Source: an optimization exercise on an open RTL-to-GDS flow (aim: small area and few clock cycles). Production flows keep margins and buffers that such runs may drop. At most, simulation tests tie the RTL to the original design; equivalence was not proved. Not every run is shown, and edits may drop behaviour that the tests do not exercise. The RTL of run 2 was laid out without a check of its function. No activity file was given, so power comes from the tool's default toggle rates.

$ cat run.sh
#!/bin/bash
# synth_recipe.tcl (not shown) runs the flow's synth.tcl, then flattens the netlist and writes it again
# the make line also repeats each setting of config.mk as NAME=value (left out here)
make -C /OpenROAD-flow-scripts/flow DESIGN_CONFIG=/design/flow/config.mk WORK_HOME=/design/flow/orfs CLKGATE_MAP_FILE= SYNTH_SCRIPT=/design/flow/synth_recipe.tcl finish
$ cat design.v
module alu (
  input [32-1:0] a, b, 
  input [6-1:0] s,
  output [32-1:0] y,
  output zero );
  assign y = s==6'b100000 ? a+b:
  			 s==6'b100010 ? a-b:
             s==6'b100100 ? a & b:
             s==6'b100101 ? a | b:
             s==6'b100110 ? a ^ b:
             s==6'b100111 ? ~ (a | b):
  			 s==6'b100001 ? a+b:
			 b;
  assign zero = (y == 32'b0);
endmodule
module rfile (
 input clk,
 input [5-1:0] a1, a2, a3,
 output [32-1:0] rd1, rd2,
 input [32-1:0] wd3,
 input we3);
	reg [32-1:0] rf[0:32-1];
	assign rd1 = |a1 == 0 ? 0: rf[a1];
	assign rd2 = |a2 == 0 ? 0: rf[a2];
	always @(posedge clk) 
		if(we3) rf[a3] <= wd3;
endmodule
module mipse(
input clk, rst_n,
input [32-1:0] instr,
input [32-1:0] readdata,
output reg [32-1:0] pc, 
output [32-1:0] aluresult,
output [32-1:0] writedata,
output memwrite);
wire [32-1:0] srca, srcb, result;
wire [6-1:0] opcode;
wire [5-1:0] shamt;
wire [6-1:0] func;
wire [5-1:0] rs, rd, rt, writereg;
wire [6-1:0] com;
wire [32-1:0] signimm;
wire [32-1:0] unsignimm;
wire [32-1:0] pcplus4;
wire regwrite;
wire sw_op, beq_op, bne_op, addi_op, lw_op, j_op, jal_op, jr_op, alu_op;
wire ori_op, lui_op;
wire slt_op, slti_op, sltiu_op;
wire zero;
wire addiu_op, sltu_op, bltz_op, bgez_op, blez_op, sll_op, movz_op, movz_en;
assign {opcode, rs, rt, rd, shamt, func} = instr;
assign signimm = {{16{instr[15]}},instr[15:0]};
assign unsignimm = {16'b0,instr[15:0]};
assign sw_op = (opcode == 6'b101011);
assign lw_op = (opcode == 6'b100011);
assign alu_op = (opcode == 6'b000000) & (func[5:3] == 3'b100);
assign addi_op = (opcode == 6'b001000);
assign addiu_op = (opcode == 6'b001001);
assign slti_op = (opcode == 6'b001010);
assign sltiu_op = (opcode == 6'b001011);
assign ori_op = (opcode == 6'b001101);
assign lui_op = (opcode == 6'b001111);
assign beq_op = (opcode == 6'b000100);
assign bne_op = (opcode == 6'b000101);
assign j_op = (opcode == 6'b000010);
assign jal_op = (opcode == 6'b000011);
assign jr_op = (opcode == 6'b000000) & (func == 6'b001000);
assign slt_op = (opcode == 6'b000000) & (func == 6'b101010);
assign sltu_op = (opcode == 6'b000000) & (func == 6'b101001);
assign memwrite = sw_op;
assign bltz_op = (opcode == 6'b000001) & (rt == 5'b00000);
assign bgez_op = (opcode == 6'b000001) & (rt == 5'b00001);
assign blez_op = (opcode == 6'b000110);
assign sll_op = (opcode == 6'b000000) & (func == 6'b000000);
assign movz_op = (opcode == 6'b000000) & (func == 6'b010000);
assign srcb = (addi_op | lw_op | sw_op | slti_op) ? signimm : 
				lui_op ? {instr[15:0], 16'b0}:
				(ori_op | addiu_op | sltiu_op) ? unsignimm : 
								writedata;
assign com = (addi_op | addiu_op | lw_op | sw_op) ? 6'b100000: 
			ori_op ? 6'b100101:
			lui_op ? 6'b000001:
			(beq_op | bne_op | slt_op | sltu_op | slti_op | sltiu_op ) ? 6'b100010: func;
assign movz_en = movz_op & (writedata == 0);
assign result = slt_op | sltu_op | slti_op | sltiu_op ? {31'b0,aluresult[31]} :
		movz_en ?  srca:
		sll_op ? (writedata << shamt) :
		jal_op ? pcplus4:
		lw_op  ? readdata :
		aluresult;
assign regwrite = lw_op | alu_op | addi_op | addiu_op | jal_op | slt_op | sltu_op | slti_op | sltiu_op | sll_op | movz_en | ori_op | lui_op;
assign writereg = jal_op ? 5'b11111: alu_op | slt_op | sltu_op | sll_op | movz_en ? rd : rt;
alu alu_1(.a(srca), .b(srcb), .s(com), .y(aluresult), .zero(zero));
rfile rfile_1(.clk(clk), .rd1(srca), .a1(rs), .rd2(writedata), .a2(rt), 
	.wd3(result), .a3(writereg), .we3(regwrite));
assign pcplus4 = pc+4;
always @(posedge clk or negedge rst_n) 
begin 
   if(!rst_n) pc <= 0;
   else if (j_op | jal_op) 
   	 pc	<= {pc[31:28],instr[25:0],2'b0};
   else if (jr_op) 
   	 pc	<= srca;
   else if ((beq_op & zero) | (bne_op & !zero))
     pc <= pcplus4 +{signimm[29:0],2'b0} ;
	else if ((bltz_op & (srca < 0)) | (blez_op & (srca <= 0)) | (bgez_op & (srca > 0)))
     pc <= pcplus4 +{signimm[29:0],2'b0} ;
   else 
     pc <= pcplus4;
end
endmodule
$ cat config.mk
export PLATFORM = sky130hd
export DESIGN_NAME = mipse
export DESIGN_NICKNAME = mipse
export VERILOG_FILES = /design/flow/design.v
export SDC_FILE = /design/flow/constraint.sdc
export NUM_CORES = 4
export LEC_CHECK = 0
export CAP_MARGIN = 20
export CORE_MARGIN = 2
export CORE_UTILIZATION = 40
export SLEW_MARGIN = 20
$ cat constraint.sdc
create_clock -name core_clock -period 10.0 [get_ports {clk}]
set_input_delay 2.0000 -clock core_clock [delete_from_list [all_inputs] [get_ports {clk}]]
set_output_delay 2.0000 -clock core_clock [all_outputs]
set_load 0.01 [all_outputs]
==> run_1/met3.png <==
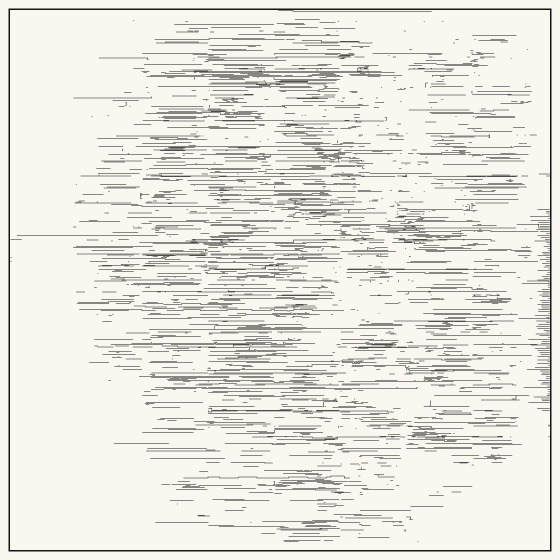
- main direction: horizontal
- nets with wire on the layer: 967
- longest straight run: 159 um
- share of all routed wire: 11%

==> run_1/registers.png <==
The bar under the picture is 100 um long.
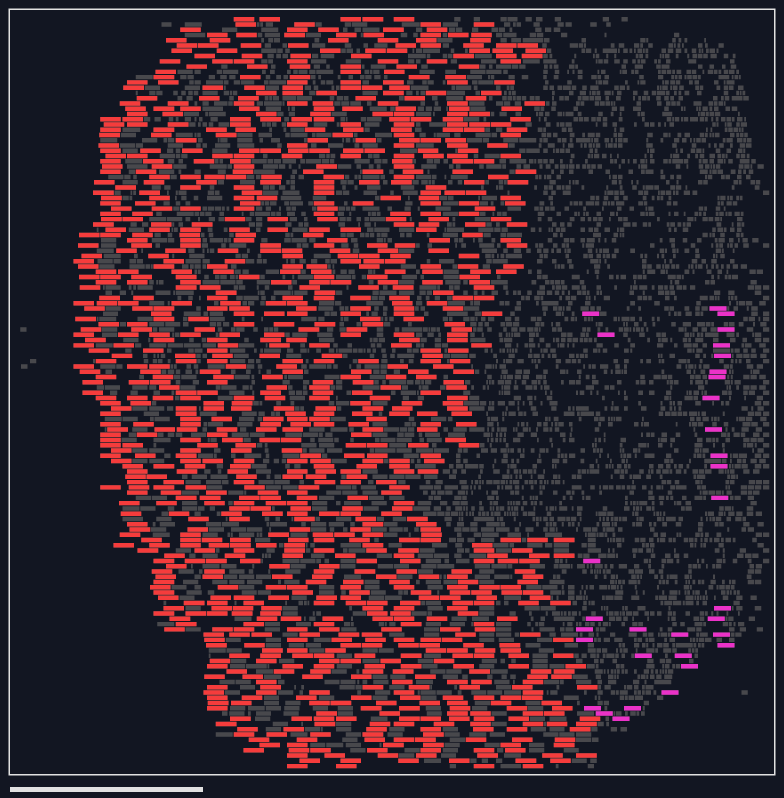
- magenta: `pc` (placed flops 32)
- red: `rfile_1.rf` (placed flops 1024)

==> summary.md, run 1 <==
| Metric | Value |
|---|---|
| Fin nets | 5351 |
| Status | complete, no violations |
| Most frequent CP cell | buf_4 |
| Worst Skew | 51.2 ps |
| Vias per cell | 6.61 |
| RSZ-0062 raised after global routing | no |
| Worst EP arrival | 7840 ps |
| CP bufs+invs | 8 |
| Warnings, synthesis | 2 |
| Largest net degree at the start of global routing | 51 |
| Total number of vias | 48400 |
| Seq/Total Area, Yosys | 51.6% |
| Initial antenna violation count | 5 |
| DRC | 0 |
| Root Buffer Master | clkbuf_16 |
| CP startpoint kind | input pin |
| Clock sink count | 1056 |
| Top delay family on crit path | compound AO/OA/AOI/OAI gates |
| Top FF cell, synth | edfxtp_1 |
| H-Tree Depth | 3 |
| Total gr overflow | 0 |
| DP Area | 70000 um^2 |
| Data required time at the worst endpoint | 8000 ps |
| Avg Inst Size Synth | 13.5 um^2 |
| WL final | 262 mm |
| Die H | 395 um |
| TritonCTS clock tree | done |
| Measured slew at the worst slew-check pin | 1180 ps |
| Fmax | 0.102 GHz |
| Slowest stage delay, CP | 490 ps |
| Die width | 395 um |
| Hold Vio Cnt, Final | 0 |
| DP HPWL | 185 mm |
| Share of flip-flops with an asynchronous set or reset | 3.03% |
| Layout Area Growth over Synthesis | 20.8% |
| Synth top area cells | edfxtp_1 (50%), mux4_2 (16%), mux2i_1 (5.5%) |
| Leakage | 26.1 nW |
| DIE AREA | 156000 um^2 |
| Number of enable flip-flop cells after synthesis | 1024 |
| Post-layout min period | 9840 ps |
| CTS max path bufs | 3 |
| Yosys reg bits | 1056 |
| Vias in the first global route | 46800 |
| DRT iter0 DRCs | 7144 |
| Crit Path Class | in -> out |
| Post-synth top area share | 50.3% |
| Total core area | 152000 um^2 |
| CTS clk-pin slew, worst paths | 70 ps |
| HP Class | reg -> reg |
| WL per Instance | 35.8 um |
| Worst setup EP type | output port |
| Worst-Skew Late Latency | 770 ps |
| I/O Pins | 163 |
| Final setup fails | 0 |
| First-pass GRT wire length | 362 mm |
| Routability cong. | 1.04 |
| VDD IR-drop max | 0.148 mV |
==> run_1/final_congestion.png <==
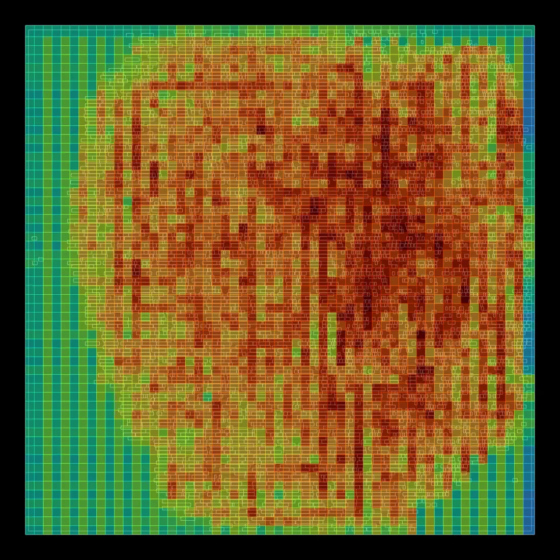
GRT Overall Usage: 32.9%
grt met3 use: 6.04%
fin util: 48.7%
GR Layer Usage met2: 50.6%
GRT busiest layer: met2

[run 1: cells by family (layout without fill, tap and decap cells)]
family / Yosys count / in the layout / synth area share, %
mux: 807 / 807 / 22.3
buf+inv: 437 / 1184 / 3.42
xor+xnor: 107 / 107 / 1.53
compound gates: 1025 / 1025 / 11.4
simple gates: 1026 / 1026 / 8.03
flops: 1056 / 1056 / 51.6
fa+ha+maj: 88 / 88 / 1.81
other cells: 0 / 3 / 0
[run 1: worst reg2reg max path: cells and delay by family (launching register included)]
kind,cells,cell delay [ps]
DFF,1,450
adders and majority gates,2,470
buffers and inverters,7,1230
muxes,3,1210
AOI/OAI and AO/OA,8,1550
and+or+nand+nor,11,2560
[run 1: timing repair]
item,4_1_cts,5_1_grt
setup buffers,0,3
endpoints found under the hold margin,0,0
gates cloned,0,0
endpoints found under the setup margin,6,13
gates resized for setup,4,39
pin swaps,0,0
[run 1: flip-flops by register name, summed over array words and instances (netlist names)]
register / cells
rfile_1.rf: 1024
pc: 32
[run 1: power by group]
part	switching [mW]	total (mW)	internal [mW]
clock	1.86	4.28	2.41
sequential	0.0965	5.39	5.29
combinational	2.52	4.14	1.62
total	4.48	13.8	9.32
[run 1: placed cells by master, fill, tap and decap left out, types with 25 or more instances in the layout]
master,synthesis,routed
dfrtp_1,32,32
nor2_4,0,33
a31oi_1,46,38
nand2_1,290,288
buf_12,1,55
nor2_1,299,257
nor2b_1,34,32
nand2b_1,29,29
a221oi_1,25,25
clkbuf_16,0,112
mux2_2,34,34
xnor2_1,76,76
clkdlybuf4s50_1,0,150
mux4_2,431,431
edfxtp_1,1024,1024
o22ai_1,52,52
buf_4,32,624
nand3_1,112,112
nand4_1,31,31
inv_1,123,121
o21ai_0,158,153
nor3_1,52,48
ha_1,87,86
mux2i_1,334,333
o211ai_1,63,63
o21ai_1,25,30
xor2_1,31,31
a211oi_1,49,45
a21oi_1,217,195
and2_1,36,36
a22oi_1,137,136
[run 1: per-stage QoR]
stage	power [mW]	setup WS, ps	util, %	cells
after CTS	13.7	10.6	48.5	7321
after floorplan	7.61	5.25	-	4546
after global routing	14.2	9.89	48.7	7323
after global placement	9.46	-122	46.1	7111
after detailed placement	9.48	-106	46.1	7112
final	13.8	162	48.7	7326
[run 1: cells in the mapped netlist, types with 17 or more instances]
master / n
edfxtp_1: 1024
mux4_2: 431
mux2i_1: 334
nor2_1: 299
nand2_1: 290
a21oi_1: 217
clkbuf_1: 167
o21ai_0: 158
a22oi_1: 137
inv_1: 123
nand3_1: 112
ha_1: 87
xnor2_1: 76
o211ai_1: 63
nor3_1: 52
o22ai_1: 52
a211oi_1: 49
buf_2: 47
a31oi_1: 46
and2_1: 36
mux2_2: 34
nor2b_1: 34
buf_4: 32
dfrtp_1: 32
buf_6: 31
nand4_1: 31
xor2_1: 31
nand2b_1: 29
buf_1: 28
a221oi_1: 25
and3_1: 25
o21ai_1: 25
o221ai_1: 25
nor4_1: 23
a21o_1: 22
a22o_1: 18
or3_1: 18
o21a_1: 17
o21bai_1: 17
[run 1: routing by layer]
layer / wire (um) / up-vias / share of wire (%) / GRT usage [%]
met4: 17500 / 2 / 6.7 / 18.8
met5: 13 / - / 0.0050 / 0
met1: 97900 / 24600 / 37 / 43.9
met3: 28900 / 720 / 11 / 6.04
met2: 118000 / 3446 / 45 / 50.6
li1: - / 19700 / - / -
[run 1: path summary, 6_finish.rpt]
path                       slack (ps)              from       endpoint  cells past startpoint
min                               660            pc[31]         pc[31]                      2
max                               160         instr[16]  aluresult[31]                     27
max reg2reg                      2410  rfile_1.rf[3][0]          pc[9]                     31
min in group asynchronous        1390             rst_n         pc[21]                      1
min reg2reg                       660            pc[31]         pc[31]                      2
max in group asynchronous        7940             rst_n          pc[9]                      1
[run 1: area by class of cell]
cell class                 count  area, um^2
inverter                     129         485
tap                         2030        2540
sequential                  1056       31600
timing repair buffer         846        7450
fill                       13200       78000
clock inverter                80         876
antenna                        3        7.51
clock buffer                 129        2870
multi-input combinational   3053       28100
==> run_1/met2.png <==
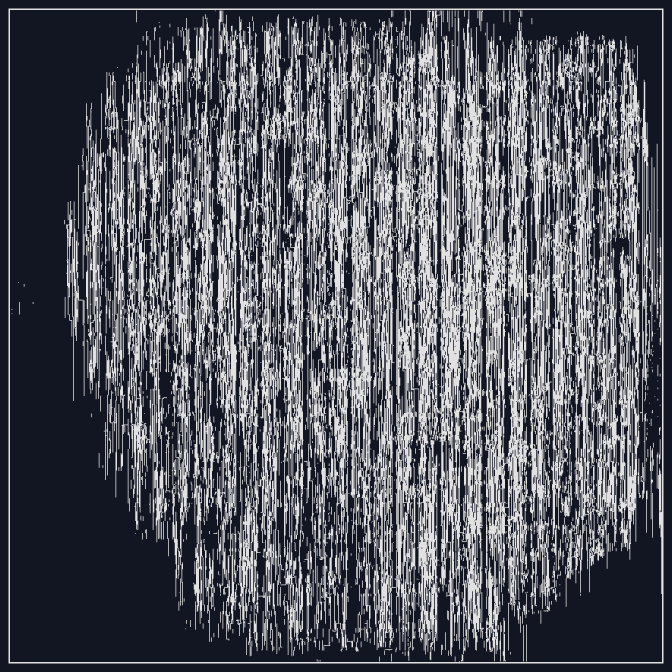

--- run 2 (changed files replaced; the others as in run 1) ---
==> design.v <==
module alu (
  input [32-1:0] a, b,
  input sub,
  input [1:0] lsel,
  output [32-1:0] sum,
  output [32-1:0] lg);
  assign sum = a + (b ^ {32{sub}}) + {31'b0, sub};
  assign lg = lsel == 2'd0 ? a & b :
              lsel == 2'd1 ? a | b :
              lsel == 2'd2 ? a ^ b :
                             ~(a | b);
endmodule
module rfile (
 input clk,
 input [5-1:0] a1, a2, a3,
 output [32-1:0] rd1, rd2,
 input [32-1:0] wd3,
 input we3);
  wire [31:0] s1 = 32'b1 << a1;
  wire [31:0] s2 = 32'b1 << a2;
  wire [31:0] s3 = 32'b1 << a3;
  wire [32*32-1:0] q;
  assign q[31:0] = 32'b0;
  genvar i, b;
  generate
    for (i = 1; i < 32; i = i + 1) begin : r
      reg [32-1:0] v;
      always @(posedge clk)
        if (we3 & s3[i]) v <= wd3;
      assign q[i*32 +: 32] = v;
    end
    for (b = 0; b < 32; b = b + 1) begin : rb
      wire [31:0] col;
      for (i = 0; i < 32; i = i + 1) begin : c
        assign col[i] = q[i*32 + b];
      end
      rsel p1(.d(col), .s(s1), .y(rd1[b]));
      rsel p2(.d(col), .s(s2), .y(rd2[b]));
    end
  endgenerate
endmodule
module rsel (
  input [31:0] d,
  input [31:0] s,
  output y);
  wire [10:0] t;
  ao2n g0(.a0(d[1]), .s0(s[1]), .a1(d[2]), .s1(s[2]), .y(t[0]));
  genvar k;
  generate
    for (k = 1; k < 10; k = k + 1) begin : g
      ao3n g(.a0(d[3*k]), .s0(s[3*k]), .a1(d[3*k+1]), .s1(s[3*k+1]),
             .a2(d[3*k+2]), .s2(s[3*k+2]), .y(t[k]));
    end
  endgenerate
  ao2n g10(.a0(d[30]), .s0(s[30]), .a1(d[31]), .s1(s[31]), .y(t[10]));
  assign y = ~&t;
endmodule
module ao3n (input a0, s0, a1, s1, a2, s2, output y);
  assign y = ~((a0 & s0) | (a1 & s1) | (a2 & s2));
endmodule
module ao2n (input a0, s0, a1, s1, output y);
  assign y = ~((a0 & s0) | (a1 & s1));
endmodule
module mipse(
input clk, rst_n,
input [32-1:0] instr,
input [32-1:0] readdata,
output [32-1:0] pc,
output [32-1:0] aluresult,
output [32-1:0] writedata,
output memwrite);
wire [5:0] op = instr[31:26];
wire [4:0] rs = instr[25:21];
wire [4:0] rt = instr[20:16];
wire [4:0] rd = instr[15:11];
wire [4:0] sh = instr[10:6];
wire [5:0] fn = instr[5:0];
wire [15:0] imm = instr[15:0];
wire op0x  = op[5:3] == 3'b000;
wire r_t   = op == 6'b000000;
wire i_alu = ~op[5] & op[3];               
wire ld    = op[5] & ~op[3];               
wire st    = op[5] & op[3];                
wire jmp   = op0x & ~op[2] & op[1];        
wire jal   = jmp & op[0];
wire bcmp  = op0x & op[2] & ~op[1];        
wire blez  = op0x & op[2] & op[1];
wire bgez  = op0x & ~op[2] & ~op[1] & op[0] & rt[0];
wire jr    = r_t & ~fn[5] & fn[3];
wire movz  = r_t & ~fn[5] & fn[4];
wire [32-1:0] srca, rtv;
assign writedata = rtv;
wire sel_rt  = r_t | bcmp;
wire sel_imm = i_alu | ld | st;
wire se      = ~op[0] | op[5];
wire [32-1:0] srcb;
assign srcb[15:0]  = ({16{sel_rt}} & rtv[15:0]) | ({16{sel_imm}} & imm);
assign srcb[31:16] = ({16{sel_rt}} & rtv[31:16]) | {16{sel_imm & se & imm[15]}};
wire sub = r_t ? (fn[3] | fn[1]) : (i_alu & op[1]);
wire [1:0] lsel = r_t ? fn[1:0] : 2'b01;
wire [32-1:0] sum, lg;
alu alu_1(.a(srca), .b(srcb), .sub(sub), .lsel(lsel), .sum(sum), .lg(lg));
assign aluresult = sum;
wire eq = (srca ^ srcb) == 0;
wire rtz = rtv == 0;
reg [31:2] pcr;
assign pc = {pcr, 2'b00};
wire [31:2] pc4 = pcr + 30'd1;
wire [31:2] bt = pc4 + {{14{imm[15]}}, imm};
wire s_sum = (r_t & ((fn[5] & ~fn[3] & ~fn[2]) | movz)) | (i_alu & ~op[2] & ~op[1]);
wire s_slt = (r_t & fn[5] & fn[3]) | (i_alu & ~op[2] & op[1]);
wire s_log = (r_t & fn[5] & fn[2]) | (i_alu & op[2] & ~op[1]);
wire s_lui = i_alu & op[2] & op[1];
wire s_sll = r_t & ~fn[5] & ~fn[4];
wire [32-1:0] shv = rtv << sh;
wire [32-1:0] result =
    ({32{s_sum}} & sum) |
    {31'b0, s_slt & sum[31]} |
    ({32{s_log}} & lg) |
    {{16{s_lui}} & imm, 16'b0} |
    ({32{s_sll}} & shv) |
    ({32{jal}} & {pc4, 2'b00}) |
    ({32{ld}} & readdata);
wire regwrite = r_t ? (fn[5] | (~fn[3] & (~fn[4] | rtz))) : (i_alu | ld | jal);
wire [4:0] writereg = jal ? 5'd31 : r_t ? rd : rt;
rfile rfile_1(.clk(clk), .rd1(srca), .a1(rs), .rd2(rtv), .a2(rt),
  .wd3(result), .a3(writereg), .we3(regwrite));
assign memwrite = st;
wire taken = (bcmp | blez) & (op[0] ^ eq) | bgez & ~eq;
always @(posedge clk or negedge rst_n)
  if (!rst_n) pcr <= 30'd0;
  else if (jmp) pcr <= {pcr[31:28], instr[25:0]};
  else if (jr) pcr <= srca[31:2];
  else if (taken) pcr <= bt;
  else pcr <= pc4;
endmodule
==> config.mk <==
export PLATFORM = sky130hd
export DESIGN_NAME = mipse
export DESIGN_NICKNAME = mipse
export VERILOG_FILES = /design/flow/design.v
export SDC_FILE = /design/flow/constraint.sdc
export NUM_CORES = 4
export LEC_CHECK = 0
export CAP_MARGIN = 20
export CORE_MARGIN = 2
export CORE_UTILIZATION = 40
export GPL_TIMING_DRIVEN = 0
export SLEW_MARGIN = 20
export SYNTH_HIERARCHICAL = 1
==> run_2/met2.png <==
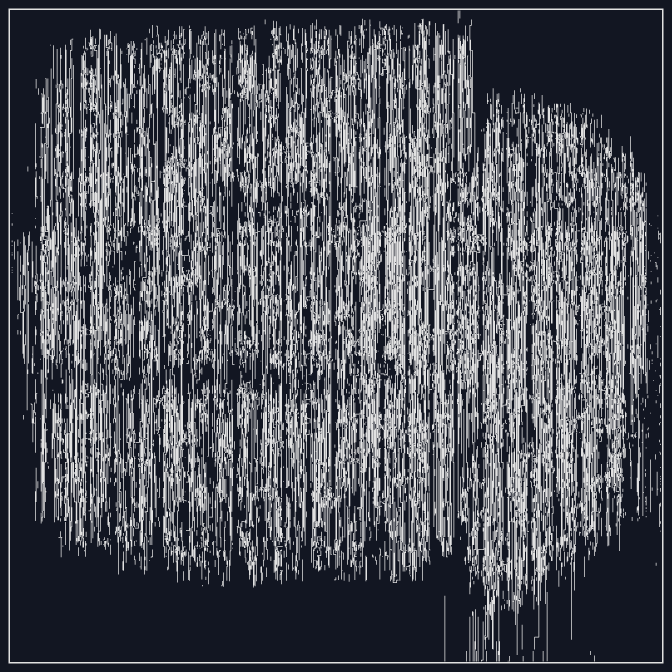
- share of all routed wire: 43%
- main direction: vertical
- nets with wire on the layer: 3904
- wire length on this layer: 95.3 mm
- longest straight run: 137 um

==> run_2/registers.png <==
The bar under the picture is 100 um long.
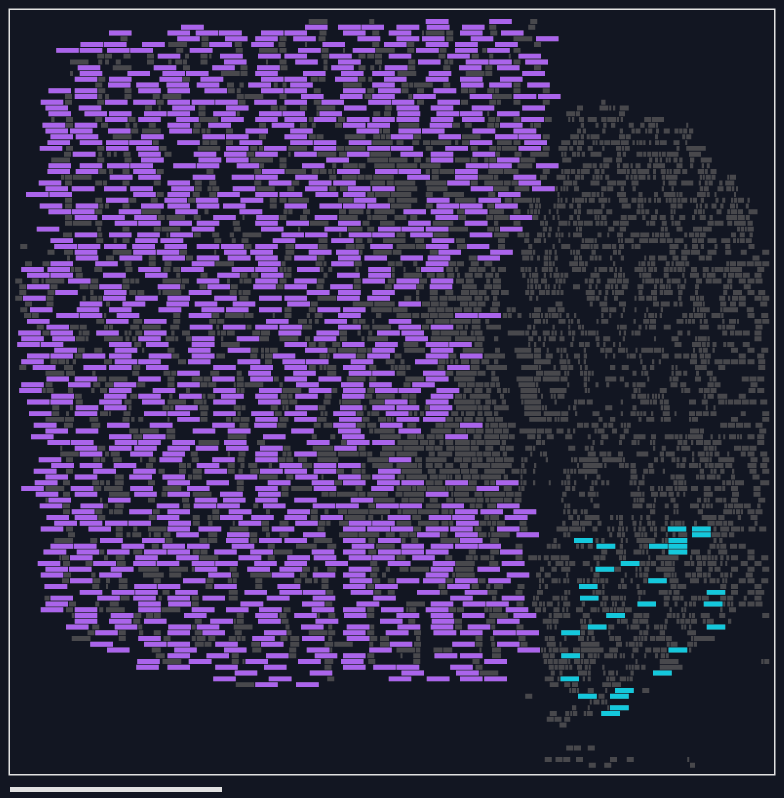
- purple: `rfile_1.r.v` (placed flops 992)
- cyan: `pcr` (placed flops 30; where lower right)

==> summary.md, run 2 <==
| Metric | Value |
|---|---|
| Status | failed layout checks |
| Layout check failures | negative setup slack |
| Initial antenna violation count | 7 (+2) |
| Top delay family on crit path | simple AND/OR/NAND/NOR gates |
| Die width | 360 um (-8.8%) |
| Vias per cell | 7.21 (+9.1%) |
| Fmax | 0.0999 GHz (-1.7%) |
| First-pass GRT wire length | 306 mm (-16%) |
| HP Class | reg -> reg |
| Die H | 360 um (-8.8%) |
| Placed cell count | 5692 (-20%) |
| Hold Path Cell Cnt | 2 (unchanged) |
| Routability cong. | 1.07 (+3.3%) |
| Total core area | 126000 um^2 (-17%) |
| Largest net degree at the start of global routing | 32 (-37%) |
| Final setup fails | 1 (+1) |
| CP startpoint kind | input pin |
| Worst Skew | 41.4 ps (-9.81 ps) |
| Root Buffer Master | clkbuf_16 |
| DRC | 0 (unchanged) |
| Total gr overflow | 0 (unchanged) |
| I/O Pins | 163 (unchanged) |
| Crit Path Class | in -> out |
| Clock sink count | 1022 (-3.2%) |
| Final WS setup | -8.72 ps (-171 ps) |
| H-Tree Depth | 3 (unchanged) |
| Top flop regs | rfile_1.r.v x992, pcr x30 |
| DP Area | 58800 um^2 (-16%) |
| Worst setup EP type | output port |
| CP bufs+invs | 2 (-6) |
| Power Total | 11.9 mW (-14%) |
| Data required time at the worst endpoint | 8000 ps (about the same) |
| VDD IR-drop max | 0.158 mV (+6.4%) |
| WHS Endpoint | pcr[30] |
| Vias in the first global route | 40600 (-13%) |
| Slowest stage delay, CP | 760 ps (+270 ps) |
| Layout Area Growth over Synthesis | 23.0% |
| R2r startpoint | rfile_1.r[21].v[2] |
| Post-Layout Cell Count | 5896 (-20%) |
| TritonCTS clock tree | done |
| Fin util | 49.6% (+0.97 points) |
| Measured slew at the worst slew-check pin | 1200 ps (+17.0 ps) |
run 2: cell type report:
| cell class | instances | area (um^2) |
|---|---|---|
| Tap cell | 1650 | 2060 |
| Clock buffer | 133 | 2780 |
| Timing Repair Buffer | 335 | 5170 |
| Antenna cell | 1 | 2.50 |
| Multi-Input combinational cell | 2483 | 20600 |
| Buffer | 101 | 469 |
| Clock inverter | 59 | 468 |
| Fill cell | 10800 | 63400 |
| Inverter | 112 | 420 |
| Sequential cell | 1022 | 30500 |
run 2: worst max-delay path by stage:
stage | startpoint | to | slack, ps | depth (start not counted)
2_1_floorplan | instr[17] | aluresult[28] | 1000 | 15
3_3_place_gp | instr[16] | rfile_1.r[12].v[6] | -5210 | 10
3_5_place_dp | instr[19] | aluresult[29] | -1330 | 19
4_1_cts | instr[25] | aluresult[31] | 20 | 15
5_1_grt | instr[22] | aluresult[29] | 0.4 | 15
6_report | instr[24] | aluresult[24] | -9 | 14
run 2: layer usage:
layer	GRT usage (%)	wire length [um]	share of wire (%)	up-vias
li1	-	-	-	17200
met1	41.2	77600	35	21100
met2	48.7	95300	43	3529
met3	10.2	31400	14	680
met4	21.8	16900	7.7	6
met5	0	77	0.035	-
run 2: where the power goes:
group	switching [mW]	leakage (nW)	internal, mW
Combinational	1.97	9.65	1.11
Clock	1.67	1.58	2.11
Sequential	0.129	9.46	4.89
Total	3.77	20.7	8.11
run 2: tightest hold or removal path, cell delays in order (launching register included):
cell     delay (ps)
dfrtp_1         480
a22oi_1         130
o21ai_0          80
run 2: per-stage QoR:
stage	setup slack, ps	setup TNS, ps	hold WS, ps
after floorplan	1000	0	621
after global placement	-5210	-4656190	701
after detailed placement	-1330	-40670	702
after CTS	18.8	0	716
after global routing	0.417	0	775
final	-8.72	-8.72	726
run 2: timing repair:
action	in CTS	in global routing
gates resized for setup	56	49
pin swaps	4	3
endpoints found under the setup margin	29	20
setup buffers	10	3
cloned	0	1
==> run_2/met3.png <==
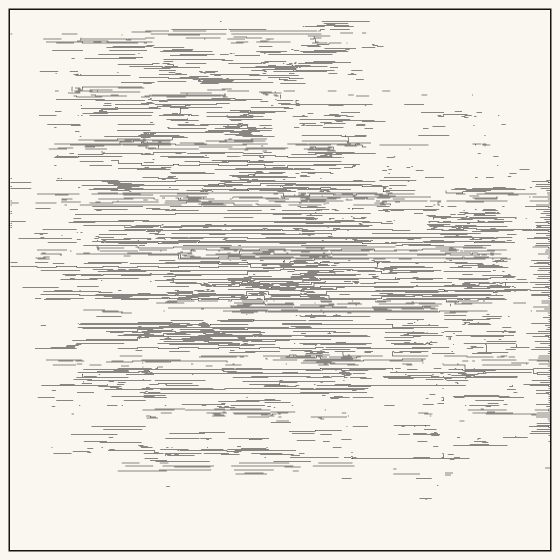

## Run 3: what changed since run 2
--- a/design.v
+++ b/design.v
@@ -6,3 +6,8 @@
   output [32-1:0] lg);
-  assign sum = a + (b ^ {32{sub}}) + {31'b0, sub};
+  wire [31:0] bb = b ^ {32{sub}};
+  wire [31:0] p = a ^ bb;
+  wire [31:0] g = a & bb;
+  wire [31:0] c;
+  bk32 bk(.p(p), .g(g), .cin(sub), .c(c));
+  assign sum = p ^ c;
   assign lg = lsel == 2'd0 ? a & b :
@@ -11,2 +16,123 @@
                              ~(a | b);
+endmodule
+module bk32 (
+  input [31:0] p, g,
+  input cin,
+  output [31:0] c);
+  wire g0c = g[0] | (p[0] & cin);
+  wire G0 = g[1] | (p[1] & g0c);
+  wire P0 = p[1] & p[0];
+  wire G1 = g[3] | (p[3] & g[2]);
+  wire P1 = p[3] & p[2];
+  wire G2 = g[5] | (p[5] & g[4]);
+  wire P2 = p[5] & p[4];
+  wire G3 = g[7] | (p[7] & g[6]);
+  wire P3 = p[7] & p[6];
+  wire G4 = g[9] | (p[9] & g[8]);
+  wire P4 = p[9] & p[8];
+  wire G5 = g[11] | (p[11] & g[10]);
+  wire P5 = p[11] & p[10];
+  wire G6 = g[13] | (p[13] & g[12]);
+  wire P6 = p[13] & p[12];
+  wire G7 = g[15] | (p[15] & g[14]);
+  wire P7 = p[15] & p[14];
+  wire G8 = g[17] | (p[17] & g[16]);
+  wire P8 = p[17] & p[16];
+  wire G9 = g[19] | (p[19] & g[18]);
+  wire P9 = p[19] & p[18];
+  wire G10 = g[21] | (p[21] & g[20]);
+  wire P10 = p[21] & p[20];
+  wire G11 = g[23] | (p[23] & g[22]);
+  wire P11 = p[23] & p[22];
+  wire G12 = g[25] | (p[25] & g[24]);
+  wire P12 = p[25] & p[24];
+  wire G13 = g[27] | (p[27] & g[26]);
+  wire P13 = p[27] & p[26];
+  wire G14 = g[29] | (p[29] & g[28]);
+  wire P14 = p[29] & p[28];
+  wire G15 = g[31] | (p[31] & g[30]);
+  wire P15 = p[31] & p[30];
+  wire G16 = G1 | (P1 & G0);
+  wire P16 = P1 & P0;
+  wire G17 = G3 | (P3 & G2);
+  wire P17 = P3 & P2;
+  wire G18 = G5 | (P5 & G4);
+  wire P18 = P5 & P4;
+  wire G19 = G7 | (P7 & G6);
+  wire P19 = P7 & P6;
+  wire G20 = G9 | (P9 & G8);
+  wire P20 = P9 & P8;
+  wire G21 = G11 | (P11 & G10);
+  wire P21 = P11 & P10;
+  wire G22 = G13 | (P13 & G12);
+  wire P22 = P13 & P12;
+  wire G23 = G15 | (P15 & G14);
+  wire P23 = P15 & P14;
+  wire G24 = G17 | (P17 & G16);
+  wire P24 = P17 & P16;
+  wire G25 = G19 | (P19 & G18);
+  wire P25 = P19 & P18;
+  wire G26 = G21 | (P21 & G20);
+  wire P26 = P21 & P20;
+  wire G27 = G23 | (P23 & G22);
+  wire P27 = P23 & P22;
+  wire G28 = G25 | (P25 & G24);
+  wire P28 = P25 & P24;
+  wire G29 = G27 | (P27 & G26);
+  wire P29 = P27 & P26;
+  wire G30 = G29 | (P29 & G28);
+  wire P30 = P29 & P28;
+  wire G31 = G26 | (P26 & G28);
+  wire P31 = P26 & P28;
+  wire G32 = G18 | (P18 & G24);
+  wire P32 = P18 & P24;
+  wire G33 = G20 | (P20 & G28);
+  wire P33 = P20 & P28;
+  wire G34 = G22 | (P22 & G31);
+  wire P34 = P22 & P31;
+  wire G35 = G2 | (P2 & G16);
+  wire P35 = P2 & P16;
+  wire G36 = G4 | (P4 & G24);
+  wire P36 = P4 & P24;
+  wire G37 = G6 | (P6 & G32);
+  wire P37 = P6 & P32;
+  wire G38 = G8 | (P8 & G28);
+  wire P38 = P8 & P28;
+  wire G39 = G10 | (P10 & G33);
+  wire P39 = P10 & P33;
+  wire G40 = G12 | (P12 & G31);
+  wire P40 = P12 & P31;
+  wire G41 = G14 | (P14 & G34);
+  wire P41 = P14 & P34;
+  wire G42 = g[2] | (p[2] & G0);
+  wire P42 = p[2] & P0;
+  wire G43 = g[4] | (p[4] & G16);
+  wire P43 = p[4] & P16;
+  wire G44 = g[6] | (p[6] & G35);
+  wire P44 = p[6] & P35;
+  wire G45 = g[8] | (p[8] & G24);
+  wire P45 = p[8] & P24;
+  wire G46 = g[10] | (p[10] & G36);
+  wire P46 = p[10] & P36;
+  wire G47 = g[12] | (p[12] & G32);
+  wire P47 = p[12] & P32;
+  wire G48 = g[14] | (p[14] & G37);
+  wire P48 = p[14] & P37;
+  wire G49 = g[16] | (p[16] & G28);
+  wire P49 = p[16] & P28;
+  wire G50 = g[18] | (p[18] & G38);
+  wire P50 = p[18] & P38;
+  wire G51 = g[20] | (p[20] & G33);
+  wire P51 = p[20] & P33;
+  wire G52 = g[22] | (p[22] & G39);
+  wire P52 = p[22] & P39;
+  wire G53 = g[24] | (p[24] & G31);
+  wire P53 = p[24] & P31;
+  wire G54 = g[26] | (p[26] & G40);
+  wire P54 = p[26] & P40;
+  wire G55 = g[28] | (p[28] & G34);
+  wire P55 = p[28] & P34;
+  wire G56 = g[30] | (p[30] & G41);
+  wire P56 = p[30] & P41;
+  assign c = {G56, G41, G55, G34, G54, G40, G53, G31, G52, G39, G51, G33, G50, G38, G49, G28, G48, G37, G47, G32, G46, G36, G45, G24, G44, G35, G43, G16, G42, G0, g0c, cin};
 endmodule
@@ -46,11 +172,10 @@
   wire [10:0] t;
-  ao2n g0(.a0(d[1]), .s0(s[1]), .a1(d[2]), .s1(s[2]), .y(t[0]));
   genvar k;
   generate
-    for (k = 1; k < 10; k = k + 1) begin : g
-      ao3n g(.a0(d[3*k]), .s0(s[3*k]), .a1(d[3*k+1]), .s1(s[3*k+1]),
-             .a2(d[3*k+2]), .s2(s[3*k+2]), .y(t[k]));
+    for (k = 0; k < 10; k = k + 1) begin : g
+      ao3n g(.a0(d[3*k+1]), .s0(s[3*k+1]), .a1(d[3*k+2]), .s1(s[3*k+2]),
+             .a2(d[3*k+3]), .s2(s[3*k+3]), .y(t[k]));
     end
   endgenerate
-  ao2n g10(.a0(d[30]), .s0(s[30]), .a1(d[31]), .s1(s[31]), .y(t[10]));
+  assign t[10] = ~(d[31] & s[31]);
   assign y = ~&t;
@@ -59,5 +184,2 @@
   assign y = ~((a0 & s0) | (a1 & s1) | (a2 & s2));
-endmodule
-module ao2n (input a0, s0, a1, s1, output y);
-  assign y = ~((a0 & s0) | (a1 & s1));
 endmodule
--- a/config.mk
+++ b/config.mk
@@ -11,2 +11,3 @@
 export GPL_TIMING_DRIVEN = 0
+export SETUP_SLACK_MARGIN = 0.3
 export SLEW_MARGIN = 20
==> run_3/met3.png <==
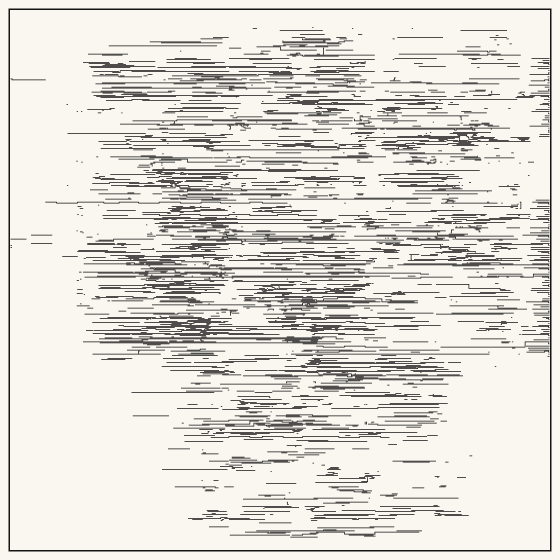
- main direction: horizontal
- nets with wire on the layer: 966
- longest straight run: 161 um
- share of all routed wire: 14%
- wire length on this layer: 28.8 mm

==> run_3/port_nets.png <==
The bar under the picture is 100 um long.
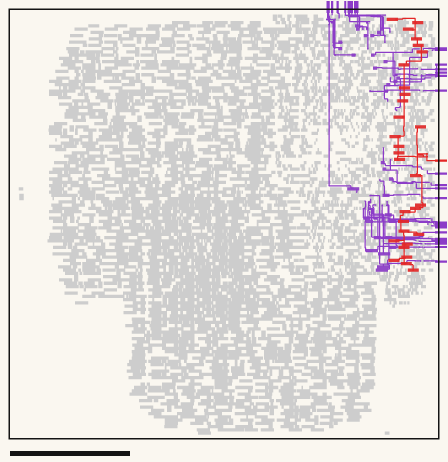
- purple: `aluresult` (direction output; end cells 32; wire 2240 um)
- red: `rst_n` (direction input; end cells 30; wire 390 um)

==> summary.md, run 3 <==
| Metric | Value |
|---|---|
| Status | complete, no violations |
| Met1 usage in global routing | 40.8% (-0.40 points) |
| Largest Register | rfile_1.r.v |
| First-pass GRT wire length | 290 mm (-5.3%) |
| Slowest stage delay, CP | 720 ps (-40 ps) |
| Mapped Cells | 3495 |
| Root Buffer Master | clkbuf_16 |
| Top flop regs | rfile_1.r.v x992, pcr x30 |
| Cts hold-fix bufs | 0 |
| I/O Pins | 163 (unchanged) |
| Post-route ant nets | 0 |
| Worst Skew | 63.6 ps (+22.2 ps) |
| Initial antenna violation count | 12 (+5) |
| CTS max path bufs | 3 |
| Data required time at the worst endpoint | 8000 ps (about the same) |
| Hold_ws | 674 ps (-51.9 ps) |
| HP Class | reg -> reg |
| Die width | 357 um (-0.85%) |
| Total gr overflow | 0 (unchanged) |
| Worst setup EP type | output port |
| Total core area | 124000 um^2 (-1.7%) |
| Clock sink count | 1022 (unchanged) |
| GRT busiest layer | met2 |
| TritonCTS clock tree | done |
| Layout Area Growth over Synthesis | 23.5% |
| Vias per cell | 7.24 (+0.40%) |
| Fmax | 0.102 GHz (+2.5%) |
| CP startpoint kind | input pin |
| H-Tree Depth | 3 (unchanged) |
| Final setup fails | 0 (-1) |
| VDD IR-drop max | 0.138 mV (-13%) |
| GR Layer Usage met2 | 48.2% (-0.51 points) |
| CP cell instances | buf_4 -> nand2b_1 -> clkbuf_8 -> nor2_4 -> buf_8 -> a222oi_1 -> nand4_1 -> a2111o_2 -> a41oi_2 -> inv_1 -> xor2_1 -> ha_1 -> nand3_1 -> a2111o_1 -> buf_4 -> a31oi_1 -> or2_2 -> buf_4 -> xor2_2 -> clkdlybuf4s50_1 |
| Routability cong. | 1.03 (-4.1%) |
| Power Total | 11.7 mW (-1.8%) |
| Hold Path Cell Cnt | 2 (unchanged) |
| Grt met3 use | 8.44% (-1.8 points) |
| Crit Path Class | in -> out |
| Largest net degree at the start of global routing | 32 (unchanged) |
| Row cnt | 129 |
| Fin nets | 4181 |
| Vias in the first global route | 38800 (-4.4%) |
| Measured slew at the worst slew-check pin | 1130 ps (-71.2 ps) |
| Die H | 357 um (-0.85%) |
| DRC | 0 (unchanged) |
Testbench counts for the RTL of run 3, summed over its fixed seeds: cycles 115,339.
## run 3: worst max-delay path: cells and delay by family
| family | cells | cell delay (ps) |
|---|---|---|
| AND/OR/NAND/NOR | 5 | 1270 |
| adder cells (fa/ha/maj) | 1 | 360 |
| XOR/XNOR | 2 | 410 |
| AO/OA/AOI/OAI | 5 | 2030 |
| buffers and inverters | 7 | 1650 |
## run 3: report_power, final
part	switching, mW	leakage, nW	internal (mW)
combinational	1.76	10.3	1.07
clock	1.69	1.63	2.17
sequential	0.0904	9.46	4.89
## run 3: repair_timing
| item | CTS | global route |
|---|---|---|
| buffers inserted | 32 | 21 |
| pin swaps | 36 | 28 |
| gates resized for setup | 115 | 28 |
| gates cloned | 0 | 0 |
| setup endpoints to repair | 111 | 24 |
## run 3: metrics by stage
stage	cell area, um^2	TNS (ps)	setup slack (ps)	utilization (%)	std cells
floorplan	49900	0	1510	-	3496
global placement	53600	-4723920	-3500	43.3	5293
detailed placement	57500	-167770	-1950	46.5	5429
CTS	61400	0	301	49.6	5648
global route	61700	0	266	49.8	5670
finish	61700	0	236	49.8	5675
## run 3: layout make-up
type                       instances  area (um^2)
fill                           10500        62100
sequential                      1022        30500
multi-input combinational       2220        19400
timing repair buffer             349         5070
clock buffer                     123         2630
tap                             1637         2050
buffer                           125          751
clock inverter                    64          711
inverter                         129          484
antenna                            6         15.0
## run 3: path summary, 6_finish.rpt
check	from	endpoint	slack, ps
max	instr[18]	aluresult[24]	240
min	pcr[29]	pcr[29]	670
max reg2reg	rfile_1.r[10].v[3]	rfile_1.r[19].v[26]	3170
min reg2reg	pcr[29]	pcr[29]	670
max in group asynchronous	rst_n	pcr[4]	8340
min in group asynchronous	rst_n	pcr[13]	1210
## run 3: routing by layer
layer	vias to the layer above	share of wire (%)
li1	16500	-
met1	20500	35
met2	3420	44
met3	658	14
met4	12	7.5
met5	-	0.038
==> run_3/final_congestion.png <==
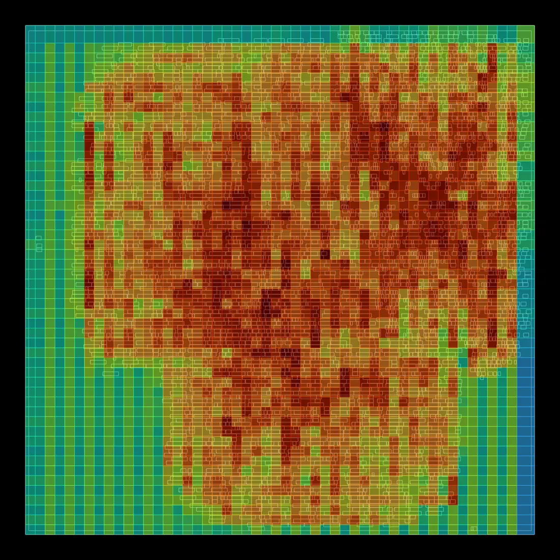

## Run 4: what changed since run 3
--- a/config.mk
+++ b/config.mk
@@ -10,2 +10,4 @@
 export CORE_UTILIZATION = 40
+export CTS_BUF_LIST = sky130_fd_sc_hd__clkbuf_8
+export CTS_CLUSTER_SIZE = 40
 export GPL_TIMING_DRIVEN = 0
==> run_4/final_congestion.png <==
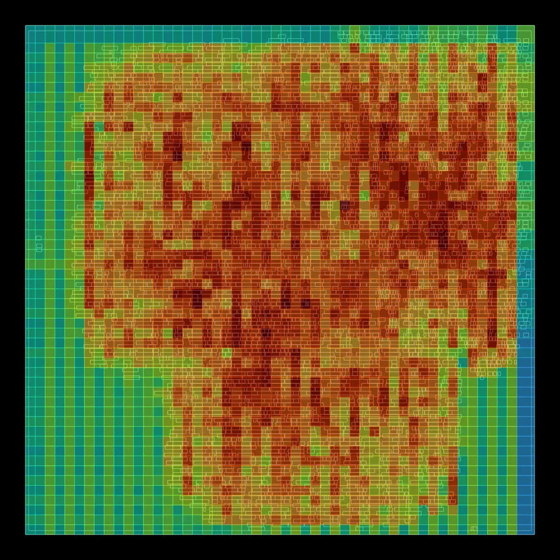
grt met3 use: 8.43%
met1 usage in global routing: 41.5%
fin util: 49.5%
GR Layer Usage met2: 48.5%

==> run_4/port_nets.png <==
The bar under the picture is 100 um long.
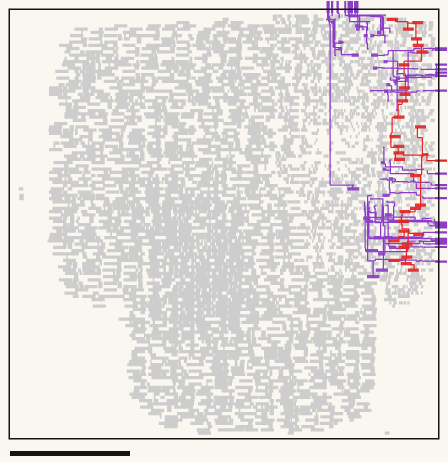
- red: `rst_n` (direction input; end cells 30; wire 407 um)
- purple: `aluresult` (direction output; end cells 32; wire 2280 um)

==> summary.md, run 4 <==
| Metric | Value |
|---|---|
| Status | complete, no violations |
| Internal power | 7.70 mW (-5.3%) |
| Warnings, synthesis | 8 |
| Final setup fails | 0 (unchanged) |
| Crit Path Max Fanout | 17 |
| CTS max path bufs | 3 (unchanged) |
| Met3 wire length | 29.6 mm (+2.9%) |
| Initial antenna violation count | 15 (+3) |
| Setup crit start | instr[16] |
| Placed cell count | 5429 (unchanged) |
| Wire length on met2 | 93.0 mm (+0.87%) |
| Final Instance Area | 61300 um^2 (-0.66%) |
| Commonest non-fill, non-tap cell in the layout | edfxtp_1 |
| Part of the power in combinational logic | 25.0% (+0.8 points) |
| Share of cells above drive strength 1 | 17.0% |
| Mapped Cells | 3495 (unchanged) |
| Area occupied by multi-input gates | 19400 um^2 (-0.11%) |
| Reg2reg setup slack | 2980 ps (-190 ps) |
| Data required time at the worst endpoint | 8000 ps (about the same) |
| Die width | 357 um (unchanged) |
| DP Area | 57500 um^2 (unchanged) |
| DP HPWL | 148 mm |
| Post-layout min period | 9790 ps |
| Register area | 30500 um^2 (unchanged) |
| Root Buffer Master | clkbuf_8 |
| Post-Layout Cell Count | 5771 (+1.7%) |
| Largest Register | rfile_1.r.v |
| Total number of vias | 41300 |
| Worst setup EP type | output port |
| DRT iter0 DRCs | 9714 |
| Reg2reg path depth | 20 |
| VDD IR-drop max | 0.133 mV (-3.2%) |
| Most frequent cells in the layout | edfxtp_1 (992), a222oi_1 (672), nand2_1 (246), inv_1 (171), ha_1 (165) |
| Max_cap viols | 0 |
| HP Class | reg -> reg |
| Final worst-path cycle share | 97.9% |
| Die H | 357 um (unchanged) |
| Sequential power share | 44.2% (+1.5 points) |
| Routability cong. | 1.03 (unchanged) |
| R2r startpoint | rfile_1.r[19].v[3] |
| Top flop regs | rfile_1.r.v x992, pcr x30 |
| Hold Vio Cnt, Final | 0 |
| Clock sink count | 1022 (unchanged) |
| RSZ-0062 raised after global routing | no |
| Layout Area Growth over Synthesis | 22.7% |
| Crit Path Class | in -> out |
| Clk network pwr share | 30.8% (-2.3 points) |
| # port buffers | 160 |
| Vias per cell | 7.15 (-1.2%) |
| Row cnt | 129 (unchanged) |
| GRT Overall Usage | 32.3% |
| DIE AREA | 128000 um^2 |
| Total core area | 124000 um^2 (unchanged) |
| Critical Path End | aluresult[31] |
| CTS clk-pin slew, worst paths | 60 ps |
| WL per Instance | 36.9 um |
| Initial Utilization | 40.3% |
| Post-route ant nets | 0 (unchanged) |
| Worst Skew | 54.5 ps (-9.11 ps) |
| Fin nets | 4231 (+1.2%) |
| Worst-Skew Late Latency | 900 ps |
| Largest net degree at the start of global routing | 32 (unchanged) |
| WL final | 213 mm |
| Hold Path Cell Cnt | 2 (unchanged) |
| Hold_ws | 675 ps (+0.823 ps) |
| I/O Pins | 163 (unchanged) |
| CTS Buf Count | 161 |
| Leakage | 21.4 nW |
| Layout fillers | 10600 (+1.5%) |
| RR Endpoint | rfile_1.r[21].v[26] |
| H-Tree Depth | 4 (+1) |
| Measured slew at the worst slew-check pin | 1130 ps (+6.92 ps) |
| Avg Inst Size Synth | 14.3 um^2 |
| WL met1 | 74.7 mm (+0.15%) |
| Max reg flops | 992 |
| Worst EP arrival | 7790 ps |
| Total gr overflow | 0 (unchanged) |
| CP startpoint kind | input pin |
| TritonCTS clock tree | done |
| Slew margin rel. | 24.4% |
| DRC | 0 (unchanged) |
| Vias in the first global route | 39200 (+1.1%) |
| Top Metal Used | met5 |
| Sw frac | 31.7% (+1.4 points) |
| Drt pass-1 iters | 11 |
| First-pass GRT wire length | 292 mm (+0.81%) |
| Pwr dens | 184 nW/um^2 |
| Fmax | 0.102 GHz (-0.28%) |
| Cell Area, Synth | 49900 um^2 |
| NetSw | 3.58 mW (+0.99%) |
| Slew Limit Fails | 0 |
==> run 4: final cells by class <==
cell class | instances | share of cell area, %
plain buffers | 125 | 1.24
multi-input cells | 2220 | 31.7
flip-flops and latches | 1022 | 49.8
clock inverters | 130 | 1.35
clock buffers | 163 | 3.66
inverters | 129 | 0.790
diodes | 5 | 0.0204
repair buffers | 340 | 8.09
well taps | 1637 | 3.34
==> run 4: worst max-delay path: stages <==
cell and delay (ps):
buf_6 190, nand3b_1 180, buf_4 170, nor2_4 130, buf_16 210, a222oi_1 360
nand4_1 700, a2111o_2 760, a22o_2 320, xor2_1 170, ha_1 370, and4_4 250
nand2_1 60, a2111o_1 440, a311o_1 480, o21ai_2 190, a31o_1 170, buf_4 130
xor2_4 290, buf_6 150
==> run 4: metal layers <==
| layer | vias up | global-route usage (%) |
|---|---|---|
| met5 | - | 0 |
| met4 | 12 | 20.8 |
| met2 | 3488 | 48.5 |
| met3 | 634 | 8.43 |
| li1 | 16700 | - |
| met1 | 20500 | 41.5 |
==> run 4: power by group through the flow <==
stage	clock network (mW)	registers, mW	logic (mW)
3_3_place_gp	0	5.08	2.52
2_1_floorplan	0	5.08	1.41
3_5_place_dp	0	5.07	2.66
5_1_grt	3.68	4.99	2.95
6_report	3.47	4.98	2.82
4_1_cts	3.50	4.98	2.73
==> run 4: worst min-delay path by stage <==
stage               startpoint       to
floorplan              pcr[29]  pcr[29]
global placement       pcr[30]  pcr[30]
detailed placement     pcr[29]  pcr[29]
CTS                    pcr[29]  pcr[29]
global route           pcr[29]  pcr[29]
finish                 pcr[30]  pcr[30]
==> run 4: metrics by stage <==
step	total power [mW]	setup slack [ps]	setup TNS, ps
global placement	7.60	-3500	-4723920
detailed placement	7.73	-1950	-167770
global route	11.6	271	0
floorplan	6.49	1510	0
finish	11.3	209	0
CTS	11.2	208	0
==> run 4: what timing repair did <==
action                                  in CTS  in global routing
cloned                                       0                  0
pin swaps                                   35                 23
resized for setup                          110                 43
hold buffers                                 0                  0
endpoints found under the setup margin      62                 25
buffers inserted                            30                 14
==> run_4/met2.png <==
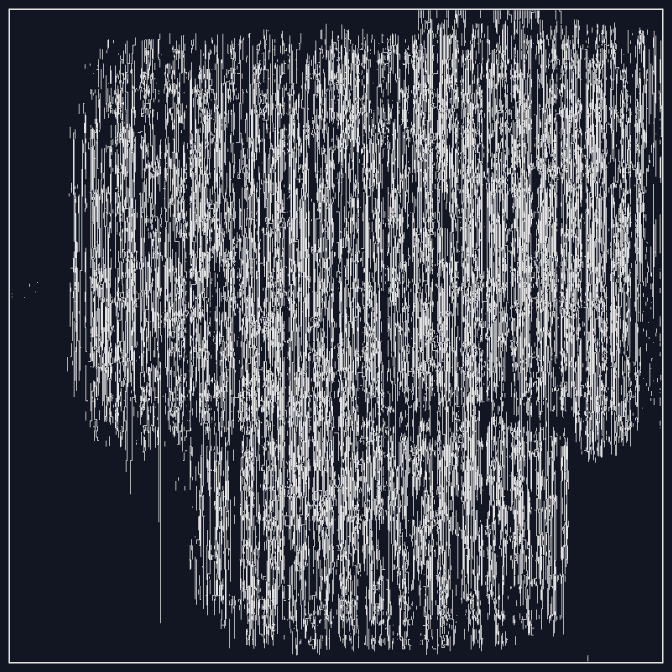

## Run 5: files that changed since run 4, shown whole
removed: run.sh
==> design.v <==
module alu (
  input [32-1:0] a, b,
  input sub,
  output [32-1:0] sum, p, g);
  wire [31:0] bb = b ^ {32{sub}};
  wire [31:0] c;
  assign p = a ^ bb;
  assign g = a & bb;
  bk32 bk(.p(p), .g(g), .cin(sub), .c(c));
  assign sum = p ^ c;
endmodule
module bk32 (
  input [31:0] p, g,
  input cin,
  output [31:0] c);
  wire g0c = g[0] | (p[0] & cin);
  wire G0 = g[1] | (p[1] & g0c);
  wire P0 = p[1] & p[0];
  wire G1 = g[3] | (p[3] & g[2]);
  wire P1 = p[3] & p[2];
  wire G2 = g[5] | (p[5] & g[4]);
  wire P2 = p[5] & p[4];
  wire G3 = g[7] | (p[7] & g[6]);
  wire P3 = p[7] & p[6];
  wire G4 = g[9] | (p[9] & g[8]);
  wire P4 = p[9] & p[8];
  wire G5 = g[11] | (p[11] & g[10]);
  wire P5 = p[11] & p[10];
  wire G6 = g[13] | (p[13] & g[12]);
  wire P6 = p[13] & p[12];
  wire G7 = g[15] | (p[15] & g[14]);
  wire P7 = p[15] & p[14];
  wire G8 = g[17] | (p[17] & g[16]);
  wire P8 = p[17] & p[16];
  wire G9 = g[19] | (p[19] & g[18]);
  wire P9 = p[19] & p[18];
  wire G10 = g[21] | (p[21] & g[20]);
  wire P10 = p[21] & p[20];
  wire G11 = g[23] | (p[23] & g[22]);
  wire P11 = p[23] & p[22];
  wire G12 = g[25] | (p[25] & g[24]);
  wire P12 = p[25] & p[24];
  wire G13 = g[27] | (p[27] & g[26]);
  wire P13 = p[27] & p[26];
  wire G14 = g[29] | (p[29] & g[28]);
  wire P14 = p[29] & p[28];
  wire G15 = g[31] | (p[31] & g[30]);
  wire P15 = p[31] & p[30];
  wire G16 = G1 | (P1 & G0);
  wire P16 = P1 & P0;
  wire G17 = G3 | (P3 & G2);
  wire P17 = P3 & P2;
  wire G18 = G5 | (P5 & G4);
  wire P18 = P5 & P4;
  wire G19 = G7 | (P7 & G6);
  wire P19 = P7 & P6;
  wire G20 = G9 | (P9 & G8);
  wire P20 = P9 & P8;
  wire G21 = G11 | (P11 & G10);
  wire P21 = P11 & P10;
  wire G22 = G13 | (P13 & G12);
  wire P22 = P13 & P12;
  wire G23 = G15 | (P15 & G14);
  wire P23 = P15 & P14;
  wire G24 = G17 | (P17 & G16);
  wire P24 = P17 & P16;
  wire G25 = G19 | (P19 & G18);
  wire P25 = P19 & P18;
  wire G26 = G21 | (P21 & G20);
  wire P26 = P21 & P20;
  wire G27 = G23 | (P23 & G22);
  wire P27 = P23 & P22;
  wire G28 = G25 | (P25 & G24);
  wire P28 = P25 & P24;
  wire G29 = G27 | (P27 & G26);
  wire P29 = P27 & P26;
  wire G30 = G29 | (P29 & G28);
  wire P30 = P29 & P28;
  wire G31 = G26 | (P26 & G28);
  wire P31 = P26 & P28;
  wire G32 = G18 | (P18 & G24);
  wire P32 = P18 & P24;
  wire G33 = G20 | (P20 & G28);
  wire P33 = P20 & P28;
  wire G34 = G22 | (P22 & G31);
  wire P34 = P22 & P31;
  wire G35 = G2 | (P2 & G16);
  wire P35 = P2 & P16;
  wire G36 = G4 | (P4 & G24);
  wire P36 = P4 & P24;
  wire G37 = G6 | (P6 & G32);
  wire P37 = P6 & P32;
  wire G38 = G8 | (P8 & G28);
  wire P38 = P8 & P28;
  wire G39 = G10 | (P10 & G33);
  wire P39 = P10 & P33;
  wire G40 = G12 | (P12 & G31);
  wire P40 = P12 & P31;
  wire G41 = G14 | (P14 & G34);
  wire P41 = P14 & P34;
  wire G42 = g[2] | (p[2] & G0);
  wire P42 = p[2] & P0;
  wire G43 = g[4] | (p[4] & G16);
  wire P43 = p[4] & P16;
  wire G44 = g[6] | (p[6] & G35);
  wire P44 = p[6] & P35;
  wire G45 = g[8] | (p[8] & G24);
  wire P45 = p[8] & P24;
  wire G46 = g[10] | (p[10] & G36);
  wire P46 = p[10] & P36;
  wire G47 = g[12] | (p[12] & G32);
  wire P47 = p[12] & P32;
  wire G48 = g[14] | (p[14] & G37);
  wire P48 = p[14] & P37;
  wire G49 = g[16] | (p[16] & G28);
  wire P49 = p[16] & P28;
  wire G50 = g[18] | (p[18] & G38);
  wire P50 = p[18] & P38;
  wire G51 = g[20] | (p[20] & G33);
  wire P51 = p[20] & P33;
  wire G52 = g[22] | (p[22] & G39);
  wire P52 = p[22] & P39;
  wire G53 = g[24] | (p[24] & G31);
  wire P53 = p[24] & P31;
  wire G54 = g[26] | (p[26] & G40);
  wire P54 = p[26] & P40;
  wire G55 = g[28] | (p[28] & G34);
  wire P55 = p[28] & P34;
  wire G56 = g[30] | (p[30] & G41);
  wire P56 = p[30] & P41;
  assign c = {G56, G41, G55, G34, G54, G40, G53, G31, G52, G39, G51, G33, G50, G38, G49, G28, G48, G37, G47, G32, G46, G36, G45, G24, G44, G35, G43, G16, G42, G0, g0c, cin};
endmodule
module rfile (
 input clk,
 input [5-1:0] a1, a2, a3,
 output [32-1:0] rd1, rd2,
 input [32-1:0] wd3,
 input we3);
  wire [31:0] s1 = 32'b1 << a1;
  wire [31:0] s2 = 32'b1 << a2;
  wire [31:0] s3 = 32'b1 << a3;
  wire [32*32-1:0] q;
  assign q[31:0] = 32'b0;
  genvar i, b;
  generate
    for (i = 1; i < 32; i = i + 1) begin : r
      reg [32-1:0] v;
      always @(posedge clk)
        if (we3 & s3[i]) v <= wd3;
      assign q[i*32 +: 32] = v;
    end
    for (b = 0; b < 32; b = b + 1) begin : rb
      wire [31:0] col;
      for (i = 0; i < 32; i = i + 1) begin : c
        assign col[i] = q[i*32 + b];
      end
      rsel p1(.d(col), .s(s1), .y(rd1[b]));
      rsel p2(.d(col), .s(s2), .y(rd2[b]));
    end
  endgenerate
endmodule
module rsel (
  input [31:0] d,
  input [31:0] s,
  output y);
  wire [11:0] t;
  wire [2:0] n;
  genvar k;
  generate
    for (k = 0; k < 10; k = k + 1) begin : g
      ao3n g(.a0(d[3*k+1]), .s0(s[3*k+1]), .a1(d[3*k+2]), .s1(s[3*k+2]),
             .a2(d[3*k+3]), .s2(s[3*k+3]), .y(t[k]));
    end
  endgenerate
  nand2c g10(.a(d[31]), .b(s[31]), .y(t[10]));
  nand4c n0(.a(t[0]), .b(t[1]), .c(t[2]), .d(t[3]), .y(n[0]));
  nand4c n1(.a(t[4]), .b(t[5]), .c(t[6]), .d(t[7]), .y(n[1]));
  nand3c n2(.a(t[8]), .b(t[9]), .c(t[10]), .y(n[2]));
  or3c o(.a(n[0]), .b(n[1]), .c(n[2]), .y(y));
endmodule
module ao3n (input a0, s0, a1, s1, a2, s2, output y);
  assign y = ~((a0 & s0) | (a1 & s1) | (a2 & s2));
endmodule
module nand2c (input a, b, output y);
  assign y = ~(a & b);
endmodule
module nand3c (input a, b, c, output y);
  assign y = ~(a & b & c);
endmodule
module nand4c (input a, b, c, d, output y);
  assign y = ~(a & b & c & d);
endmodule
module or3c (input a, b, c, output y);
  assign y = a | b | c;
endmodule
module mipse(
input clk, rst_n,
input [32-1:0] instr,
input [32-1:0] readdata,
output [32-1:0] pc,
output [32-1:0] aluresult,
output [32-1:0] writedata,
output memwrite);
wire [5:0] op = instr[31:26];
wire [4:0] rs = instr[25:21];
wire [4:0] rt = instr[20:16];
wire [4:0] rd = instr[15:11];
wire [4:0] sh = instr[10:6];
wire [5:0] fn = instr[5:0];
wire [15:0] imm = instr[15:0];
wire op0x  = op[5:3] == 3'b000;
wire r_t   = op == 6'b000000;
wire i_alu = ~op[5] & op[3];               
wire ld    = op[5] & ~op[3];               
wire st    = op[5] & op[3];                
wire jmp   = op0x & ~op[2] & op[1];        
wire jal   = jmp & op[0];
wire bcmp  = op0x & op[2] & ~op[1];        
wire blez  = op0x & op[2] & op[1];
wire bgez  = op0x & ~op[2] & ~op[1] & op[0] & rt[0];
wire jr    = r_t & ~fn[5] & fn[3];
wire movz  = r_t & ~fn[5] & fn[4];
wire rlog  = r_t & fn[5] & fn[2];          
wire ori   = i_alu & op[2] & ~op[1];
wire [32-1:0] srca, rtv;
assign writedata = rtv;
wire sel_rt  = r_t | bcmp;
wire sel_imm = i_alu | ld | st;
wire se      = ~op[0] | op[5];
wire [32-1:0] srcb;
assign srcb[15:0]  = ({16{sel_rt}} & rtv[15:0]) | ({16{sel_imm}} & imm);
assign srcb[31:16] = ({16{sel_rt}} & rtv[31:16]) | {16{sel_imm & se & imm[15]}};
wire sub = r_t ? (fn[3] | (fn[1] & ~fn[2])) : (i_alu & ~op[2] & op[1]);
wire [32-1:0] sum, p, g;
alu alu_1(.a(srca), .b(srcb), .sub(sub), .sum(sum), .p(p), .g(g));
assign aluresult = sum;
wire eq = ~|p;
wire rtz = ~|rtv;
reg [31:2] pcr;
assign pc = {pcr, 2'b00};
wire [31:2] pc4, bt;
pcadd pcadd_1(.pc(pcr), .imm(imm), .pc4(pc4), .bt(bt));
wire s_sum = (r_t & ((fn[5] & ~fn[3] & ~fn[2]) | movz)) | (i_alu & ~op[2] & ~op[1]);
wire s_slt = (r_t & fn[5] & fn[3]) | (i_alu & ~op[2] & op[1]);
wire s_g   = (rlog & ~fn[1]) | ori;
wire s_p   = (rlog & (fn[1] ^ fn[0])) | ori;
wire s_nor = rlog & fn[1] & fn[0];
wire s_lui = i_alu & op[2] & op[1];
wire s_sll = r_t & ~fn[5] & ~fn[4];
wire [32-1:0] shv;
sll16 sll_1(.x(rtv), .sh(sh[3:0]), .y(shv));
wire [32-1:0] result;
wbmux wbmux_1(.sum(sum), .p(p), .g(g), .shv(shv), .pc4(pc4), .rdata(readdata), .imm(imm),
  .s_sum(s_sum), .s_slt(s_slt), .s_g(s_g), .s_p(s_p), .s_nor(s_nor), .s_lui(s_lui),
  .s_sll0(s_sll & ~sh[4]), .s_sll16(s_sll & sh[4]), .s_jal(jal), .s_ld(ld), .y(result));
wire regwrite = r_t ? (fn[5] | (~fn[3] & (~fn[4] | rtz))) : (i_alu | ld | jal);
wire [4:0] writereg = jal ? 5'd31 : r_t ? rd : rt;
rfile rfile_1(.clk(clk), .rd1(srca), .a1(rs), .rd2(rtv), .a2(rt),
  .wd3(result), .a3(writereg), .we3(regwrite));
assign memwrite = st;
wire taken = (bcmp | blez) & (op[0] ^ eq) | bgez & ~eq;
wire [31:2] npc;
pcmux pcmux_1(.pc(pcr), .instr(instr[25:0]), .rs(srca[31:2]), .bt(bt), .pc4(pc4),
  .jmp(jmp), .jr(jr), .taken(taken), .y(npc));
always @(posedge clk or negedge rst_n)
  if (!rst_n) pcr <= 30'd0;
  else pcr <= npc;
endmodule
module sll16(input [31:0] x, input [3:0] sh, output [31:0] y);
  wire [3:0] d0 = 4'b1 << sh[1:0];
  wire [3:0] d1 = 4'b1 << sh[3:2];
  wire [34:0] xe = {x, 3'b0};
  wire [31:0] s1;
  wire [43:0] s1e = {s1, 12'b0};
  genvar i;
  generate
    for (i = 0; i < 32; i = i + 1) begin : b
      assign s1[i] = (xe[i+3] & d0[0]) | (xe[i+2] & d0[1]) | (xe[i+1] & d0[2]) | (xe[i] & d0[3]);
      assign y[i] = (s1e[i+12] & d1[0]) | (s1e[i+8] & d1[1]) | (s1e[i+4] & d1[2]) | (s1e[i] & d1[3]);
    end
  endgenerate
endmodule
module pcadd(input [31:2] pc, input [15:0] imm, output [31:2] pc4, bt);
  wire [32:2] t;
  assign t[2] = 1'b1;
  genvar i;
  generate
    for (i = 2; i < 32; i = i + 1) begin : inc
      assign pc4[i] = pc[i] ^ t[i];
      assign t[i+1] = pc[i] & t[i];
    end
  endgenerate
  wire [7:0] sa, s0, s1;
  wire ca, c0, c1;
  assign {ca, sa} = {1'b0, pc[9:2]} + {1'b0, imm[7:0]} + 9'd1;
  assign {c0, s0} = {1'b0, pc[17:10]} + {1'b0, imm[15:8]};
  assign {c1, s1} = {1'b0, pc[17:10]} + {1'b0, imm[15:8]} + 9'd1;
  wire c18 = ca ? c1 : c0;
  assign bt[9:2] = sa;
  assign bt[17:10] = ca ? s1 : s0;
  wire [32:18] q;
  assign q[18] = 1'b1;
  generate
    for (i = 18; i < 32; i = i + 1) begin : hi
      assign q[i+1] = q[i] & (pc[i] ^ imm[15]);
      assign bt[i] = pc[i] ^ (q[i] & (c18 ^ imm[15]));
    end
  endgenerate
endmodule
module wbmux(
  input [31:0] sum, p, g, shv, rdata,
  input [31:2] pc4,
  input [15:0] imm,
  input s_sum, s_slt, s_g, s_p, s_nor, s_lui, s_sll0, s_sll16, s_jal, s_ld,
  output [31:0] y);
  assign y =
    ({32{s_sum}} & sum) |
    {31'b0, s_slt & sum[31]} |
    ({32{s_g}} & g) |
    ({32{s_p}} & p) |
    ({32{s_nor}} & ~(p | g)) |
    {{16{s_lui}} & imm, 16'b0} |
    ({32{s_sll0}} & shv) |
    {{16{s_sll16}} & shv[15:0], 16'b0} |
    ({32{s_jal}} & {pc4, 2'b00}) |
    ({32{s_ld}} & rdata);
endmodule
module pcmux(
  input [31:2] pc, rs, bt, pc4,
  input [25:0] instr,
  input jmp, jr, taken,
  output [31:2] y);
  wire s_r = ~jmp & jr;
  wire s_b = ~jmp & ~jr & taken;
  wire s_4 = ~jmp & ~jr & ~taken;
  assign y = ({30{jmp}} & {pc[31:28], instr}) | ({30{s_r}} & rs) |
             ({30{s_b}} & bt) | ({30{s_4}} & pc4);
endmodule
==> flow/run.sh <==
#!/bin/bash
# Own layout flow.
#  - Synthesis: the standard synthesis script (ORFS synth.tcl, -nofsm -noshare,
#    hierarchical, then flattened and renamed) with only ABC's final mapping
#    changed: the modules that are off the critical paths are mapped with an
#    area-oriented ABC script (flow/area.abc); registers are untouched.
#  - Layout: the standard ORFS steps, with ports buffered by buf_2 instead of the
#    default pick (a slow delay cell) and clock tree synthesis without dummy loads, with clkbuf_16 and larger sink clusters.
# Each step's full output goes to a log file here; ORFS's own logs are in orfs/logs.
set -uo pipefail
here=$(pwd)
bash standard.sh "SYNTH_SCRIPT=$here/flow/synth.tcl" "MY_ABC_SCRIPT=$here/flow/area.abc" \
  "AREA_MODULES=sll16 pcadd rsel ao3n nand2c nand3c nand4c or3c wbmux pcmux" synth \
  > log_synth.txt 2>&1 || { tail -50 log_synth.txt; exit 1; }
bash standard.sh \
  "BUFFER_PORTS_ARGS=-buffer_cell sky130_fd_sc_hd__buf_2" \
  "CTS_ARGS=-sink_clustering_enable -repair_clock_nets -dont_use_dummy_load -buf_list sky130_fd_sc_hd__clkbuf_16 -sink_clustering_size 20 -sink_clustering_max_diameter 80" \
  finish > log_layout.txt 2>&1 || { tail -50 log_layout.txt; exit 1; }
tail -5 log_layout.txt
==> flow/area.abc <==
strash; ifraig; dc2; strash; &get -n; &st; &dch; &nf -a -R 1000; &put; topo; stime -c
==> flow/synth.tcl <==
proc synth {args} { yosys synth -nofsm -noshare {*}$args }
# ORFS's synth.tcl, with the final ABC mapping split in two: the modules named in
# AREA_MODULES are mapped with an area-oriented script (MY_ABC_SCRIPT), the rest
# with ORFS's own script and arguments (it leaves the area-mapped modules alone).
set f [open $::env(SCRIPTS_DIR)/synth.tcl]
set s [read $f]
close $f
set old {log_cmd abc {*}$abc_args}
set new {
  log_cmd abc {*}[lreplace $abc_args 1 1 $::env(MY_ABC_SCRIPT)] {*}$::env(AREA_MODULES)
  log_cmd abc {*}$abc_args
}
if { [string first $old $s] < 0 } { error "synth.tcl: abc call not found" }
set s [string map [list $old $new] $s]
uplevel #0 $s
# left out here: clear keep_hierarchy, flatten, clean up, hide names made inside functions, write 1_2_yosys.v
==> standard.sh <==
#!/bin/bash
# synth_recipe.tcl (not shown) runs the flow's synth.tcl, then flattens the netlist and writes it again
# the make line also repeats each setting of config.mk as NAME=value (left out here)
make -C /OpenROAD-flow-scripts/flow DESIGN_CONFIG=/design/flow/config.mk WORK_HOME=/design/flow/orfs CLKGATE_MAP_FILE= SYNTH_SCRIPT=/design/flow/synth_recipe.tcl "${@:-finish}"
==> config.mk <==
export PLATFORM = sky130hd
export DESIGN_NAME = mipse
export DESIGN_NICKNAME = mipse
export VERILOG_FILES = /design/flow/design.v
export SDC_FILE = /design/flow/constraint.sdc
export NUM_CORES = 4
export LEC_CHECK = 0
export CAP_MARGIN = 10
export CORE_MARGIN = 2
export CORE_UTILIZATION = 40
export GPL_TIMING_DRIVEN = 0
export SETUP_SLACK_MARGIN = 0.3
export SLEW_MARGIN = 10
export SYNTH_HIERARCHICAL = 1
==> run_5/met2.png <==
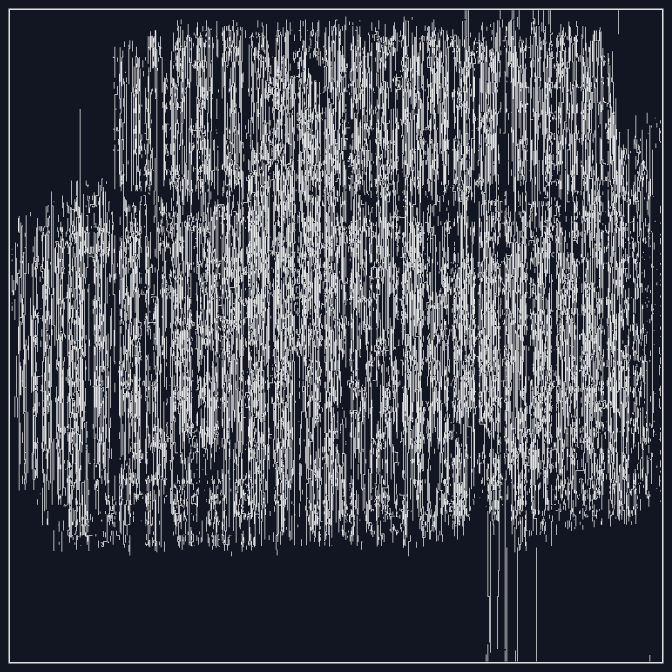
- nets with wire on the layer: 3282
- main direction: vertical

==> summary.md, run 5 <==
| Metric | Value |
|---|---|
| Status | failed layout checks |
| Layout check failures | antenna violations, max-capacitance violations, max-slew violations |
| Root Buffer Master | clkbuf_16 |
| Register area | 30500 um^2 (unchanged) |
| Max_cap viols | 1 (+1) |
| Die H | 344 um (-3.7%) |
| Most frequent cells in the layout | edfxtp_1 (992), a222oi_1 (748), nand2_1 (273), buf_2 (162), nand4_1 (145) |
| Cts hold-fix bufs | 0 (unchanged) |
| GRT Overall Usage | 32.2% (-0.054 points) |
| Slew margin rel. | -0.864% (-25 points) |
| CTS Buf Count | 59 (-63%) |
| Data required time at the worst endpoint | 8000 ps (about the same) |
| CP max stage cell | or3_4 |
| Cell Area, Synth | 46300 um^2 (-7.3%) |
| TritonCTS clock tree | done |
| Row cnt | 124 (-3.9%) |
| NetSw | 2.83 mW (-21%) |
| Top delay family on crit path | compound AO/OA/AOI/OAI gates |
| Total core area | 115000 um^2 (-7.4%) |
| Pwr dens | 172 nW/um^2 (-6.4%) |
| # port buffers | 157 (-1.9%) |
| Mapped Cells | 3093 (-12%) |
| Worst setup EP type | output port |
| CTS clk-pin slew, worst paths | 60 ps (about the same) |
| Largest Register | rfile_1.r.v |
| DP HPWL | 136 mm (-8.1%) |
| WL per Instance | 39.7 um (+7.6%) |
| Commonest non-fill, non-tap cell in the layout | edfxtp_1 |
| HP Class | reg -> reg |
| CTS max path bufs | 3 (unchanged) |
| Slew Limit Fails | 9 (+9) |
| Drt pass-1 iters | 14 (+3) |
| Measured slew at the worst slew-check pin | 1510 ps (+373 ps) |
| Die width | 344 um (-3.7%) |
| Post-route ant nets | 1 (+1) |
| Part of the power in combinational logic | 21.8% (-3.2 points) |
| I/O Pins | 163 (unchanged) |
| Sw frac | 30.0% (-1.7 points) |
| H-Tree Depth | 2 (-2) |
| Post-layout min period | 9700 ps (-93.0 ps) |
| Final WS setup | 302 ps (+93.0 ps) |
| Max reg flops | 992 (unchanged) |
| Setup slack at placement | -914 ps (+1030 ps) |
==> run_5/port_nets.png <==
The bar under the picture is 100 um long.
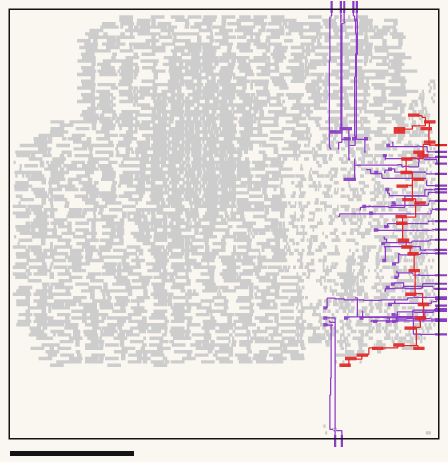
- red: `rst_n` (direction input; end cells 30; wire 345 um)
- purple: `aluresult` (direction output; end cells 32; wire 2250 um)

## run 5: power groups by stage
stage	combinational (mW)	sequential, mW	clock, mW
after floorplan	1.01	5.07	0
after global placement	1.80	5.08	0
after detailed placement	1.92	5.07	0
after CTS	1.94	4.97	2.40
after global routing	2.13	4.98	2.54
final	2.05	4.97	2.40
## run 5: through the flow
step                setup TNS, ps  hold slack (ps)  power, mW  cells
global placement         -2211490              619       6.88   4763
finish                          0              630       9.41   4985
detailed placement         -14490              617       6.98   4900
CTS                             0              628       9.31   4962
global route                    0              688       9.65   4971
floorplan                       0              640       6.09   3094
## run 5: routing by layer
layer	vias to the layer above	part of all wire (%)	wire, um	GRT usage, %
met3	497	16	32000	11.0
li1	15000	-	-	-
met4	8	5.9	11700	16.4
met2	3441	42	83700	47.3
met5	-	0.023	46	0
met1	19200	36	70400	42.5
## run 5: path summary, 6_finish.rpt
| path | end | slack (ps) | cells past startpoint |
|---|---|---|---|
| hold / removal | pcr[18] | 630 | 3 |
| setup / recovery | aluresult[31] | 300 | 22 |
| max in group asynchronous | pcr[2] | 8040 | 1 |
| min in group asynchronous | pcr[30] | 1380 | 1 |
| setup reg to reg | rfile_1.r[25].v[29] | 2440 | 29 |
| hold reg to reg | pcr[18] | 630 | 3 |
## run 5: what timing repair did
| action | in CTS | in global routing |
|---|---|---|
| buffers inserted | 2 | 8 |
| pin swaps | 7 | 8 |
| gates cloned | 1 | 0 |
| setup endpoints to repair | 24 | 9 |
| resized for setup | 26 | 18 |
## run 5: cell type report
class | count | area share [%]
Buffer | 57 | 0.808
Antenna cell | 14 | 0.0641
Timing Repair Buffer | 305 | 6.98
Sequential cell | 1022 | 55.9
Inverter | 31 | 0.213
Clock buffer | 59 | 2.70
Multi-Input combinational cell | 1985 | 29.9
Tap cell | 1512 | 3.46
## run 5: worst min-delay path, cell delays in order (launching register included)
cell and delay (ps):
dfrtp_1 410, xor2_1 90, nand2_1 50, nand2_1 40
==> run_5/registers.png <==
The bar under the picture is 100 um long.
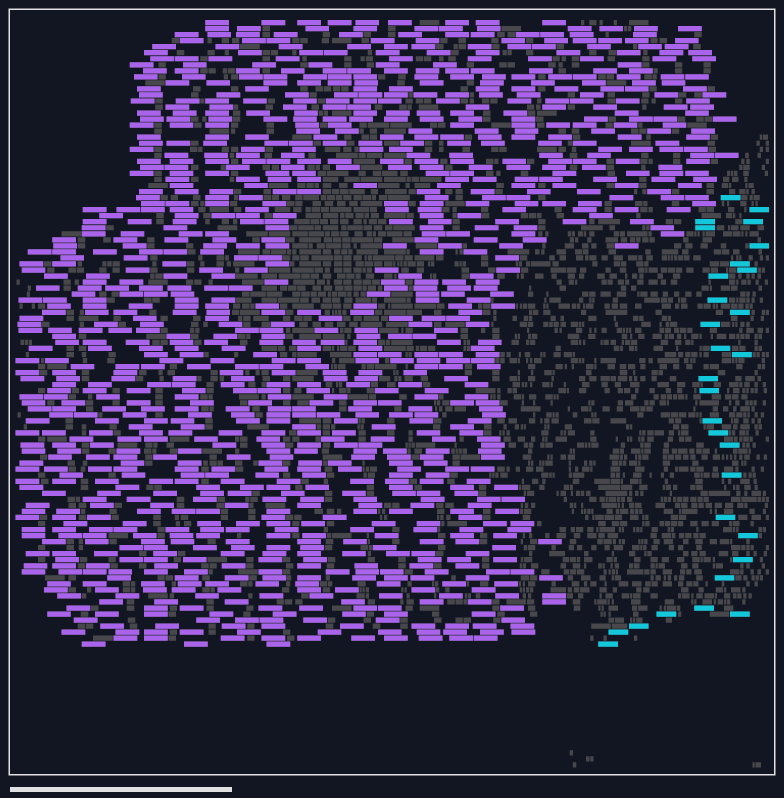

## Run 6: what changed since run 5
--- a/design.v
+++ b/design.v
@@ -138,13 +138,23 @@
  input we3);
-  wire [31:0] s1 = 32'b1 << a1;
-  wire [31:0] s2 = 32'b1 << a2;
-  wire [31:0] s3 = 32'b1 << a3;
+  wire [3:0] l1, l2, l3;
+  wire [7:0] h1, h2, h3;
+  predec pd1(.a(a1), .en(1'b1), .lo_n(l1), .hi_n(h1));
+  predec pd2(.a(a2), .en(1'b1), .lo_n(l2), .hi_n(h2));
+  predec pd3(.a(a3), .en(we3), .lo_n(l3), .hi_n(h3));
   wire [32*32-1:0] q;
   assign q[31:0] = 32'b0;
-  genvar i, b;
+  wire [4*32-1:0] s1, s2, s3;
+  genvar i, b, k;
   generate
+    for (k = 0; k < 4; k = k + 1) begin : grp
+      selgrp g1(.lo_n(l1), .hi_n(h1), .s(s1[32*k +: 32]));
+      selgrp g2(.lo_n(l2), .hi_n(h2), .s(s2[32*k +: 32]));
+      selgrp g3(.lo_n(l3), .hi_n(h3), .s(s3[32*k +: 32]));
+    end
     for (i = 1; i < 32; i = i + 1) begin : r
       reg [32-1:0] v;
-      always @(posedge clk)
-        if (we3 & s3[i]) v <= wd3;
+      for (k = 0; k < 4; k = k + 1) begin : w
+        always @(posedge clk)
+          if (s3[32*k + i]) v[8*k +: 8] <= wd3[8*k +: 8];
+      end
       assign q[i*32 +: 32] = v;
@@ -156,4 +166,17 @@
       end
-      rsel p1(.d(col), .s(s1), .y(rd1[b]));
-      rsel p2(.d(col), .s(s2), .y(rd2[b]));
+      rsel p1(.d(col), .s(s1[32*(b/8) +: 32]), .y(rd1[b]));
+      rsel p2(.d(col), .s(s2[32*(b/8) +: 32]), .y(rd2[b]));
+    end
+  endgenerate
+endmodule
+module predec (input [4:0] a, input en, output [3:0] lo_n, output [7:0] hi_n);
+  assign lo_n = ~(4'b1 << a[1:0]);
+  assign hi_n = ~({7'b0, en} << a[4:2]);
+endmodule
+module selgrp (input [3:0] lo_n, input [7:0] hi_n, output [31:0] s);
+  assign s[0] = 1'b0;
+  genvar i;
+  generate
+    for (i = 1; i < 32; i = i + 1) begin : g
+      nor2c n(.a(lo_n[i % 4]), .b(hi_n[i / 4]), .y(s[i]));
     end
@@ -161,2 +184,5 @@
 endmodule
+module nor2c (input a, b, output y);
+  assign y = ~(a | b);
+endmodule
 module rsel (
--- a/flow/run.sh
+++ b/flow/run.sh
@@ -12,3 +12,3 @@
 bash standard.sh "SYNTH_SCRIPT=$here/flow/synth.tcl" "MY_ABC_SCRIPT=$here/flow/area.abc" \
-  "AREA_MODULES=sll16 pcadd rsel ao3n nand2c nand3c nand4c or3c wbmux pcmux" synth \
+  "AREA_MODULES=sll16 pcadd rsel ao3n nand2c nand3c nand4c or3c nor2c selgrp wbmux pcmux" synth \
   > log_synth.txt 2>&1 || { tail -50 log_synth.txt; exit 1; }
@@ -16,3 +16,3 @@
   "BUFFER_PORTS_ARGS=-buffer_cell sky130_fd_sc_hd__buf_2" \
-  "CTS_ARGS=-sink_clustering_enable -repair_clock_nets -dont_use_dummy_load -buf_list sky130_fd_sc_hd__clkbuf_16 -sink_clustering_size 20 -sink_clustering_max_diameter 80" \
+  "CTS_ARGS=-sink_clustering_enable -repair_clock_nets -dont_use_dummy_load -buf_list sky130_fd_sc_hd__clkbuf_16 -sink_clustering_size 26 -sink_clustering_max_diameter 100" \
   finish > log_layout.txt 2>&1 || { tail -50 log_layout.txt; exit 1; }
--- a/config.mk
+++ b/config.mk
@@ -7,8 +7,8 @@
 export LEC_CHECK = 0
-export CAP_MARGIN = 10
+export CAP_MARGIN = 20
 export CORE_MARGIN = 2
-export CORE_UTILIZATION = 40
+export CORE_UTILIZATION = 45
 export GPL_TIMING_DRIVEN = 0
-export SETUP_SLACK_MARGIN = 0.3
-export SLEW_MARGIN = 10
+export SETUP_SLACK_MARGIN = 0.35
+export SLEW_MARGIN = 20
 export SYNTH_HIERARCHICAL = 1
==> run_6/registers.png <==
The bar under the picture is 100 um long.
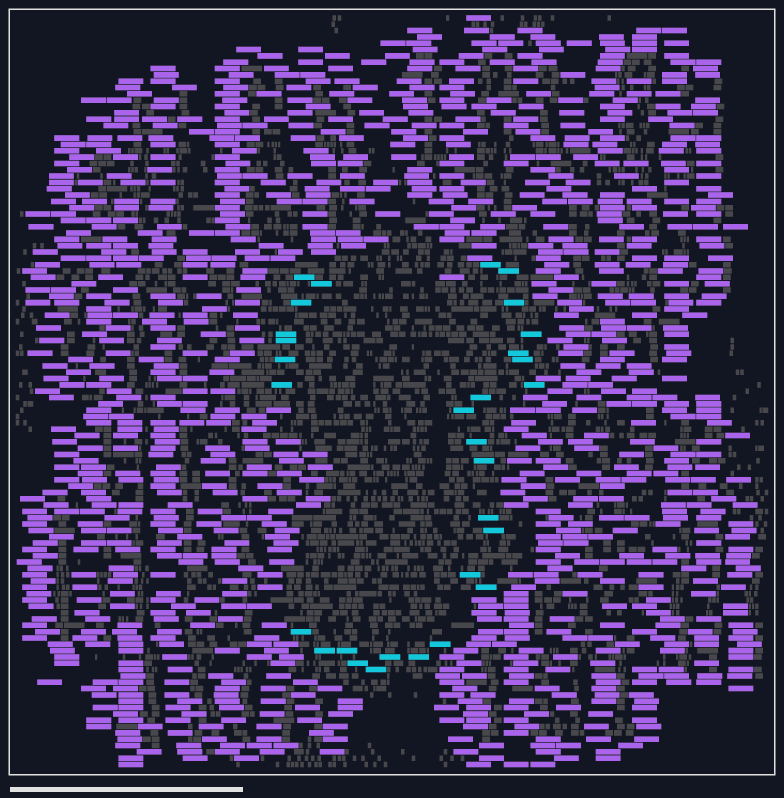
- cyan: `pcr` (placed flops 30)
- purple: `rfile_1.r.v` (placed flops 992; where spread over the die)

==> run_6/final_congestion.png <==
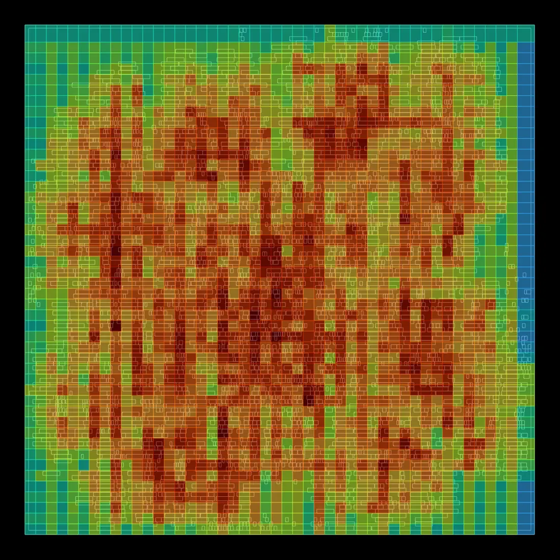
WL per Instance: 37.6 um
GR Layer Usage met2: 50.5%
met1 usage in global routing: 46.7%
fin util: 51.0%

==> summary.md, run 6 <==
| Metric | Value |
|---|---|
| Slew margin rel. | 34.3% (+35 points) |
| Die H | 328 um (-4.6%) |
| TritonCTS clock tree | done |
| Post-route ant nets | 0 (-1) |
| Wire length on met2 | 82.1 mm (-1.9%) |
| Worst-Skew Late Latency | 690 ps |
| DP HPWL | 137 mm (+0.17%) |
| CTS max path bufs | 3 (unchanged) |
| Critical Path End | aluresult[18] |
| CP max stage cell | a222oi_1 |
| Post-layout min period | 9730 ps (+33.9 ps) |
| Data required time at the worst endpoint | 8000 ps (about the same) |
| Top Metal Used | met5 |
| WL met1 | 69.9 mm (-0.74%) |
| Total number of vias | 39500 |
| VDD IR-drop max | 0.125 mV |
| Met3 wire length | 27.9 mm (-13%) |
| Root Buffer Master | clkbuf_16 |
| Routability cong. | 0.998 |
| Slew Limit Fails | 0 (-9) |
| Pwr dens | 166 nW/um^2 (-3.7%) |
| Die width | 328 um (-4.6%) |
| Reg2reg setup slack | 2650 ps (+210 ps) |
| Row cnt | 119 (-4.0%) |
| Max reg flops | 992 (unchanged) |
| CTS clk-pin slew, worst paths | 90 ps (+30 ps) |
| RR Endpoint | rfile_1.r[27].v[30] |
| DRT iter0 DRCs | 10300 |
| Cts hold-fix bufs | 0 (unchanged) |
| Register area | 30500 um^2 (unchanged) |
| I/O Pins | 163 (unchanged) |
| CP bufs+invs | 4 |
| Largest Register | rfile_1.r.v |
| GRT Overall Usage | 34.4% (+2.2 points) |
| Mapped Cells | 3364 (+8.8%) |
| Drt pass-1 iters | 13 (-1) |
| HP Class | reg -> reg |
| Final WS setup | 268 ps (-33.9 ps) |
| Status | complete, no violations |
| Hold Vio Cnt, Final | 0 |
| Reg2reg path depth | 30 (+3.4%) |
| # port buffers | 157 (unchanged) |
| Top delay family on crit path | compound AO/OA/AOI/OAI gates |
| CTS Buf Count | 46 (-22%) |
| Most frequent cells in the layout | edfxtp_1 (992), a222oi_1 (748), nor2_1 (389), nand2_1 (271), buf_2 (163) |
| Measured slew at the worst slew-check pin | 985 ps (-521 ps) |
| Crit. path cell count | 21 (-4.5%) |
| Max_cap viols | 0 (-1) |
| Commonest non-fill, non-tap cell in the layout | edfxtp_1 |
| Worst setup EP type | output port |
| R2r startpoint | pcr[3] |
| Slowest stage delay, CP | 680 ps |
| Total core area | 105000 um^2 (-8.6%) |
| H-Tree Depth | 2 (unchanged) |
Testbench counts for the RTL of run 6, summed over its fixed seeds: cycles 115,339.
==> run 6: repair_timing <==
action | in CTS | in global routing
setup endpoints to repair | 19 | 14
buffers inserted | 18 | 10
gates resized for setup | 17 | 15
cloned | 1 | 1
pin swaps | 6 | 11
==> run 6: layer usage <==
layer	up-vias	global-route usage, %
li1	15800	-
met3	598	9.89
met4	16	17.4
met5	-	0
met2	3345	50.5
met1	19700	46.7
==> run 6: worst register-to-register path, delay by kind of cell, from the launching register on <==
kind | cells | cell delay, ps
AO/OA/AOI/OAI | 1 | 220
adder cells (fa/ha/maj) | 28 | 5510
flip-flops | 1 | 460
AND/OR/NAND/NOR | 1 | 640
==> run 6: worst min-delay path by stage <==
| stage | from | end | slack, ps |
|---|---|---|---|
| 6_report | pcr[31] | pcr[31] | 640 |
| 5_1_grt | pcr[18] | pcr[18] | 700 |
| 4_1_cts | pcr[31] | pcr[31] | 640 |
| 3_5_place_dp | pcr[31] | pcr[31] | 620 |
| 3_3_place_gp | pcr[18] | pcr[18] | 620 |
| 2_1_floorplan | pcr[26] | pcr[26] | 640 |
==> run 6: through the flow <==
step	cell area, um^2	hold slack (ps)	total power, mW	setup TNS (ps)	instances
5_1_grt	53400	699	9.11	0	5098
2_1_floorplan	47400	640	5.92	0	3380
3_3_place_gp	50000	615	6.66	-2759070	4928
6_report	53400	636	8.86	0	5106
3_5_place_dp	51800	624	6.75	-1660	5022
4_1_cts	53300	645	8.81	0	5087
==> run 6: area by class of cell <==
class,instances,area share (%)
multi-input combinational,2281,31.7
buffer,48,0.721
clock buffer,46,2.15
tap,1391,3.26
timing repair buffer,279,4.78
inverter,31,0.218
sequential,1022,57.2
antenna,8,0.0375
==> run 6: power breakdown <==
group | switching [mW] | total [mW] | internal, mW
clock | 1.29 | 2.11 | 0.826
combinational | 1.20 | 1.78 | 0.571
sequential | 0.114 | 4.98 | 4.86
total | 2.60 | 8.86 | 6.26
==> run_6/met2.png <==
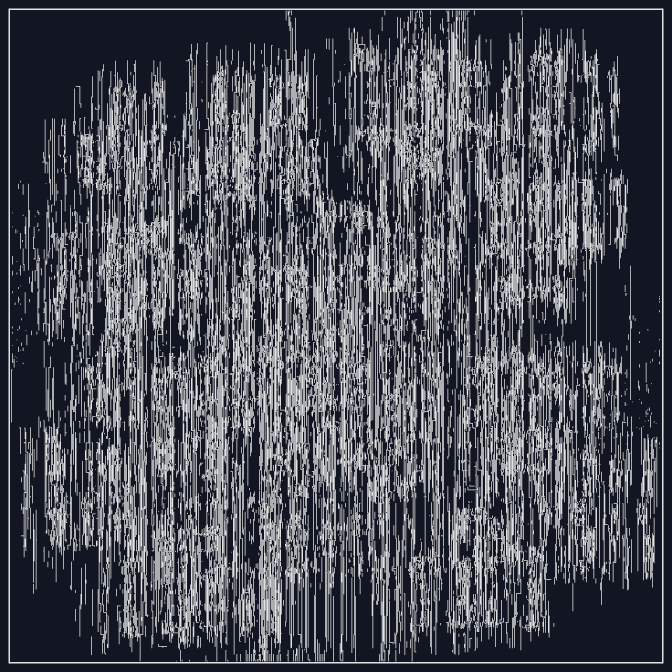

## Run 7: what changed since run 6
--- a/config.mk
+++ b/config.mk
@@ -9,3 +9,3 @@
 export CORE_MARGIN = 2
-export CORE_UTILIZATION = 45
+export CORE_UTILIZATION = 55
 export GPL_TIMING_DRIVEN = 0
==> run_7/met2.png <==
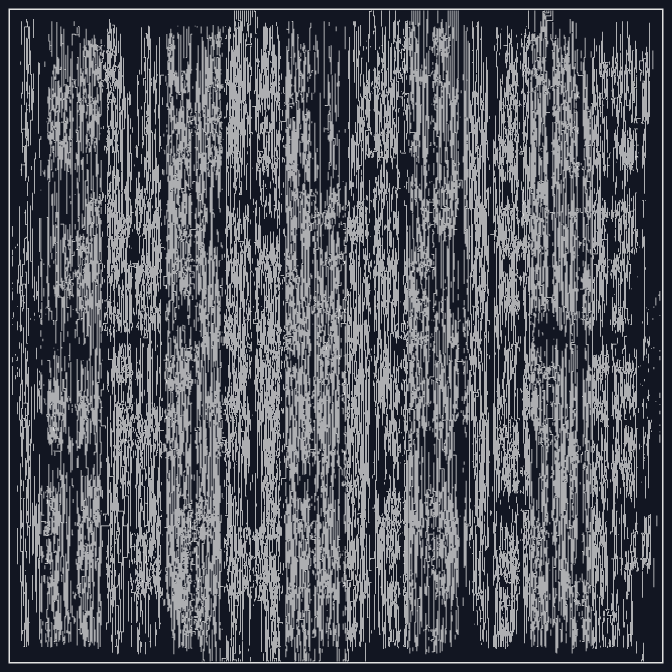
- main direction: vertical
- longest straight run: 156 um

==> summary.md, run 7 <==
| Metric | Value |
|---|---|
| Status | complete, no violations |
| Largest net degree at the start of global routing | 36 |
| HP Class | reg -> reg |
| WL met1 | 65.1 mm (-6.9%) |
| Avg Inst Size Synth | 14.1 um^2 |
| TritonCTS clock tree | done |
| Hold_ws | 656 ps (+19.7 ps) |
| Routability cong. | 1.02 (+2.7%) |
| Root Buffer Master | clkbuf_16 |
| VDD IR-drop max | 0.177 mV (+41%) |
| CTS Buf Count | 45 (-2.2%) |
| Post-route ant nets | 0 (unchanged) |
| Hold Vio Cnt, Final | 0 (unchanged) |
| Worst-Skew Late Latency | 660 ps (-30 ps) |
| RSZ-0062 raised after global routing | no |
| Worst setup EP type | output port |
| CP startpoint kind | input pin |
| Drt pass-1 iters | 20 (+7) |
| Vias in the first global route | 38000 |
| Die width | 297 um (-9.4%) |
| Clock sink count | 1022 |
| CTS max path bufs | 3 (unchanged) |
| First-pass GRT wire length | 270 mm |
| Max_cap viols | 0 (unchanged) |
| H-Tree Depth | 2 (unchanged) |
| DRT iter0 DRCs | 11200 (+8.5%) |
| Cell Area, Synth | 47400 um^2 |
| Worst EP arrival | 7670 ps |
| # port buffers | 157 (unchanged) |
| DP HPWL | 139 mm (+1.6%) |
| Power Total | 8.83 mW (-0.37%) |
| Leakage | 18.2 nW |
| Vias per cell | 8.35 |
| Mapped Cells | 3364 (unchanged) |
| Commonest non-fill, non-tap cell in the layout | edfxtp_1 |
| Data required time at the worst endpoint | 8000 ps (about the same) |
| Die H | 297 um (-9.4%) |
| Total core area | 85300 um^2 (-19%) |
| Fin util | 62.0% (+11 points) |
| Initial antenna violation count | 19 |
| Final setup fails | 0 |
| WL final | 194 mm |
| DIE AREA | 88500 um^2 |
| Warnings, synthesis | 8 |
| Layout Area Growth over Synthesis | 11.6% |
| Row cnt | 107 (-10%) |
| Pwr dens | 167 nW/um^2 (+0.70%) |
| Wire length on met2 | 83.4 mm (+1.7%) |
| Top Metal Used | met5 |
| Top flop regs | rfile_1.r.v x992, pcr x30 |
| DRC | 0 |
| Share of cells above drive strength 1 | 12.4% |
| Most frequent cells in the layout | edfxtp_1 (992), a222oi_1 (748), nor2_1 (385), nand2_1 (271), buf_2 (165) |
| Total number of vias | 40400 (+2.2%) |
| CTS clk-pin slew, worst paths | 100 ps (about the same) |
| Slew margin rel. | 22.6% (-12 points) |
| Final worst-path cycle share | 96.7% |
| Crit Path Class | in -> out |
| Fmax | 0.103 GHz |
| Largest Register | rfile_1.r.v |
| Fin nets | 3841 |
| Initial Utilization | 55.5% |
| GRT Overall Usage | 42.3% (+7.9 points) |
| Measured slew at the worst slew-check pin | 1160 ps (+176 ps) |
| Total gr overflow | 0 |
| Worst Skew | 36.8 ps |
| Post-layout min period | 9670 ps (-64.5 ps) |
| Setup TNS Final | 0 ps (unchanged) |
| Crit Path Max Fanout | 18 |
| Met3 wire length | 32.7 mm (+17%) |
| Slew Limit Fails | 0 (unchanged) |
| Max reg flops | 992 (unchanged) |
| I/O Pins | 163 (unchanged) |
| WL per Instance | 40.1 um (+6.6%) |
==> run_7/met3.png <==
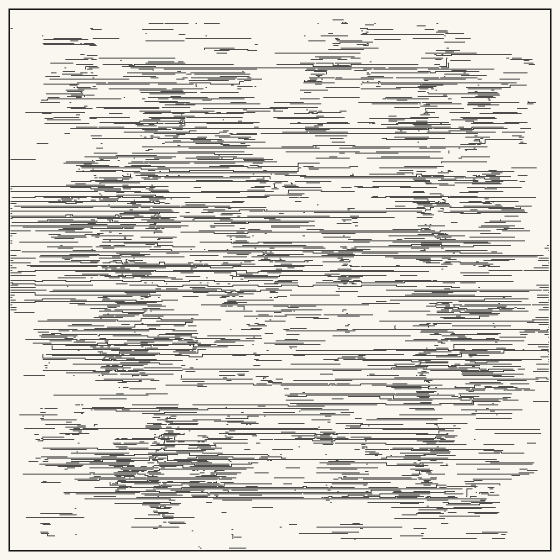
- wire length on this layer: 32.7 mm
- nets with wire on the layer: 1314
- longest straight run: 178 um
- share of all routed wire: 17%

## run 7: stage by stage
| stage | area (um^2) | setup WS (ps) | instances |
|---|---|---|---|
| 2_1_floorplan | 47400 | 1580 | 3380 |
| 3_3_place_gp | 49600 | -3080 | 4681 |
| 3_5_place_dp | 51400 | -488 | 4776 |
| 4_1_cts | 52700 | 359 | 4829 |
| 5_1_grt | 52900 | 363 | 4836 |
| 6_report | 52900 | 333 | 4839 |
## run 7: worst paths after layout
kind	from	end	slack, ps	depth (start not counted)
worst min register to register	pcr[18]	pcr[18]	660	3
max in group asynchronous	rst_n	pcr[23]	7970	1
worst max register to register	pcr[3]	rfile_1.r[11].v[29]	2560	29
min in group asynchronous	rst_n	pcr[17]	1460	1
worst max-delay path	instr[17]	aluresult[18]	330	22
worst min-delay path	pcr[18]	pcr[18]	660	3
## run 7: final cells by class
class	count	area, um^2
repair buffers	263	2350
plain buffers	48	385
fillers	6495	32400
well taps	1144	1430
diodes	5	12.5
inverters	31	116
clock buffers	45	1130
flip-flops and latches	1022	30500
multi-input cells	2281	16900
## run 7: what timing repair did
item / in CTS / in global routing
hold buffers: 0 / 0
endpoints found under the setup margin: 17 / 15
resized for setup: 11 / 22
gates cloned: 2 / 1
buffers inserted: 6 / 4
pin swaps: 4 / 8
## run 7: report_power, final
| part | leakage (nW) | internal, mW | total [mW] | switching, mW |
|---|---|---|---|---|
| registers | 9.52 | 4.86 | 4.97 | 0.109 |
| logic | 8.16 | 0.573 | 1.80 | 1.23 |
| clock network | 0.555 | 0.808 | 2.06 | 1.25 |
| total | 18.2 | 6.24 | 8.83 | 2.59 |
## run 7: worst max-delay path, cell delays in order
cell	delay, ps
buf_2	230
nand2_4	400
buf_12	280
nor2_1	180
a222oi_1	550
nand4_1	310
or3_1	630
nand2_1	120
o21ai_0	100
xor2_1	190
ha_1	400
a21oi_1	170
o21ai_0	130
nand3_1	150
o211ai_1	110
buf_4	180
a21o_1	200
a21o_1	210
a21o_1	200
buf_4	130
xor2_1	520
buf_2	250
## run 7: routing by layer
layer	vias up	track usage [%]
met3	748	13.2
li1	15800	-
met2	4027	62.8
met4	16	22.2
met5	-	0
met1	19800	56.1

==> layout pictures side by side <==
Sequential cells grouped by signal name.
The bar under the picture is 100 um long.
(a)
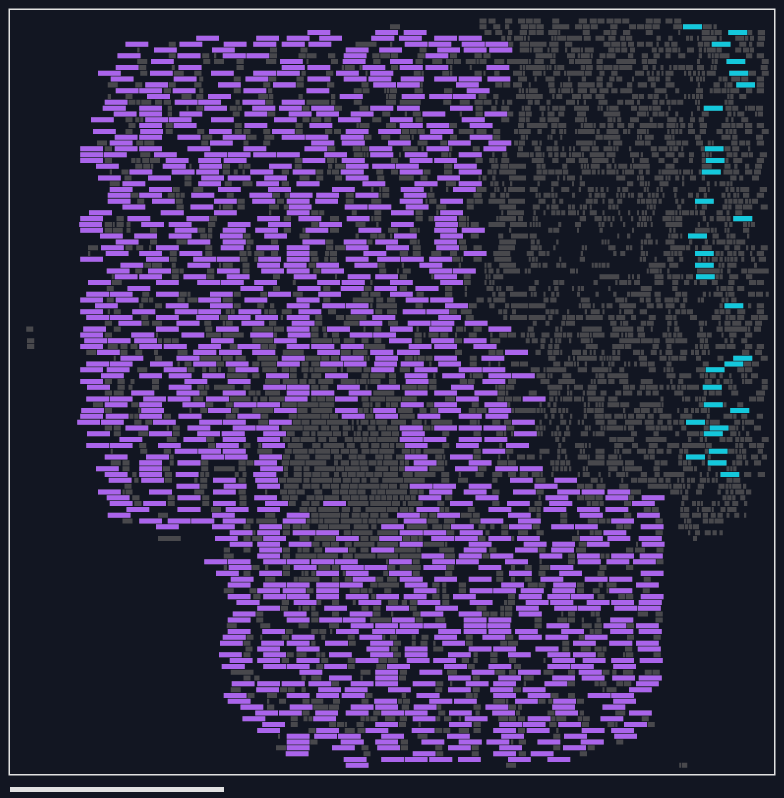
(b)
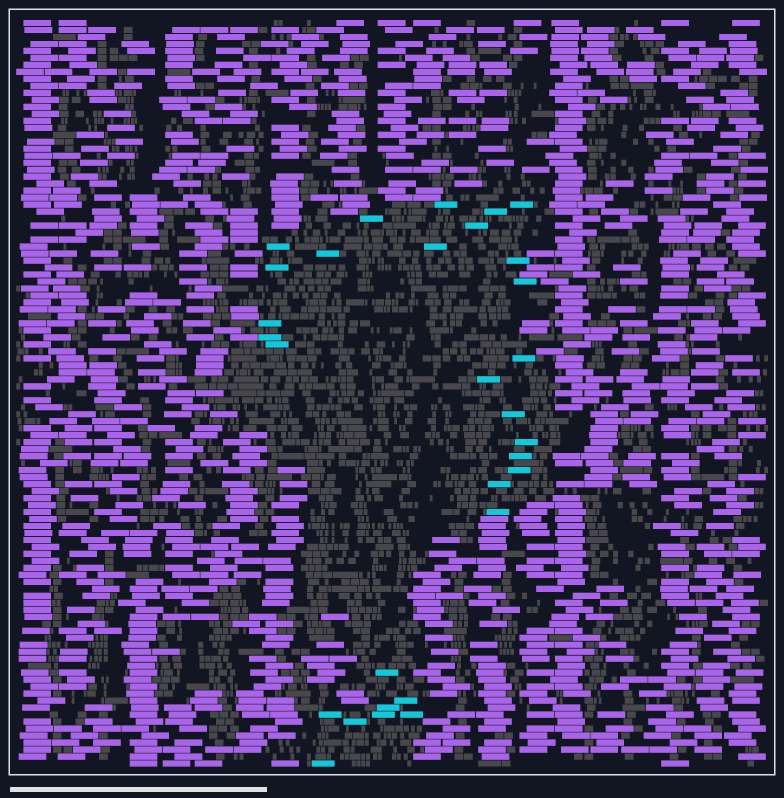
run 4 -> (a)
run 7 -> (b)
- largest die: (a)
- most cells: (a)


==> screenshots <==
M3 wires.
picture 1
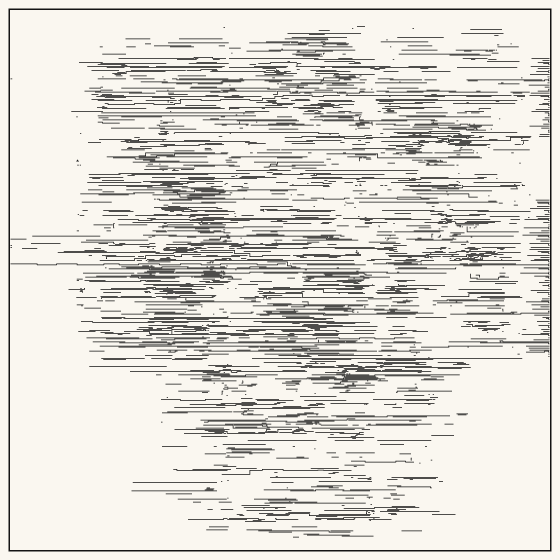
picture 2
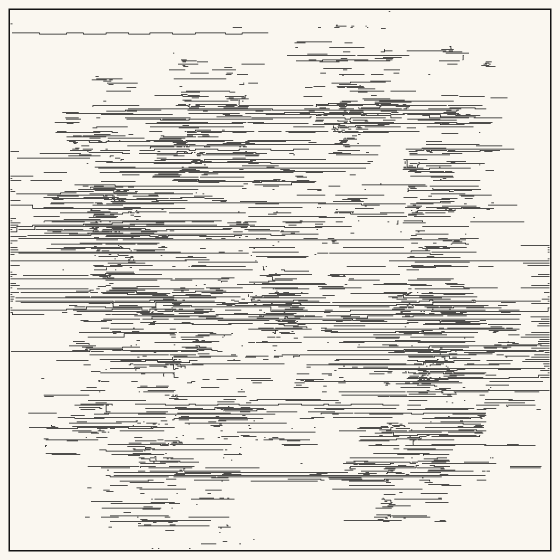
picture 3
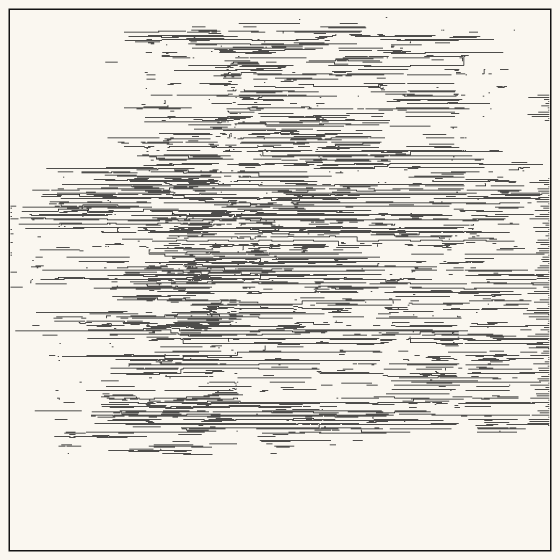
picture 3 -> run 5
picture 2 -> run 6
picture 1 -> run 4

## port drivers added, routing unchanged
The results above use ideal ports. As a check the final layouts listed here were re-extracted and re-timed, cells and wires unchanged.
Step 1 assumes that a clkbuf_16 drives the clock port and a buf_2 every other input.
Step 2 moves the port delays by t, midway between the first and last clock arrival at a register: inputs arrive t later, outputs are due t later. That takes back most of the time a late clock gives input paths.
Three values: ideal, step 1, step 2; two values: the first two.
run | shift t [ns] | setup slack, ns | worst setup path after step 2 | worst register clock-pin slew, ns
run 1 | 0.812 | 0.162 / 0.111 / 0.111 | input to output | 0.07 / 0.07
run 2 | 0.764 | -0.009 / -0.077 / -0.077 | input to output | 0.07 / 0.07
run 3 | 0.787 | 0.236 / 0.205 / 0.205 | input to output | 0.07 / 0.07
run 4 | 0.941 | 0.209 / 0.157 / 0.157 | input to output | 0.07 / 0.07
run 5 | 0.760 | 0.302 / 0.254 / 0.254 | input to output | 0.09 / 0.09
run 6 | 0.733 | 0.268 / 0.245 / 0.245 | input to output | 0.11 / 0.11
run 7 | 0.708 | 0.333 / 0.265 / 0.265 | input to output | 0.11 / 0.11
